What follows belongs to an exercise in optimizing a design on an open flow for small area and a short achievable clock period; a production flow would make more cautious choices. In this exercise RTL edits were held to simulation tests only and were not proved equivalent to the original. Some runs may be left out. An edit can pass the tests and still lose a function that they never use.

Run 1, clock wires, drivers and flops:
Scale: 1 px per um.
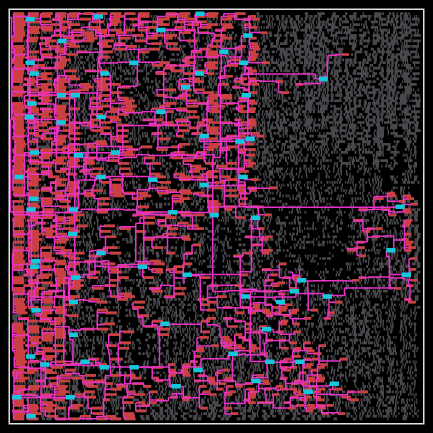
Run 1, finished layout with every layer on:
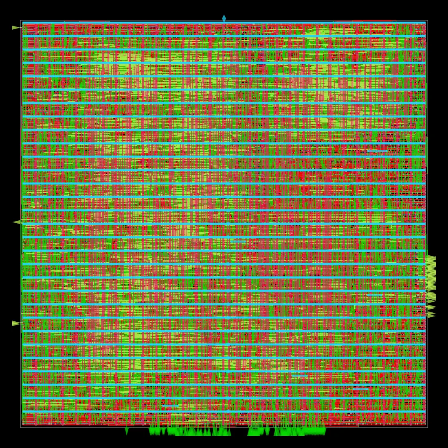
Run 1, selected gate families:
Scale: 1.5 px per um.
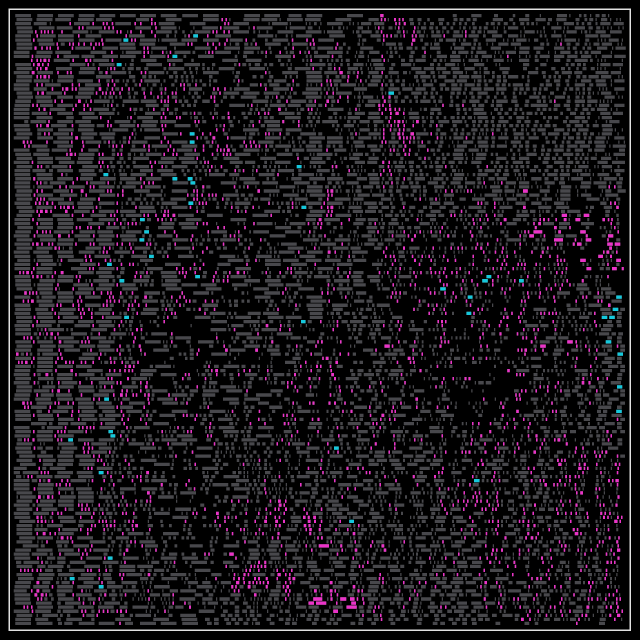
==> flow/design.v, too long to show whole: its modules and the start of the top module <==
// module alu: 28 lines
// module mul32p: 892 lines
// module cond_check: 28 lines
// module decoder: 67 lines
// module data_path: 302 lines
module data_path (
    input  wire        clk,
    input  wire        reset,
    input  wire [31:0] instr,
    input  wire [31:0] read_data,
    input  wire        irq,
    input  wire        firq,
    output wire [31:0] pc,
    output wire [31:0] addr_data,
    output wire [31:0] write_data,
    output wire        we
);
  // ...
==> flow/flow/run.sh <==
#!/bin/bash
# Layout: the standard ORFS flow (standard.sh), unchanged except that
# timing repair (floorplan, CTS and global-route repair_timing) aims for a
# larger setup slack than the default and uses only unbuffer, sizing, pin
# swap and cloning moves (no rebuffering), so that it sizes the critical
# paths instead of stopping once the 15 ns clock is met.  The SDC, clock
# period, synthesis and every other step are the standard ones.
set -euo pipefail
cd "$(dirname "$0")/.."
bash standard.sh SETUP_SLACK_MARGIN=9.5 SETUP_MOVE_SEQUENCE=unbuffer,sizeup,swap,clone finish > flow_make.log 2>&1
==> flow/standard.sh <==
#!/bin/bash
# synth_recipe.tcl (not shown) runs the flow's synth.tcl, then flattens the netlist and writes it again
# the make line also repeats each setting of config.mk as NAME=value (left out here)
make -C /OpenROAD-flow-scripts/flow DESIGN_CONFIG=/design/flow/config.mk WORK_HOME=/design/flow/orfs CLKGATE_MAP_FILE= SYNTH_SCRIPT=/design/flow/synth_recipe.tcl "${@:-finish}"
==> flow/config.mk <==
export PLATFORM = sky130hd
export DESIGN_NAME = data_path
export DESIGN_NICKNAME = data_path
export VERILOG_FILES = /design/flow/design.v
export SDC_FILE = /design/flow/constraint.sdc
export NUM_CORES = 4
export LEC_CHECK = 0
export ABC_AREA = 1
export CAP_MARGIN = 30
export CELL_PAD_IN_SITES_DETAIL_PLACEMENT = 1
export CELL_PAD_IN_SITES_GLOBAL_PLACEMENT = 2
export CORE_MARGIN = 2
export CORE_UTILIZATION = 45
export CTS_CLUSTER_DIAMETER = 100
export CTS_CLUSTER_SIZE = 20
export PLACE_DENSITY = 0.55
export SLEW_MARGIN = 30
==> flow/constraint.sdc <==
create_clock -name core_clock -period 15.0 [get_ports {clk}]
set_input_delay 3.0000 -clock core_clock [delete_from_list [all_inputs] [get_ports {clk}]]
set_output_delay 3.0000 -clock core_clock [all_outputs]
set_load 0.01 [all_outputs]
==> out/metrics.cfg, run 1 <==
[global_routing]
grt_use_total_pct=45.91
busiest_layer=met2
grt_first_pass_wirelength_um=553600
grt_use_met1_pct=57.92
grt_start_max_net_pins=115
grt_pass1_vias=71880
grt-ovfl-total=0
grt_use_met3_pct=11.86
antenna_found_initial=34

[placed_design]
dp_slack_ns=7.639
gp_congestion=1.067
dpl_cell_area_um2=80380
portBuffers=164
dp.cells=10930

[sta]
skew_ns=0.05317
setup_viol=0
whs_ns=0.3242
slew_headroom_pct=20.50
fin_crit_ns=6.345
hold_viol=0
max_freq_mhz=157.6
worst_slew_pin_slew_ns=1.183
fin_tns_setup_ns=0

[synthesis]
synth_warnings=4
dominantRegCellSynth=edfxtp_1
synth_top_family_by_area=compound AO/OA/AOI/OAI gates
synth_top_area_share_pct=34.22
synth_xor_area_share_pct=4.488
synth_compound_area_share_pct=17.64
postSynthCellCount=8788
netlist_top_cells_area=edfxtp_1 (34%), nand2_1 (9.7%), dfxtp_1 (8.5%), fa_1 (5.8%), inv_1 (5.4%)
async_reset_ff_share_pct=2.968
synth_commonest_cells=nand2_1 (1949), inv_1 (1080), edfxtp_1 (858)
syn_nets=9249
synth_seq_area_share_pct=43.89
synth_edf_count=858
synth_top_area_cell=edfxtp_1
synth_area_per_cell_um2=8.569
synth-simple-area-share_pct=16.53

[drt]
vias=73810
wl_met3_um=46350
dr.first_iter.drc_count=10040
detail-route-antenna-nets=0
routedWlPerCell_um=36.37
drt-met1-wl_um=150800
dr.pass1.iters=6
detail_route.vias_per_cell=6.642
wl_met2_um=170300

[critical_path]
slowest_stage=fa_2
crit_path_cell_trace=clkinvlp_4 > o22ai_2 > xor2_1 > fa_2 > fa_1 > fa_1 > fa_1 > inv_1 > fa_1 > inv_1 > fa_2 > ha_4 > a21oi_2 > o21ai_0 > a21oi_1 > xor2_1 > o21ai_0 > inv_1 > nand2_1 > nand2_1 > nand2_1 > a21oi_1
critical_path_required_ns=15.68
worstSetupPathType=reg -> reg
cp_data_arrival_time_ns=7.03
crit_top_cell=fa_1
start_kind=register
cp.depth=22
r2r_slack_ns=8.65
cp_num_buf_inv=4
cpPeakStageDelay_ns=0.61
worstSetupEndpointType=register

[final_layout]
n_all_buffers=408
syn_to_final_growth_pct=12.60
clkCellAreaFrac_pct=2.718
final_net_count=9304
seq_cells=1213
inv_count=1158
largest_reg_flops=858
seq_share_pct=39.10
drive_gt1_share_pct=9.961
mostFrequentLayoutCells=nand2_1 (1924), inv_1 (1042), edfxtp_1 (858), o21ai_0 (609), nor2_1 (518)
fin_util_pct=50.88
largest_class=multi-input combinational cells
fill_cells=19290
comb.multi_input.count=5986
multi_input_area_um2=38170
diodes=15
multi_input_area_share_pct=45.02
layout_commonest_cell=nand2_1
clkbuf_count=112

[hold_path]
min_path_type=reg -> reg
whs_path_depth=0

[die]
initial_utilization_pct=45.18
n_tap_cell=2204

[outcome]
outcome=no timing/DRC/antenna violations

[clock_tree]
clockBufferDepth=3
cts-buffers-inserted=76
clk_latency_ns=0.78
clk_pin_slew_ns=0.09
root_buffer=clkbuf_16
cts_resized=298

[run]
drv_cap=0

## Picture notes: 'clock wires, drivers and flops'
[red] flip-flops | count: 1213
[cyan] clock-net drivers | count: 76
[magenta] clock wires | length: 15500 um
flops lie: all over the die
routed clock nets: 77

## Picture notes: 'finished layout with every layer on'
row cnt: 150
final cell count without fillers: 11110
die width: 413.1 um
Final Cell Area: 84790 um2
die area: 170600 um2

## Picture notes: 'selected gate families'
[cyan] mux cells | cells: 48
[magenta] nand cells | cells: 2256 | where: all over the die

==> run 2: changes to the inputs <==
--- a/flow/design.v
+++ b/flow/design.v
@@ -21,7 +21,16 @@
             default: alu_result = 32'b0;
         endcase
     end
-    wire zero     = (alu_result == 32'b0);
+    reg         zero;
+    always @(*) begin
+        case (alu_control)
+            3'b000, 3'b100: zero = ((a ^ b) == ((a | b) << 1));
+            3'b001, 3'b101, 3'b111: zero = (a == b);
+            3'b010: zero = ((a & b) == 32'b0);
+            3'b011: zero = ((a | b) == 32'b0);
+            default: zero = 1'b1;
+        endcase
+    end
     wire neg      = alu_result[31];
     wire overflow = ~alu_control[1] & ((a[31] ^ b[31]) == sub) & (a[31] ^ alu_result[31]);
     wire carry    = ~alu_control[1] & cout;
@@ -1034,7 +1043,7 @@
     reg  [31:0] instr_d;
     reg         pc_src_e, reg_write_e, mem_to_reg_e, mem_write_e;
     reg  [2:0]  alu_control_e;
-    reg         branch_e, alu_src_e, shift_flag_e, swap_e;
+    reg         branch_e, shift_flag_e;
     reg  [1:0]  flag_write_e;
     reg  [3:0]  cond_e;
     reg  [31:0] rd1_e, rd2_e;
@@ -1046,7 +1055,8 @@
     reg  [1:0]  sh_kind_e;
     reg  [4:0]  sh_amt_e;
     reg         sh_big_e;
-    reg         fam, faw, fbm, fbw;
+    reg         fbm, fbw;
+    reg  [4:0]  sel_a, sel_b;    
     reg  [3:0]  flags;
     reg         pc_src_m, reg_write_m, mem_to_reg_m, mem_write_m;
     reg  [31:0] alu_result_m, write_data_m;
@@ -1082,9 +1092,8 @@
     wire        link_w   = ~we3 & link_d & m_usr;
     wire        clear_rf = reset & ~we3 & ~link_d;
     wire [31:0] wdata    = we3 ? result_w : link_d ? pc_plus4 : 32'd0;
-    wire        whz      = |wdata[31:5];
     wire [25:0] rf_en;
-    wire [32:0] rf_q [0:25];
+    wire [31:0] rf_q [0:25];
     generate
         for (g = 0; g < 26; g = g + 1) begin : g_rf
             localparam integer LR = (g < 15) ? g : (g < 22) ? g - 7 :
@@ -1096,13 +1105,13 @@
                        (g < 22) ? m_fiq :
                        (g < 24) ? m_irq : m_svc;
             assign rf_en[g] = (hit & sel) | clear_rf | ((g == 14) ? link_w : 1'b0);
-            reg [32:0] q;
+            reg [31:0] q;
             always @(posedge clk)
-                if (rf_en[g]) q <= {whz, wdata};
+                if (rf_en[g]) q <= wdata;
             assign rf_q[g] = q;
         end
     endgenerate
-    wire [32:0] lr [0:15];
+    wire [31:0] lr [0:15];
     generate
         for (g = 0; g < 8; g = g + 1) begin : g_lo
             assign lr[g] = rf_q[g];
@@ -1116,14 +1125,11 @@
                            m_svc ? rf_q[g + 11] : rf_q[g];
         end
     endgenerate
-    assign lr[15] = {|pc_plus8[31:5], pc_plus8};
-    wire [32:0] rd1_x = lr[ra1_d];
-    wire [32:0] rd2_x = lr[ra2_d];
-    wire [32:0] rs_x  = lr[ra4_d];
-    wire [32:0] rd3_x = lr[wa3_w];
-    wire [31:0] rd1_d = rd1_x[31:0];
-    wire [31:0] rd2_d = rd2_x[31:0];
-    wire [31:0] rs_d  = rs_x[31:0];
+    assign lr[15] = pc_plus8;
+    wire [3:0]  ra3_d = shift_flag_d ? wa3_w : ra4_d;
+    wire [31:0] rd1_d = lr[ra1_d];
+    wire [31:0] rd2_d = lr[ra2_d];
+    wire [31:0] rs_d  = lr[ra3_d];
     wire [32:0] rs_bx = {rs_d, 1'b0};
     wire [15:0] m_one_d, m_two_d, m_neg_d;
     generate
@@ -1140,8 +1146,8 @@
     localparam [1:0] SK_LSL = 2'd0, SK_LSR = 2'd1, SK_ROR = 2'd2, SK_IMM = 2'd3;
     wire        i11_4_zero = (instr_d[11:4] == 8'b0);
     wire        regsh      = instr_d[4];
-    wire [4:0]  amt        = regsh ? rd3_x[4:0] : instr_d[11:7];
-    wire        big        = regsh & rd3_x[32];
+    wire [4:0]  amt        = regsh ? rs_d[4:0] : instr_d[11:7];
+    wire        big        = regsh & (|rs_d[31:5]);
     reg  [1:0]  sh_kind_d;
     reg  [4:0]  sh_amt_d;
     reg         sh_big_d;
@@ -1172,16 +1178,25 @@
     wire [3:0] ra1_n = reg_src_n[0] ? 4'd15 :
                        mul_flag_n   ? instr_n[15:12] : instr_n[19:16];
     wire [3:0] ra2_n = reg_src_n[1] ? instr_n[15:12] : instr_n[3:0];
+    wire fam_n = ~reset & reg_write_e & (ra1_n == wa3_e);
+    wire faw_n = ~reset & reg_write_m & (ra1_n == wa3_m);
+    wire fbm_n = ~reset & reg_write_e & (ra2_n == wa3_e);
+    wire fbw_n = ~reset & reg_write_m & (ra2_n == wa3_m);
+    wire [4:0] opa_n = fam_n ? 5'b00001 : faw_n ? 5'b00010 : 5'b00100;
+    wire [4:0] opb_n = alu_src_n ? 5'b01000 :
+                       fbm_n ? 5'b00001 : fbw_n ? 5'b00010 : 5'b10000;
     always @(posedge clk) begin
-        fam <= ~reset & reg_write_e & (ra1_n == wa3_e);
-        faw <= ~reset & reg_write_m & (ra1_n == wa3_m);
-        fbm <= ~reset & reg_write_e & (ra2_n == wa3_e);
-        fbw <= ~reset & reg_write_m & (ra2_n == wa3_m);
+        fbm   <= fbm_n;
+        fbw   <= fbw_n;
+        sel_a <= swap_n ? opb_n : opa_n;
+        sel_b <= swap_n ? opa_n : opb_n;
     end
     wire        cond_ex;
     cond_check cond_check_u(.cond(cond_e), .flags(flags), .cond_ex(cond_ex));
     wire        branch_take_e = branch_e & cond_ex;
     wire        flush_e = reset | ldr_stall | branch_take_e;
+    wire        swap_n    = ~flush_e & swap_d;
+    wire        alu_src_n = ~flush_e & alu_src_d;
     always @(posedge clk) begin
         if (flush_e) begin
             pc_src_e      <= 1'b0;
@@ -1190,7 +1205,6 @@
             mem_write_e   <= 1'b0;
             alu_control_e <= 3'b0;
             branch_e      <= 1'b0;
-            alu_src_e     <= 1'b0;
             flag_write_e  <= 2'b0;
             rd1_e         <= 32'b0;
             rd2_e         <= 32'b0;
@@ -1199,7 +1213,6 @@
             m_neg_e       <= 16'b0;
             wa3_e         <= 4'b0;
             shift_flag_e  <= 1'b0;
-            swap_e        <= 1'b0;
             int_req_e     <= 2'b0;
         end else begin
             pc_src_e      <= pc_src_d;
@@ -1208,7 +1221,6 @@
             mem_write_e   <= mem_write_d;
             alu_control_e <= alu_control_d;
             branch_e      <= branch_d;
-            alu_src_e     <= alu_src_d;
             flag_write_e  <= flag_write_d;
             rd1_e         <= rd1_d;
             rd2_e         <= rd2_d;
@@ -1217,7 +1229,6 @@
             m_neg_e       <= m_neg_d;
             wa3_e         <= wa3_d;
             shift_flag_e  <= shift_flag_d;
-            swap_e        <= swap_d;
             int_req_e     <= {m_irq | m_svc, m_fiq | m_svc};
         end
     end
@@ -1230,13 +1241,17 @@
         sh_big_e      <= sh_big_d;
     end
     wire [31:0] ext_imm_x = {{6{ext_imm_e[25]}}, ext_imm_e};
-    wire [31:0] src_a = fam ? alu_result_m : faw ? result_w : rd1_e;
     wire [31:0] src_b = fbm ? alu_result_m : fbw ? result_w : rd2_e;
-    wire [31:0] src_bi = alu_src_e ? ext_imm_x : src_b;
+    wire [31:0] op_a = ({32{sel_a[0]}} & alu_result_m) | ({32{sel_a[1]}} & result_w) |
+                       ({32{sel_a[2]}} & rd1_e) | ({32{sel_a[3]}} & ext_imm_x) |
+                       ({32{sel_a[4]}} & rd2_e);
+    wire [31:0] op_b = ({32{sel_b[0]}} & alu_result_m) | ({32{sel_b[1]}} & result_w) |
+                       ({32{sel_b[2]}} & rd1_e) | ({32{sel_b[3]}} & ext_imm_x) |
+                       ({32{sel_b[4]}} & rd2_e);
     wire [31:0] alu_result;
     wire [3:0]  alu_flags;
-    alu alu_u(.src_ina(src_a), .src_inb(src_bi), .alu_control(alu_control_e),
-              .swap(swap_e), .alu_result(alu_result), .alu_flags(alu_flags));
+    alu alu_u(.src_ina(op_a), .src_inb(op_b), .alu_control(alu_control_e),
+              .swap(1'b0), .alu_result(alu_result), .alu_flags(alu_flags));
     wire [31:0] mul_out;
     mul32p mul_u(.a(rd1_e), .b_one(m_one_e), .b_two(m_two_e), .b_neg(m_neg_e),
                  .c(mul_control_e ? rd2_e : 32'd0), .p(mul_out));
==> flow/flow/run.sh (replaced) <==
#!/bin/bash
# Layout: the standard ORFS flow (standard.sh), unchanged except that
# timing repair (floorplan, CTS and global-route repair_timing) aims for a
# larger setup slack than the default, so that it sizes and buffers the
# critical paths instead of stopping once the 15 ns clock is met.  The SDC,
# clock period, synthesis and every other step are the standard ones.
set -euo pipefail
cd "$(dirname "$0")/.."
bash standard.sh SETUP_SLACK_MARGIN=9.5 finish > flow_make.log 2>&1
==> flow/config.mk (replaced) <==
export PLATFORM = sky130hd
export DESIGN_NAME = data_path
export DESIGN_NICKNAME = data_path
export VERILOG_FILES = /design/flow/design.v
export SDC_FILE = /design/flow/constraint.sdc
export NUM_CORES = 4
export LEC_CHECK = 0
export CAP_MARGIN = 30
export CELL_PAD_IN_SITES_DETAIL_PLACEMENT = 1
export CELL_PAD_IN_SITES_GLOBAL_PLACEMENT = 2
export CORE_MARGIN = 2
export CORE_UTILIZATION = 45
export PLACE_DENSITY = 0.55
export SLEW_MARGIN = 30
Run 2, sequential cells grouped by signal name:
Scale: 1 px per um. Other sequential cells in the stronger gray, the rest of the logic in the fainter gray.
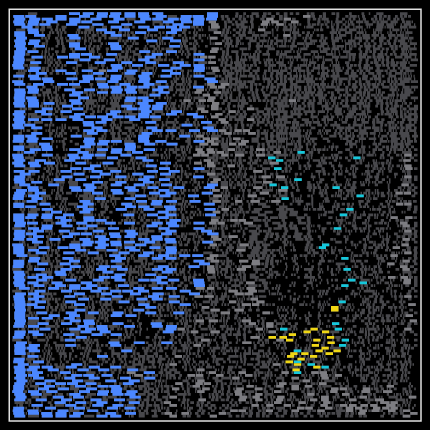
[blue] `g_rf.q` | sequential cells: 832
[yellow] `ext_imm_e` | sequential cells: 26 | where: bottom right
[cyan] `alu_result_m` | sequential cells: 32

Run 2, finished layout with every layer on:
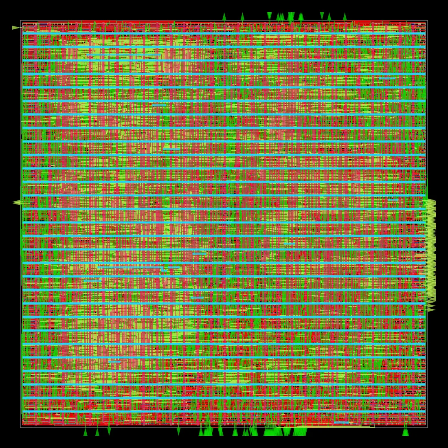
total wire length: 422800 um
final core utilization: 54.34%
DIE HEIGHT: 410.3 um
final cell count without fillers: 9802

Run 2, M3 wires:
Scale: 1.5 px per um.
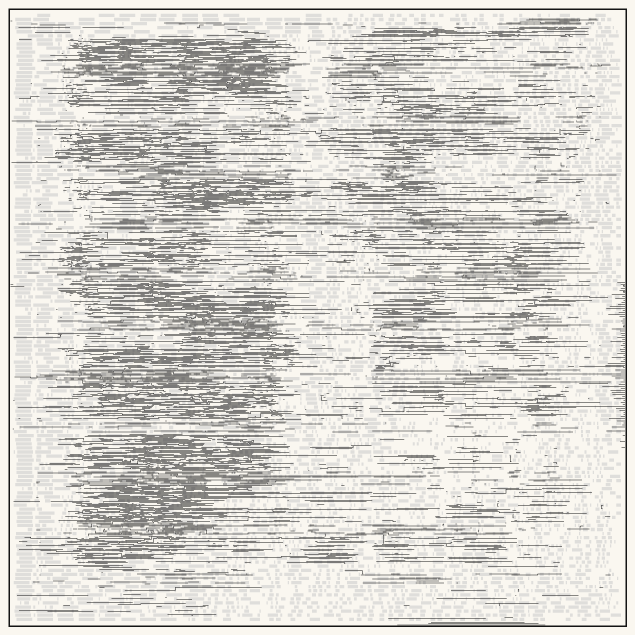
longest straight run: 177 um
wire length on this layer: 58.6 mm
share of all routed wire: 14%
main direction: horizontal
nets with wire on the layer: 1178

Run 2, clock wires, drivers and flops:
Scale: 1 px per um.
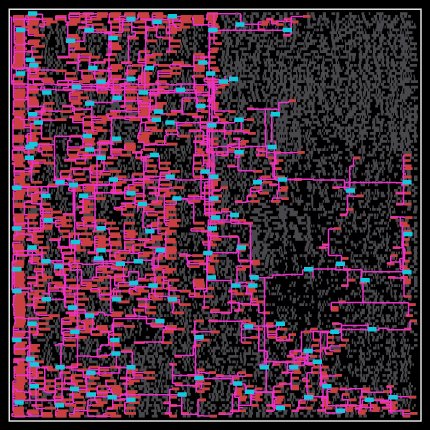
[cyan] clock-net drivers | count: 137
[red] flip-flops | count: 1193
[magenta] clock wires | length: 16400 um
routed clock nets: 138

==> out/metrics.cfg, run 2 <==
[final_layout]
drive_gt1_share_pct=16.98  ; was 9.961%
clkCellAreaFrac_pct=5.138  ; was 2.718%
clkbuf_count=171  ; was 112
multi_input_area_share_pct=46.15  ; was 45.02%
nonClkBufAreaFrac_pct=7.571  ; was 4.507%
mostFrequentLayoutCells=edfxtp_1 (832), nand2_1 (559), nor2_1 (519), a22oi_1 (404), inv_1 (376)  ; was nand2_1 (1924), inv_1 (1042), edfxtp_1 (858), o21ai_0 (609), nor2_1 (518)
regArea_um2=32500  ; was 33150 um2
multi_input_area_um2=41240  ; was 38170 um2
seq_cells=1193  ; was 1213
largest_class=multi-input combinational cells  ; unchanged
final_cell_area_um2=89350  ; was 84790 um2
layout_commonest_cell=edfxtp_1  ; was nand2_1
inv_count=392  ; was 1158
syn_to_final_growth_pct=20.31  ; was 12.60%
largest_reg_flops=832  ; was 858
diodes=17  ; was 15
comb.multi_input.count=5127  ; was 5986
final_net_count=7960  ; was 9304
seq_share_pct=36.37  ; was 39.10%
n_all_buffers=635  ; was 408
fill_cells=17250  ; was 19290

[synthesis]
dominantRegCellSynth=edfxtp_1  ; unchanged
yosysMostFrequentCell=edfxtp_1  ; was nand2_1
postSynthCellCount=7259  ; was 8788
synth_seq_area_share_pct=43.61  ; was 43.89%
synth_warnings=4  ; unchanged
synth_seq_cells=1193  ; was 1213
syn_nets=7733  ; was 9249
synth_top_area_cell=edfxtp_1  ; unchanged
synth_xor_area_share_pct=5.790  ; was 4.488%
synth_compound_area_share_pct=19.08  ; was 17.64%
synth-simple-area-share_pct=10.66  ; was 16.53%
synth.distinct_cells=103  ; was 80
netlist_top_cells_area=edfxtp_1 (34%), dfxtp_1 (8.8%), fa_1 (5.9%), mux2i_1 (4.6%), a22oi_1 (4.3%)  ; was edfxtp_1 (34%), nand2_1 (9.7%), dfxtp_1 (8.5%), fa_1 (5.8%), inv_1 (5.4%)
async_reset_ff_share_pct=3.018  ; was 2.968%
synth_commonest_cells=edfxtp_1 (832), nand2_1 (570), nor2_1 (544)  ; was nand2_1 (1949), inv_1 (1080), edfxtp_1 (858)
synth_top_family_by_area=compound AO/OA/AOI/OAI gates  ; unchanged
synth_top_area_share_pct=33.64  ; was 34.22%
synth_area_per_cell_um2=10.23  ; was 8.569 um2
synth_edf_count=832  ; was 858

[global_routing]
busiest_layer=met2  ; unchanged
grt_use_total_pct=47.91  ; was 45.91%
grt-ovfl-total=0  ; unchanged
grt_use_met1_pct=59.53  ; was 57.92%
use_met2_pct=68.39  ; was 68.51%
grt_start_max_net_pins=80  ; was 115
grt_use_met3_pct=16.13  ; was 11.86%
grt_first_pass_wirelength_um=560700  ; was 553600 um
antenna_found_initial=31  ; was 34
grt_pass1_vias=68690  ; was 71880

[sta]
setup_slack_ns=8.682  ; was 8.655 ns
skew_ns=0.06290  ; was 0.05317 ns
whs_ns=0.3276  ; was 0.3242 ns
hold_viol=0  ; unchanged
fin_tns_setup_ns=0  ; unchanged
max_freq_mhz=158.3  ; was 157.6 MHz
slew_headroom_pct=17.71  ; was 20.50%
setup_viol=0  ; unchanged
fin_crit_ns=6.318  ; was 6.345 ns
worst_slew_pin_slew_ns=1.230  ; was 1.183 ns

[drt]
routedWlPerCell_um=43.14  ; was 36.37 um
dr.first_iter.drc_count=11830  ; was 10040
detail_route.vias_per_cell=7.295  ; was 6.642
drt-met1-wl_um=149200  ; was 150800 um
detail-route-antenna-nets=0  ; unchanged
dr.pass1.iters=10  ; was 6
wl_met2_um=172900  ; was 170300 um
wl_met3_um=58560  ; was 46350 um
vias=71510  ; was 73810

[die]
fp.coreArea_um2=164400  ; was 166700 um2
dieArea_um2=168300  ; was 170600 um2
n_tap_cell=2189  ; was 2204
dieWidth_um=410.3  ; was 413.1 um
initial_utilization_pct=45.17  ; was 45.18%
rows=149  ; was 150
io_pins=165  ; unchanged

[clock_tree]
holdBufCountCts=0  ; unchanged
cts_resized=296  ; was 298
root_buffer=clkbuf_16  ; unchanged
cts-buffers-inserted=137  ; was 76
clk_pin_slew_ns=0.07  ; was 0.09 ns
clockBufferDepth=3  ; unchanged
clk_latency_ns=0.84  ; was 0.78 ns

[critical_path]
slowest_stage=fa_2  ; unchanged
start_kind=register  ; unchanged
cp_num_buf_inv=12  ; was 4
crit_top_cell=buf_4  ; was fa_1
cpPeakStageDelay_ns=0.58  ; was 0.61 ns
worstSetupPathType=reg -> reg  ; unchanged
worstSetupEndpointType=register  ; unchanged
cp.depth=27  ; was 22
cp_data_arrival_time_ns=7.01  ; was 7.03 ns
r2r_slack_ns=8.68  ; was 8.65 ns
critical_path_required_ns=15.69  ; was 15.68 ns

[outcome]
outcome=no timing/DRC/antenna violations  ; unchanged

[placed_design]
dpl_cell_area_um2=79790  ; was 80380 um2
gp_congestion=1.035  ; was 1.067
portBuffers=164  ; unchanged
dp.cells=9332  ; was 10930
dp_slack_ns=6.626  ; was 7.639 ns

[hold_path]
min_path_type=reg -> reg  ; unchanged
whs_path_depth=0  ; unchanged

[run]
drv_cap=0  ; unchanged

Run 2, selected gate families:
Scale: 1.5 px per um.
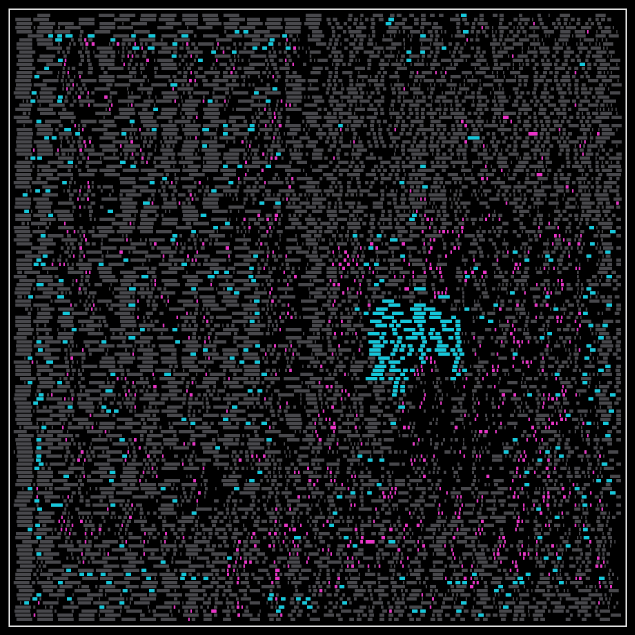

==> run 3: changes to the inputs <==
--- a/flow/design.v
+++ b/flow/design.v
@@ -1270,8 +1270,11 @@
         end
     endgenerate
     wire [31:0] shift_out = (sh_kind_e == SK_IMM) ? ext_imm_x : (rot & sh_mask);
-    wire [31:0] alu_result_e = shift_flag_e ? shift_out :
-                               mul_flag_d   ? mul_out : alu_result;
+    wire        e_sh  = shift_flag_e;
+    wire        e_mul = ~shift_flag_e & mul_flag_d;
+    wire        e_alu = ~shift_flag_e & ~mul_flag_d;
+    wire [31:0] alu_result_e = ({32{e_sh}} & shift_out) | ({32{e_mul}} & mul_out) |
+                               ({32{e_alu}} & alu_result);
     always @(posedge clk or posedge reset) begin
         if (reset) flags <= 4'b0;
         else begin
@@ -1320,10 +1323,15 @@
     wire stall_f = ldr_stall | pc_src_d | pc_src_e | pc_src_m;
     wire [31:0] pc_alt  = interrupt_e ? interrupt_vector_e :
                           pc_src_w    ? result_w : pc_plus4;
-    wire [31:0] pc_next = branch_take_e ? alu_result_e : pc_alt;
+    wire        pc_take = ~stall_f & branch_take_e;
+    wire        pc_seq  = ~stall_f & ~branch_take_e;
+    wire [31:0] pc_next = ({32{pc_take & e_mul}} & mul_out) |
+                          ({32{pc_take & e_alu}} & alu_result) |
+                          ({32{pc_take & e_sh}} & shift_out) |
+                          ({32{pc_seq}} & pc_alt) | ({32{stall_f}} & pc_f);
     always @(posedge clk or posedge reset) begin
         if (reset) pc_f <= 32'b0;
-        else if (!stall_f) pc_f <= pc_next;
+        else pc_f <= pc_next;
     end
     always @(posedge clk) begin
         if (reset | ldr_stall) instr_d <= 32'b0;
Run 3, selected gate families:
Scale: 1.5 px per um.
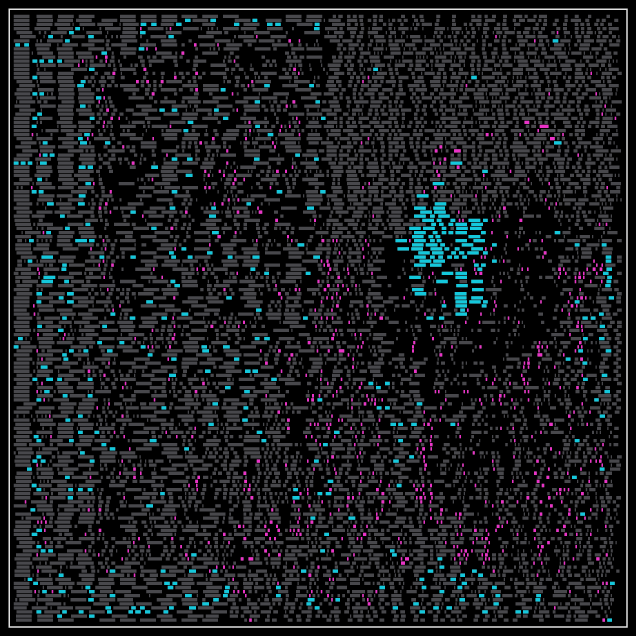
[cyan] mux cells | cells: 447 | where: all over the die
[magenta] nand cells | cells: 800 | where: all over the die

Run 3, clock wires, drivers and flops:
Scale: 1 px per um.
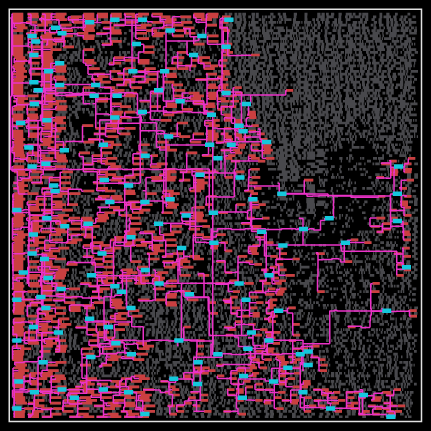
[red] flip-flops | count: 1193
[cyan] clock-net drivers | count: 135
[magenta] clock wires | length: 16400 um
routed clock nets: 136
flops lie: all over the die

==> out/metrics.cfg, run 3 <==
[final_layout]
final_cell_area_um2=89070  ; was 89350 um2
stdcell_count=9697  ; was 9802
clkCellAreaFrac_pct=5.032  ; was 5.138%
nonClkBufAreaFrac_pct=7.414  ; was 7.571%
drive_gt1_share_pct=17.66  ; was 16.98%
multi_input_area_um2=41240  ; about the same
seq_cells=1193  ; unchanged
regArea_um2=32510  ; was 32500 um2
fill_cells=17140  ; was 17250
multi_input_area_share_pct=46.30  ; was 46.15%
comb.multi_input.count=5055  ; was 5127
inv_count=379  ; was 392
diodes=18  ; was 17
fin_util_pct=54.11  ; was 54.34%
largest_class=multi-input combinational cells  ; unchanged
clkbuf_count=171  ; unchanged
largest_reg_flops=832  ; unchanged
n_all_buffers=621  ; was 635

[clock_tree]
cts-buffers-inserted=135  ; was 137
clk_pin_slew_ns=0.07  ; about the same
cts_resized=344  ; was 296
holdBufCountCts=0  ; unchanged
clockBufferDepth=3  ; unchanged
root_buffer=clkbuf_16  ; unchanged

[placed_design]
dpl_cell_area_um2=80160  ; was 79790 um2
portBuffers=164  ; unchanged
dp_slack_ns=6.910  ; was 6.626 ns
gp_congestion=1.039  ; was 1.035

[sta]
worst_slew_pin_slew_ns=1.267  ; was 1.230 ns
fin_crit_ns=6.494  ; was 6.318 ns
fin_tns_setup_ns=0  ; unchanged
max_freq_mhz=154.0  ; was 158.3 MHz
skew_ns=0.05238  ; was 0.06290 ns
setup_viol=0  ; unchanged
whs_ns=0.3288  ; was 0.3276 ns

[global_routing]
grt_start_max_net_pins=66  ; was 80
use_met2_pct=70.67  ; was 68.39%
grt_use_met3_pct=16.69  ; was 16.13%
busiest_layer=met2  ; unchanged
grt_first_pass_wirelength_um=563400  ; was 560700 um
grt_pass1_vias=69300  ; was 68690
grt_use_met1_pct=57.09  ; was 59.53%
grt_use_total_pct=47.85  ; was 47.91%
grt-ovfl-total=0  ; unchanged
antenna_found_initial=34  ; was 31

[hold_path]
min_path_type=reg -> reg  ; unchanged
whs_path_depth=0  ; unchanged

[critical_path]
worstSetupPathType=reg -> reg  ; unchanged
reg2regPathDepth=20  ; was 27
cp_num_buf_inv=5  ; was 12
cp.depth=20  ; was 27
cp_data_arrival_time_ns=7.17  ; was 7.01 ns
slowest_stage=fa_1  ; was fa_2
crit_path_cell_trace=buf_12 > buf_4 > a22oi_1 > xnor2_1 > fa_1 > fa_1 > fa_1 > fa_1 > inv_1 > fa_1 > inv_1 > fa_1 > ha_2 > inv_1 > nor2_1 > a221oi_2 > o21ai_1 > a311oi_2 > o221ai_4 > a221o_1
cpPeakStageDelay_ns=0.61  ; was 0.58 ns
critical_path_required_ns=15.68  ; was 15.69 ns
start_kind=register  ; unchanged
r2r_slack_ns=8.51  ; was 8.68 ns
worstSetupEndpointType=register  ; unchanged

[drt]
wl_met2_um=177000  ; was 172900 um
dr.pass1.iters=8  ; was 10
detail_route.vias_per_cell=7.309  ; was 7.295
detail-route-antenna-nets=0  ; unchanged
dr.first_iter.drc_count=10900  ; was 11830
drt-met1-wl_um=146000  ; was 149200 um
vias=70870  ; was 71510

[synthesis]
async_reset_ff_share_pct=3.018  ; unchanged
dominantRegCellSynth=edfxtp_1  ; unchanged
syn_nets=7653  ; was 7733
synth_warnings=4  ; unchanged
synth_xor_area_share_pct=5.574  ; was 5.790%
synth_area_per_cell_um2=10.38  ; was 10.23 um2
synth-simple-area-share_pct=10.62  ; was 10.66%
synth_seq_cells=1193  ; unchanged
synth_top_family_by_area=compound AO/OA/AOI/OAI gates  ; unchanged
netlist_top_cells_area=edfxtp_1 (34%), dfxtp_1 (8.7%), fa_1 (5.9%), a22oi_1 (5.1%), xnor2_1 (4.0%)  ; was edfxtp_1 (34%), dfxtp_1 (8.8%), fa_1 (5.9%), mux2i_1 (4.6%), a22oi_1 (4.3%)
synth_edf_count=832  ; unchanged
synth_seq_area_share_pct=43.49  ; was 43.61%
synth_top_area_share_pct=33.54  ; was 33.64%
postSynthCellCount=7179  ; was 7259

[outcome]
outcome=no timing/DRC/antenna violations  ; unchanged

[run]
drv_cap=0  ; unchanged

[die]
n_tap_cell=2189  ; unchanged
initial_utilization_pct=45.25  ; was 45.17%

Run 3, finished layout with every layer on:
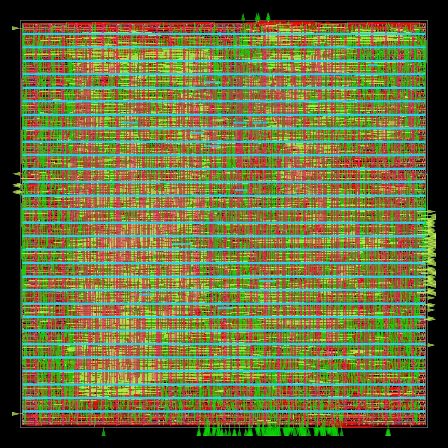
row cnt: 149
die width: 410.8 um
die area: 168800 um2
total wire length: 420100 um
Ports: 165

Run 3, sequential cells grouped by signal name:
Scale: 1 px per um. Other sequential cells in the stronger gray, the rest of the logic in the fainter gray.
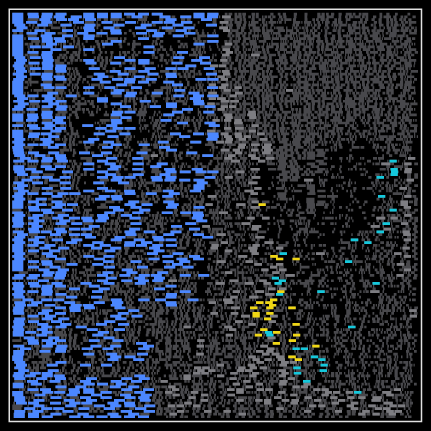
[cyan] `alu_result_m` | sequential cells: 32
[yellow] `ext_imm_e` | sequential cells: 26
[blue] `g_rf.q` | sequential cells: 832

Run 3, M3 wires:
Scale: 1.5 px per um.
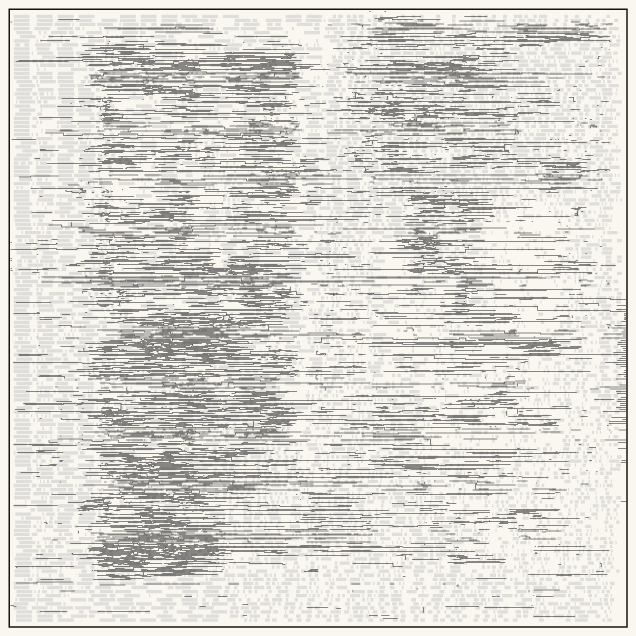

==> run 4: changes to the inputs <==
--- a/flow/config.mk
+++ b/flow/config.mk
@@ -10,5 +10,7 @@
 export CELL_PAD_IN_SITES_GLOBAL_PLACEMENT = 2
 export CORE_MARGIN = 2
 export CORE_UTILIZATION = 45
+export CTS_CLUSTER_DIAMETER = 100
+export CTS_CLUSTER_SIZE = 20
 export PLACE_DENSITY = 0.55
 export SLEW_MARGIN = 30
Run 4, M3 wires:
Scale: 1.5 px per um.
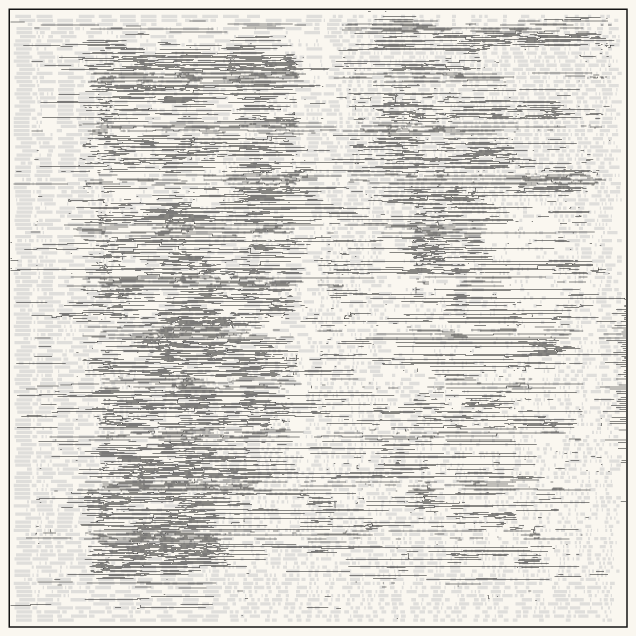
wire length on this layer: 55.3 mm
main direction: horizontal

Run 4, selected gate families:
Scale: 1.5 px per um.
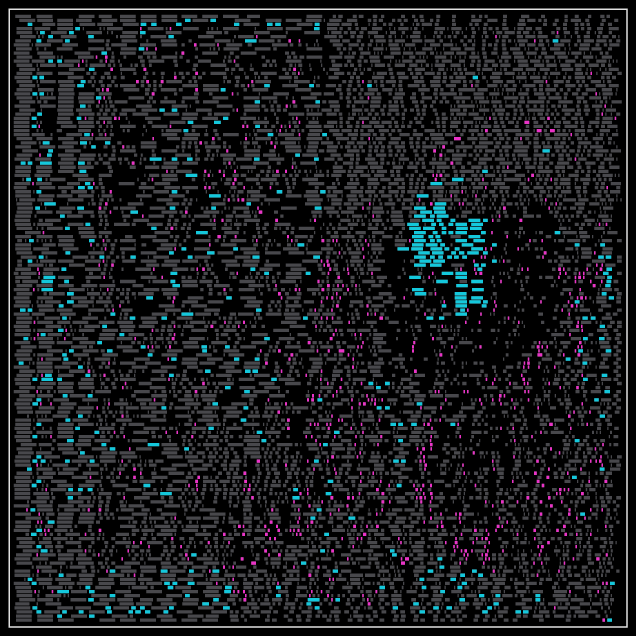
[magenta] nand cells | cells: 800 | where: all over the die
[cyan] mux cells | cells: 447 | where: all over the die

==> out/metrics.cfg, run 4 <==
[critical_path]
cp_num_buf_inv=4  ; was 5
crit_path_cell_trace=buf_6 > clkinvlp_4 > buf_12 > xnor2_1 > fa_1 > fa_1 > fa_1 > fa_1 > fa_1 > inv_1 > fa_1 > ha_1 > nor2_1 > a221oi_2 > o21ai_0 > a311oi_2 > o221ai_4 > a221o_1  ; was buf_12 > buf_4 > a22oi_1 > xnor2_1 > fa_1 > fa_1 > fa_1 > fa_1 > inv_1 > fa_1 > inv_1 > fa_1 > ha_2 > inv_1 > nor2_1 > a221oi_2 > o21ai_1 > a311oi_2 > o221ai_4 > a221o_1
start_kind=register  ; unchanged
cp_data_arrival_time_ns=7.21  ; was 7.17 ns
cp.depth=18  ; was 20
crit_top_cell=fa_1  ; unchanged
worstSetupEndpointType=register  ; unchanged
reg2regPathDepth=18  ; was 20

[placed_design]
portBuffers=164  ; unchanged
dpl_cell_area_um2=80160  ; unchanged
gp_congestion=1.039  ; unchanged

[drt]
wl_met2_um=177500  ; was 177000 um
routedWlPerCell_um=43.60  ; was 43.32 um
detail-route-antenna-nets=0  ; unchanged

[sta]
worst_slew_pin_slew_ns=1.212  ; was 1.267 ns
whs_ns=0.3327  ; was 0.3288 ns
fin_crit_ns=6.590  ; was 6.494 ns
hold_viol=0  ; unchanged
setup_slack_ns=8.410  ; was 8.506 ns

[die]
n_tap_cell=2189  ; unchanged
dieArea_um2=168800  ; unchanged
fp.coreArea_um2=164600  ; unchanged
io_pins=165  ; unchanged
initial_utilization_pct=45.25  ; unchanged

[global_routing]
antenna_found_initial=32  ; was 34
grt_pass1_vias=68240  ; was 69300
grt_start_max_net_pins=93  ; was 66
grt_use_met1_pct=57.00  ; was 57.09%

[final_layout]
seq_share_pct=37.21  ; was 36.50%
largest_reg_flops=832  ; unchanged
drive_gt1_share_pct=17.02  ; was 17.66%
mostFrequentLayoutCells=edfxtp_1 (832), nand2_1 (534), nor2_1 (479), a22oi_1 (475), inv_1 (360)  ; was edfxtp_1 (832), nand2_1 (536), nor2_1 (479), a22oi_1 (468), inv_1 (358)
largest_class=multi-input combinational cells  ; unchanged
seq_cells=1193  ; unchanged
n_all_buffers=659  ; was 621
final_net_count=7833  ; was 7859
fill_cells=17270  ; was 17140
inv_count=379  ; unchanged
regArea_um2=32520  ; was 32510 um2
layout_commonest_cell=edfxtp_1  ; unchanged
clkCellAreaFrac_pct=2.472  ; was 5.032%
multi_input_area_um2=41430  ; was 41240 um2

[synthesis]
netlist_top_cells_area=edfxtp_1 (34%), dfxtp_1 (8.7%), fa_1 (5.9%), a22oi_1 (5.1%), xnor2_1 (4.0%)  ; unchanged
synth.distinct_cells=98  ; unchanged
synth-simple-area-share_pct=10.62  ; unchanged
synth_commonest_cells=edfxtp_1 (832), nand2_1 (541), a22oi_1 (507)  ; unchanged
synth_warnings=4  ; unchanged
synth_edf_count=832  ; unchanged
synth_compound_area_share_pct=19.34  ; unchanged
synth_top_area_share_pct=33.54  ; unchanged
postSynthCellCount=7179  ; unchanged

[clock_tree]
holdBufCountCts=0  ; unchanged
cts_resized=331  ; was 344

[outcome]
outcome=no timing/DRC/antenna violations  ; unchanged

[hold_path]
min_path_type=reg -> reg  ; unchanged

Run 4, finished layout with every layer on:
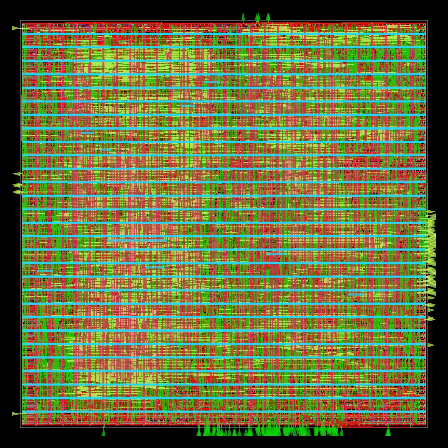
final core utilization: 53.10%
final cell count without fillers: 9620
Final Cell Area: 87410 um2
DIE HEIGHT: 410.8 um

Run 4, sequential cells grouped by signal name:
Scale: 1 px per um. Other sequential cells in the stronger gray, the rest of the logic in the fainter gray.
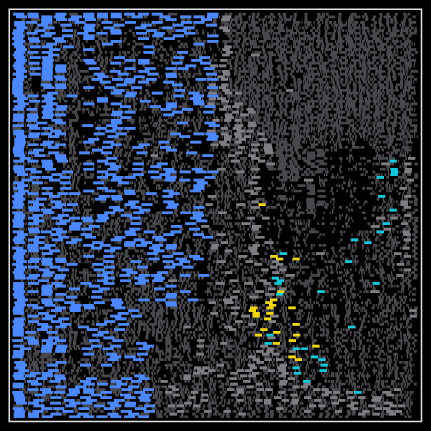
[blue] `g_rf.q` | sequential cells: 832
[cyan] `alu_result_m` | sequential cells: 32
[yellow] `ext_imm_e` | sequential cells: 26

Run 4, clock wires, drivers and flops:
Scale: 1 px per um.
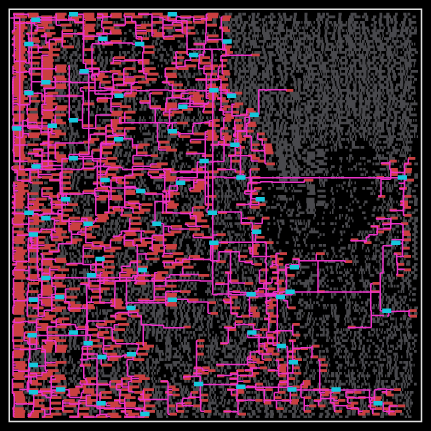

==> run 5: changes to the inputs <==
--- a/flow/config.mk
+++ b/flow/config.mk
@@ -5,6 +5,7 @@
 export SDC_FILE = /design/flow/constraint.sdc
 export NUM_CORES = 4
 export LEC_CHECK = 0
+export ABC_AREA = 1
 export CAP_MARGIN = 30
 export CELL_PAD_IN_SITES_DETAIL_PLACEMENT = 1
 export CELL_PAD_IN_SITES_GLOBAL_PLACEMENT = 2
Run 5, clock wires, drivers and flops:
Scale: 1 px per um.
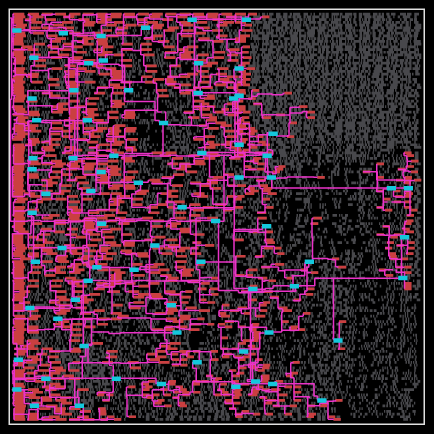
[magenta] clock wires | length: 15300 um
[cyan] clock-net drivers | count: 74
[red] flip-flops | count: 1193
routed clock nets: 75

Run 5, selected gate families:
Scale: 1.5 px per um.
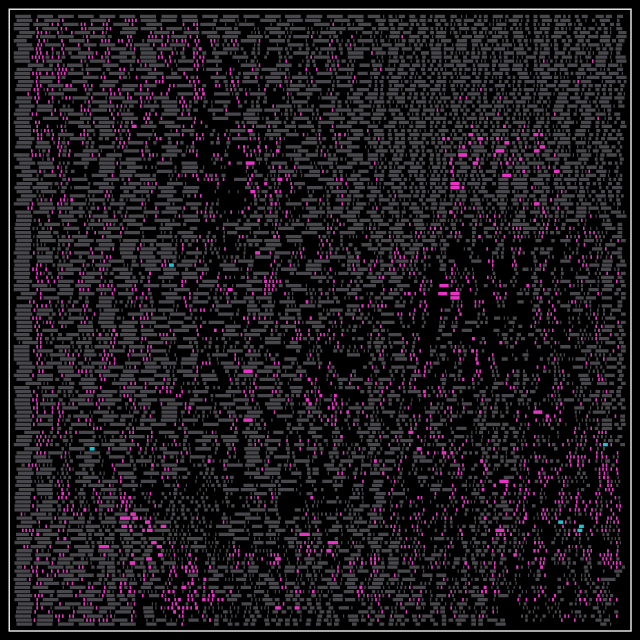
[magenta] nand cells | cells: 2263 | where: all over the die
[cyan] mux cells | cells: 6

Run 5, sequential cells grouped by signal name:
Scale: 1 px per um. Other sequential cells in the stronger gray, the rest of the logic in the fainter gray.
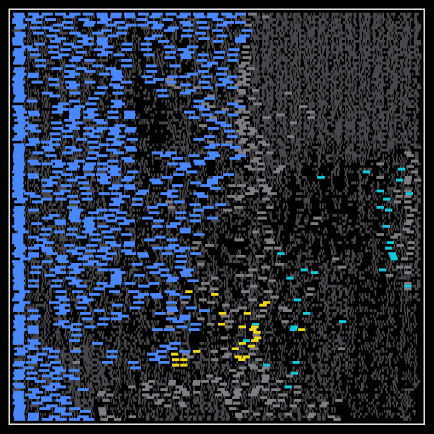
[cyan] `alu_result_m` | sequential cells: 32
[blue] `g_rf.q` | sequential cells: 832
[yellow] `ext_imm_e` | sequential cells: 26 | where: bottom middle
not colored: 303

Run 5, finished layout with every layer on:
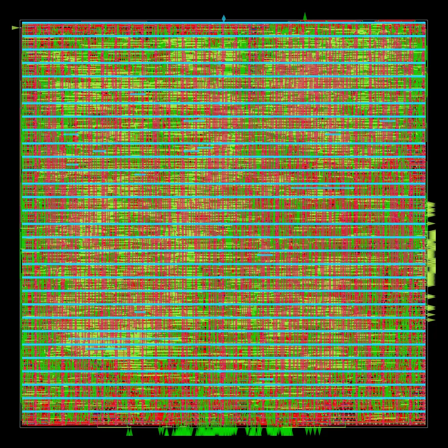
final core utilization: 52.84%
Final Cell Area: 88170 um2
final cell count without fillers: 11400
die width: 413.5 um
total wire length: 439100 um

==> out/metrics.cfg, run 5 <==
[sta]
worst_slew_pin_slew_ns=1.223  ; was 1.212 ns
whs_ns=0.3321  ; was 0.3327 ns
fin_tns_setup_ns=0  ; unchanged
fin_crit_ns=6.428  ; was 6.590 ns
slew_headroom_pct=16.34  ; was 19.11%
max_freq_mhz=155.6  ; was 151.8 MHz
setup_viol=0  ; unchanged
hold_viol=0  ; unchanged
skew_ns=0.06907  ; was 0.04810 ns

[critical_path]
reg2regPathDepth=22  ; was 18
start_kind=register  ; unchanged
cp.depth=22  ; was 18
critical_path_required_ns=15.73  ; was 15.62 ns
crit_path_cell_trace=clkinvlp_4 > buf_4 > o22ai_4 > xor2_2 > fa_1 > fa_2 > fa_1 > fa_1 > inv_1 > fa_1 > inv_2 > fa_1 > ha_4 > inv_2 > nor4_4 > nand4_1 > buf_4 > nand3_4 > nand3_4 > nand3_2 > nand2_1 > inv_1  ; was buf_6 > clkinvlp_4 > buf_12 > xnor2_1 > fa_1 > fa_1 > fa_1 > fa_1 > fa_1 > inv_1 > fa_1 > ha_1 > nor2_1 > a221oi_2 > o21ai_0 > a311oi_2 > o221ai_4 > a221o_1
cp_data_arrival_time_ns=7.16  ; was 7.21 ns
worstSetupEndpointType=register  ; unchanged
cpPeakStageDelay_ns=0.59  ; was 0.65 ns
crit_top_cell=fa_1  ; unchanged
cp_num_buf_inv=7  ; was 4
r2r_slack_ns=8.57  ; was 8.41 ns
slowest_stage=fa_1  ; unchanged

[placed_design]
dp.cells=11030  ; was 9279
dp_slack_ns=6.845  ; was 6.910 ns
portBuffers=164  ; unchanged
dpl_cell_area_um2=80520  ; was 80160 um2

[synthesis]
synth_top_area_share_pct=33.10  ; was 33.54%
synth_edf_count=832  ; unchanged
synth_seq_area_share_pct=42.91  ; was 43.49%
synth_seq_cells=1193  ; unchanged
synth.distinct_cells=78  ; was 98
synth_top_area_cell=edfxtp_1  ; unchanged
syn_nets=9363  ; was 7653
synth_warnings=4  ; unchanged
synth_commonest_cells=nand2_1 (1987), inv_1 (1108), edfxtp_1 (832)  ; was edfxtp_1 (832), nand2_1 (541), a22oi_1 (507)
dominantRegCellSynth=edfxtp_1  ; unchanged
synth_compound_area_share_pct=17.26  ; was 19.34%
synth_xor_area_share_pct=4.990  ; was 5.574%
postSynthCellCount=8889  ; was 7179
yosysMostFrequentCell=nand2_1  ; was edfxtp_1
synth_area_per_cell_um2=8.491  ; was 10.38 um2
synth-simple-area-share_pct=17.29  ; was 10.62%
synth_top_family_by_area=simple AND/OR/NAND/NOR gates  ; was compound AO/OA/AOI/OAI gates

[drt]
drt-met1-wl_um=153000  ; was 145800 um
dr.first_iter.drc_count=11110  ; was 10260
vias=77190  ; was 70650
wl_met3_um=55580  ; was 55250 um
dr.pass1.iters=8  ; was 10
routedWlPerCell_um=38.53  ; was 43.60 um
wl_met2_um=184900  ; was 177500 um

[clock_tree]
cts_resized=341  ; was 331
clk_latency_ns=0.78  ; was 0.75 ns
holdBufCountCts=0  ; unchanged
clockBufferDepth=3  ; unchanged
cts-buffers-inserted=74  ; was 72
root_buffer=clkbuf_16  ; unchanged
clk_pin_slew_ns=0.10  ; was 0.09 ns

[global_routing]
use_met2_pct=70.92  ; was 70.17%
antenna_found_initial=40  ; was 32
grt_first_pass_wirelength_um=569500  ; was 556700 um
grt_use_met1_pct=58.60  ; was 57.00%
grt-ovfl-total=0  ; unchanged
busiest_layer=met2  ; unchanged
grt_use_total_pct=47.53  ; was 47.27%
grt_start_max_net_pins=118  ; was 93
grt_use_met3_pct=13.25  ; was 16.09%
grt_pass1_vias=73260  ; was 68240

[final_layout]
largest_class=multi-input combinational cells  ; unchanged
largest_reg_flops=832  ; unchanged
multi_input_area_share_pct=44.72  ; was 47.40%
multi_input_area_um2=39430  ; was 41430 um2
seq_share_pct=36.90  ; was 37.21%
comb.multi_input.count=6029  ; was 5054
diodes=15  ; was 29
syn_to_final_growth_pct=16.81  ; was 17.35%
drive_gt1_share_pct=13.27  ; was 17.02%
clkbuf_count=103  ; was 106
regArea_um2=32530  ; was 32520 um2
final_net_count=9611  ; was 7833
layout_commonest_cell=nand2_1  ; was edfxtp_1
n_all_buffers=638  ; was 659
inv_count=1201  ; was 379
clkCellAreaFrac_pct=2.500  ; was 2.472%
nonClkBufAreaFrac_pct=7.274  ; was 8.039%
fill_cells=19110  ; was 17270
mostFrequentLayoutCells=nand2_1 (1959), inv_1 (1057), edfxtp_1 (832), nor2_1 (571), o22ai_1 (510)  ; was edfxtp_1 (832), nand2_1 (534), nor2_1 (479), a22oi_1 (475), inv_1 (360)

[die]
io_pins=165  ; unchanged
fp.coreArea_um2=166800  ; was 164600 um2
n_tap_cell=2204  ; was 2189
rows=150  ; was 149
initial_utilization_pct=45.24  ; was 45.25%
dieArea_um2=171000  ; was 168800 um2

[hold_path]
whs_path_depth=0  ; unchanged

[run]
drv_cap=0  ; unchanged

[outcome]
outcome=no timing/DRC/antenna violations  ; unchanged

==> run 6: changes to the inputs <==
==> flow/flow/run.sh (replaced) <==
#!/bin/bash
# Layout: the standard ORFS flow (standard.sh), unchanged except that
# timing repair (floorplan, CTS and global-route repair_timing) aims for a
# larger setup slack than the default and uses only unbuffer, sizing, pin
# swap and cloning moves (no rebuffering), so that it sizes the critical
# paths instead of stopping once the 15 ns clock is met.  The SDC, clock
# period, synthesis and every other step are the standard ones.
set -euo pipefail
cd "$(dirname "$0")/.."
bash standard.sh SETUP_SLACK_MARGIN=9.5 SETUP_MOVE_SEQUENCE=unbuffer,sizeup,swap,clone finish > flow_make.log 2>&1
--- a/flow/config.mk
+++ b/flow/config.mk
@@ -5,7 +5,6 @@
 export SDC_FILE = /design/flow/constraint.sdc
 export NUM_CORES = 4
 export LEC_CHECK = 0
-export ABC_AREA = 1
 export CAP_MARGIN = 30
 export CELL_PAD_IN_SITES_DETAIL_PLACEMENT = 1
 export CELL_PAD_IN_SITES_GLOBAL_PLACEMENT = 2
Run 6, finished layout with every layer on:
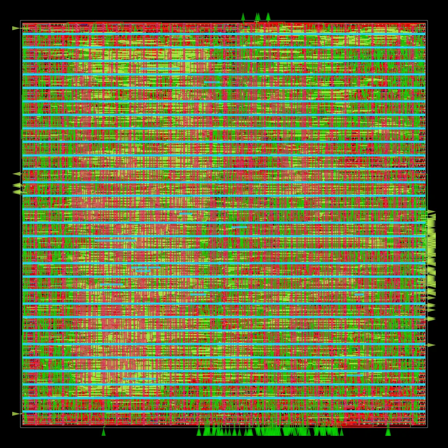
final core utilization: 51.74%
final cell count without fillers: 9444
Final Cell Area: 85170 um2
die width: 410.8 um

Run 6, M3 wires:
Scale: 1.5 px per um.
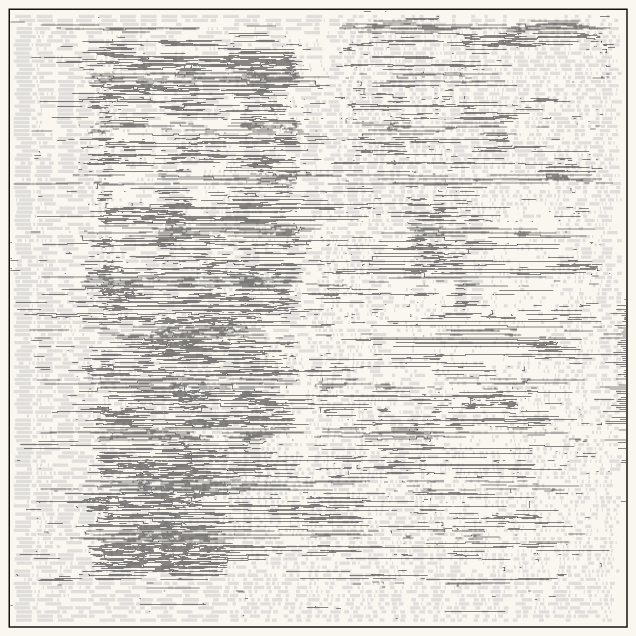
nets with wire on the layer: 1113
longest straight run: 180 um
share of all routed wire: 12%
main direction: horizontal
wire length on this layer: 51.0 mm

Run 6, sequential cells grouped by signal name:
Scale: 1 px per um. Other sequential cells in the stronger gray, the rest of the logic in the fainter gray.
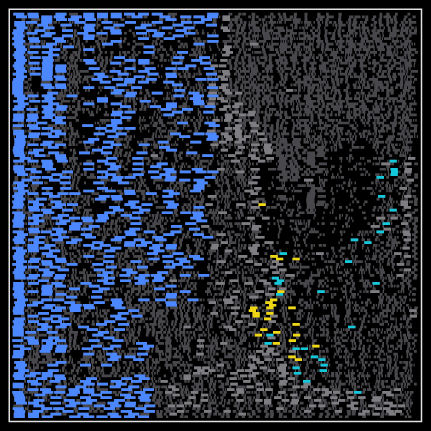
[blue] `g_rf.q` | sequential cells: 832
[cyan] `alu_result_m` | sequential cells: 32
[yellow] `ext_imm_e` | sequential cells: 26
not colored: 303

Run 6, selected gate families:
Scale: 1.5 px per um.
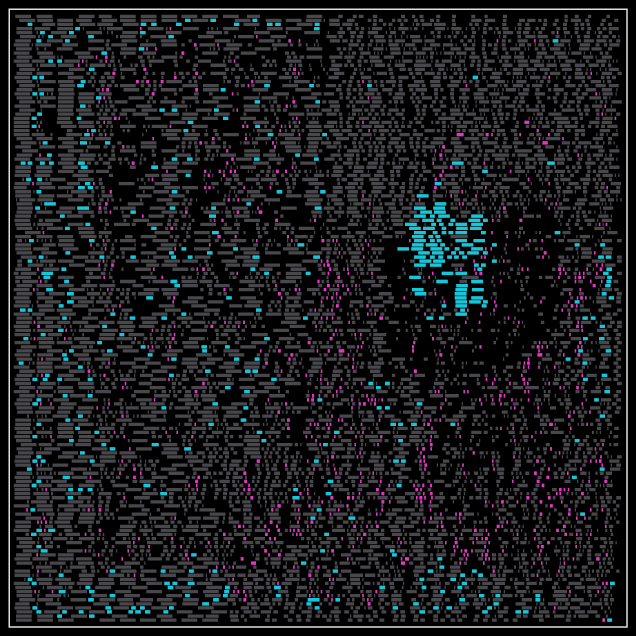
[cyan] mux cells | cells: 447 | where: all over the die
[magenta] nand cells | cells: 801 | where: all over the die

==> out/metrics.cfg, run 6 <==
[synthesis]
synth-simple-area-share_pct=10.62  ; was 17.29%
dominantRegCellSynth=edfxtp_1  ; unchanged
synth_area_per_cell_um2=10.38  ; was 8.491 um2
postSynthCellCount=7179  ; was 8889
async_reset_ff_share_pct=3.018  ; unchanged
synth_top_area_cell=edfxtp_1  ; unchanged
yosysMostFrequentCell=edfxtp_1  ; was nand2_1
synth_top_family_by_area=compound AO/OA/AOI/OAI gates  ; was simple AND/OR/NAND/NOR gates
synth_compound_area_share_pct=19.34  ; was 17.26%
syn_nets=7653  ; was 9363
netlist_top_cells_area=edfxtp_1 (34%), dfxtp_1 (8.7%), fa_1 (5.9%), a22oi_1 (5.1%), xnor2_1 (4.0%)  ; was edfxtp_1 (33%), nand2_1 (9.9%), dfxtp_1 (8.6%), fa_1 (5.8%), inv_1 (5.5%)

[drt]
drt_wl_total_um=410800  ; was 439100 um
wl_met2_um=174700  ; was 184900 um
dr.pass1.iters=9  ; was 8
detail_route.vias_per_cell=7.344  ; was 6.772
drt-met1-wl_um=145900  ; was 153000 um
vias=69360  ; was 77190
dr.first_iter.drc_count=10270  ; was 11110
detail-route-antenna-nets=0  ; unchanged
wl_met3_um=50980  ; was 55580 um

[placed_design]
dp.cells=9279  ; was 11030
portBuffers=164  ; unchanged

[sta]
setup_viol=0  ; unchanged
hold_viol=0  ; unchanged
setup_slack_ns=8.332  ; was 8.572 ns
fin_crit_ns=6.668  ; was 6.428 ns
slew_headroom_pct=20.52  ; was 16.34%

[final_layout]
drive_gt1_share_pct=14.14  ; was 13.27%
seq_cells=1193  ; unchanged
mostFrequentLayoutCells=edfxtp_1 (832), nand2_1 (535), a22oi_1 (494), nor2_1 (478), inv_1 (364)  ; was nand2_1 (1959), inv_1 (1057), edfxtp_1 (832), nor2_1 (571), o22ai_1 (510)
multi_input_area_share_pct=48.14  ; was 44.72%
multi_input_area_um2=41000  ; was 39430 um2
final_net_count=7674  ; was 9611
diodes=12  ; was 15
nonClkBufAreaFrac_pct=6.244  ; was 7.274%
seq_share_pct=38.12  ; was 36.90%
n_all_buffers=496  ; was 638
inv_count=379  ; was 1201
clkbuf_count=106  ; was 103
layout_commonest_cell=edfxtp_1  ; was nand2_1
largest_reg_flops=832  ; unchanged

[critical_path]
slowest_stage=fa_1  ; unchanged
cpPeakStageDelay_ns=0.54  ; was 0.59 ns
worstSetupEndpointType=register  ; unchanged
start_kind=register  ; unchanged
crit_top_cell=fa_1  ; unchanged
reg2regPathDepth=23  ; was 22
cp_data_arrival_time_ns=7.29  ; was 7.16 ns
crit_path_cell_trace=buf_12 > buf_16 > a22oi_2 > xnor2_2 > fa_1 > inv_1 > fa_1 > fa_1 > inv_1 > fa_1 > inv_1 > fa_1 > ha_4 > a21o_1 > a21o_1 > a221o_1 > a311oi_2 > o21bai_2 > a31oi_4 > nand2b_4 > mux2i_4 > o221ai_4 > a221o_1  ; was clkinvlp_4 > buf_4 > o22ai_4 > xor2_2 > fa_1 > fa_2 > fa_1 > fa_1 > inv_1 > fa_1 > inv_2 > fa_1 > ha_4 > inv_2 > nor4_4 > nand4_1 > buf_4 > nand3_4 > nand3_4 > nand3_2 > nand2_1 > inv_1

[global_routing]
grt-ovfl-total=0  ; unchanged
grt_pass1_vias=67440  ; was 73260
grt_use_total_pct=46.48  ; was 47.53%
grt_first_pass_wirelength_um=548200  ; was 569500 um
grt_use_met1_pct=56.66  ; was 58.60%
busiest_layer=met2  ; unchanged

[clock_tree]
clockBufferDepth=3  ; unchanged
root_buffer=clkbuf_16  ; unchanged
cts_resized=203  ; was 341

[hold_path]
whs_path_depth=0  ; unchanged
min_path_type=reg -> reg  ; unchanged

[outcome]
outcome=no timing/DRC/antenna violations  ; unchanged

[die]
n_tap_cell=2189  ; was 2204
io_pins=165  ; unchanged
dieArea_um2=168800  ; was 171000 um2
rows=149  ; was 150

[run]
drv_cap=0  ; unchanged

Run 6, clock wires, drivers and flops:
Scale: 1 px per um.
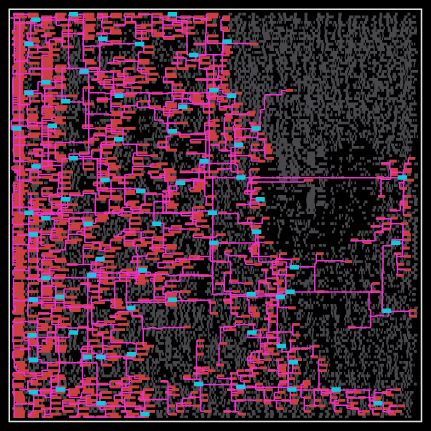

==> run 7: changes to the inputs <==
--- a/flow/config.mk
+++ b/flow/config.mk
@@ -5,6 +5,7 @@
 export SDC_FILE = /design/flow/constraint.sdc
 export NUM_CORES = 4
 export LEC_CHECK = 0
+export ABC_AREA = 1
 export CAP_MARGIN = 30
 export CELL_PAD_IN_SITES_DETAIL_PLACEMENT = 1
 export CELL_PAD_IN_SITES_GLOBAL_PLACEMENT = 2
Run 7, clock wires, drivers and flops:
Scale: 1 px per um.
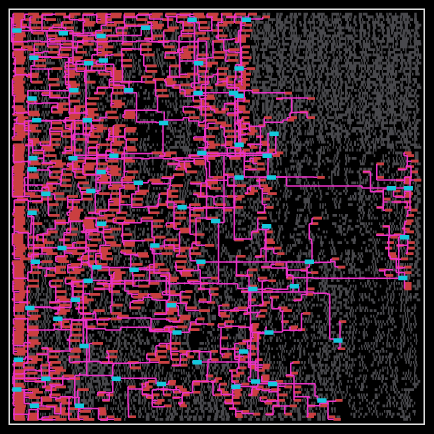
[red] flip-flops | count: 1193
[magenta] clock wires | length: 15300 um
[cyan] clock-net drivers | count: 74
routed clock nets: 75

Run 7, finished layout with every layer on:
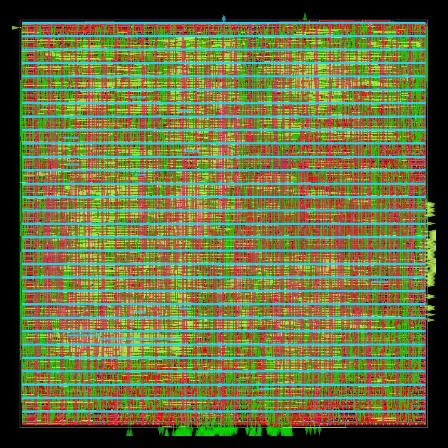
die area: 171000 um2
row cnt: 150
total wire length: 421200 um

==> out/metrics.cfg, run 7 <==
[final_layout]
largest_reg_flops=832  ; unchanged
final_net_count=9415  ; was 7674
clkbuf_count=103  ; was 106
inv_count=1213  ; was 379
fill_cells=19320  ; was 17340
nonClkBufAreaFrac_pct=4.769  ; was 6.244%
drive_gt1_share_pct=10.40  ; was 14.14%
clkCellAreaFrac_pct=2.586  ; was 2.537%
fin_util_pct=51.10  ; was 51.74%
stdcell_count=11210  ; was 9444
seq_share_pct=38.08  ; was 38.12%
diodes=19  ; was 12
syn_to_final_growth_pct=12.96  ; was 14.34%
multi_input_area_share_pct=45.67  ; was 48.14%
largest_class=multi-input combinational cells  ; unchanged
seq_cells=1193  ; unchanged

[sta]
fin_tns_setup_ns=0  ; unchanged
setup_slack_ns=8.562  ; was 8.332 ns
slew_headroom_pct=19.35  ; was 20.52%
setup_viol=0  ; unchanged
skew_ns=0.07504  ; was 0.04902 ns
hold_viol=0  ; unchanged
fin_crit_ns=6.438  ; was 6.668 ns
max_freq_mhz=155.3  ; was 150.0 MHz
worst_slew_pin_slew_ns=1.179  ; was 1.185 ns

[synthesis]
synth_area_per_cell_um2=8.491  ; was 10.38 um2
synth-simple-area-share_pct=17.29  ; was 10.62%
syn_nets=9363  ; was 7653
synth_seq_cells=1193  ; unchanged
synth_top_family_by_area=simple AND/OR/NAND/NOR gates  ; was compound AO/OA/AOI/OAI gates
async_reset_ff_share_pct=3.018  ; unchanged
synth_seq_area_share_pct=42.91  ; was 43.49%
dominantRegCellSynth=edfxtp_1  ; unchanged
synth_commonest_cells=nand2_1 (1987), inv_1 (1108), edfxtp_1 (832)  ; was edfxtp_1 (832), nand2_1 (541), a22oi_1 (507)
synth_edf_count=832  ; unchanged
yosysMostFrequentCell=nand2_1  ; was edfxtp_1
synth_warnings=4  ; unchanged
synth_top_area_share_pct=33.10  ; was 33.54%
synth_xor_area_share_pct=4.990  ; was 5.574%
synth.distinct_cells=78  ; was 98
postSynthCellCount=8889  ; was 7179
synth_compound_area_share_pct=17.26  ; was 19.34%

[die]
dieWidth_um=413.5  ; was 410.8 um
fp.dieH_um=413.5  ; was 410.8 um
io_pins=165  ; unchanged
n_tap_cell=2204  ; was 2189
initial_utilization_pct=45.24  ; was 45.25%

[global_routing]
grt_use_met3_pct=12.87  ; was 14.67%
grt_use_met1_pct=58.62  ; was 56.66%
grt_pass1_vias=72290  ; was 67440
grt_use_total_pct=47.17  ; was 46.48%
grt_first_pass_wirelength_um=564400  ; was 548200 um
use_met2_pct=70.12  ; was 69.19%
grt_start_max_net_pins=118  ; was 93
busiest_layer=met2  ; unchanged
antenna_found_initial=35  ; was 34

[critical_path]
crit_top_cell=fa_1  ; unchanged
reg2regPathDepth=24  ; was 23
r2r_slack_ns=8.56  ; was 8.33 ns
cp.depth=24  ; was 23
worstSetupEndpointType=register  ; unchanged
critical_path_required_ns=15.69  ; was 15.62 ns
cp_data_arrival_time_ns=7.13  ; was 7.29 ns
start_kind=register  ; unchanged
cpPeakStageDelay_ns=0.57  ; was 0.54 ns
worstSetupPathType=reg -> reg  ; unchanged
slowest_stage=fa_1  ; unchanged
cp_num_buf_inv=4  ; was 5

[clock_tree]
holdBufCountCts=0  ; unchanged
clockBufferDepth=3  ; unchanged
cts_resized=167  ; was 203
clk_pin_slew_ns=0.09  ; about the same
root_buffer=clkbuf_16  ; unchanged
clk_latency_ns=0.79  ; was 0.76 ns

[placed_design]
dpl_cell_area_um2=80520  ; was 80160 um2
portBuffers=164  ; unchanged
gp_congestion=1.046  ; was 1.039
dp.cells=11030  ; was 9279

[drt]
drt-met1-wl_um=151000  ; was 145900 um
wl_met2_um=177700  ; was 174700 um
wl_met3_um=51530  ; was 50980 um
dr.first_iter.drc_count=11010  ; was 10270
vias=74970  ; was 69360
dr.pass1.iters=7  ; was 9
detail_route.vias_per_cell=6.691  ; was 7.344
routedWlPerCell_um=37.59  ; was 43.49 um

[hold_path]
whs_path_depth=0  ; unchanged
min_path_type=reg -> reg  ; unchanged

[run]
drv_cap=0  ; unchanged

[outcome]
outcome=no timing/DRC/antenna violations  ; unchanged

Run 7, sequential cells grouped by signal name:
Scale: 1 px per um. Other sequential cells in the stronger gray, the rest of the logic in the fainter gray.
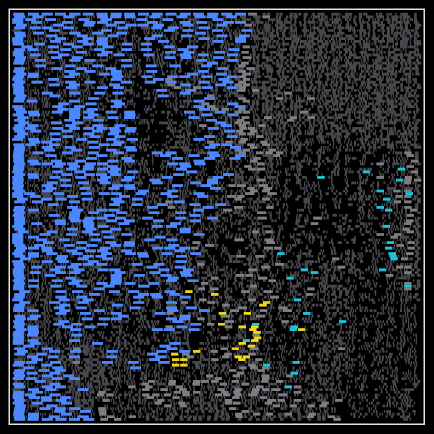
[cyan] `alu_result_m` | sequential cells: 32
[blue] `g_rf.q` | sequential cells: 832
[yellow] `ext_imm_e` | sequential cells: 26 | where: bottom middle
not colored: 303

Run 7, M3 wires:
Scale: 1.5 px per um.
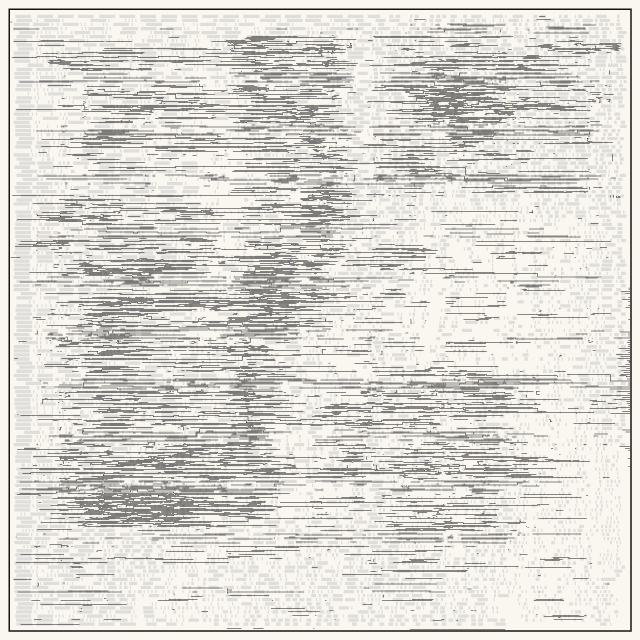
wire length on this layer: 51.5 mm
main direction: horizontal

static timing again, ports no longer ideal:
How much do the figures lean on ideal ports? The routed layouts below were timed once more, with nothing changed but the port constraints.
Step 1 sets driving cells, clkbuf_16 on the clock port and buf_2 on the other inputs (assumed; they add their load-dependent delay and slew).
Step 2 also shifts input and output timing later by t, the mid clock arrival at the registers, as if the neighbouring blocks saw the same clock.
Slacks: ideal / step 1 / step 2; pairs: ideal / step 1.
| run | shift t [ns] | setup WS [ns] | clock arrival spread, ns |
|---|---|---|---|
| run 1 | 0.847 | 8.655 / 8.655 / 8.625 | 0.055 / 0.055 |
| run 2 | 0.906 | 8.682 / 8.682 / 8.252 | 0.065 / 0.066 |
| run 3 | 0.885 | 8.506 / 8.506 / 8.413 | 0.053 / 0.053 |
| run 4 | 0.822 | 8.410 / 8.410 / 8.377 | 0.050 / 0.050 |
| run 5 | 0.846 | 8.572 / 8.572 / 8.369 | 0.070 / 0.070 |
| run 6 | 0.829 | 8.332 / 8.333 / 8.333 | 0.050 / 0.049 |
| run 7 | 0.850 | 8.562 / 8.562 / 8.147 | 0.076 / 0.075 |
After both steps setup and hold are still met in every run listed. The setup slack of run 2, which loses most, moves by 0.000 ns with the drivers and by -0.430 ns with both steps.
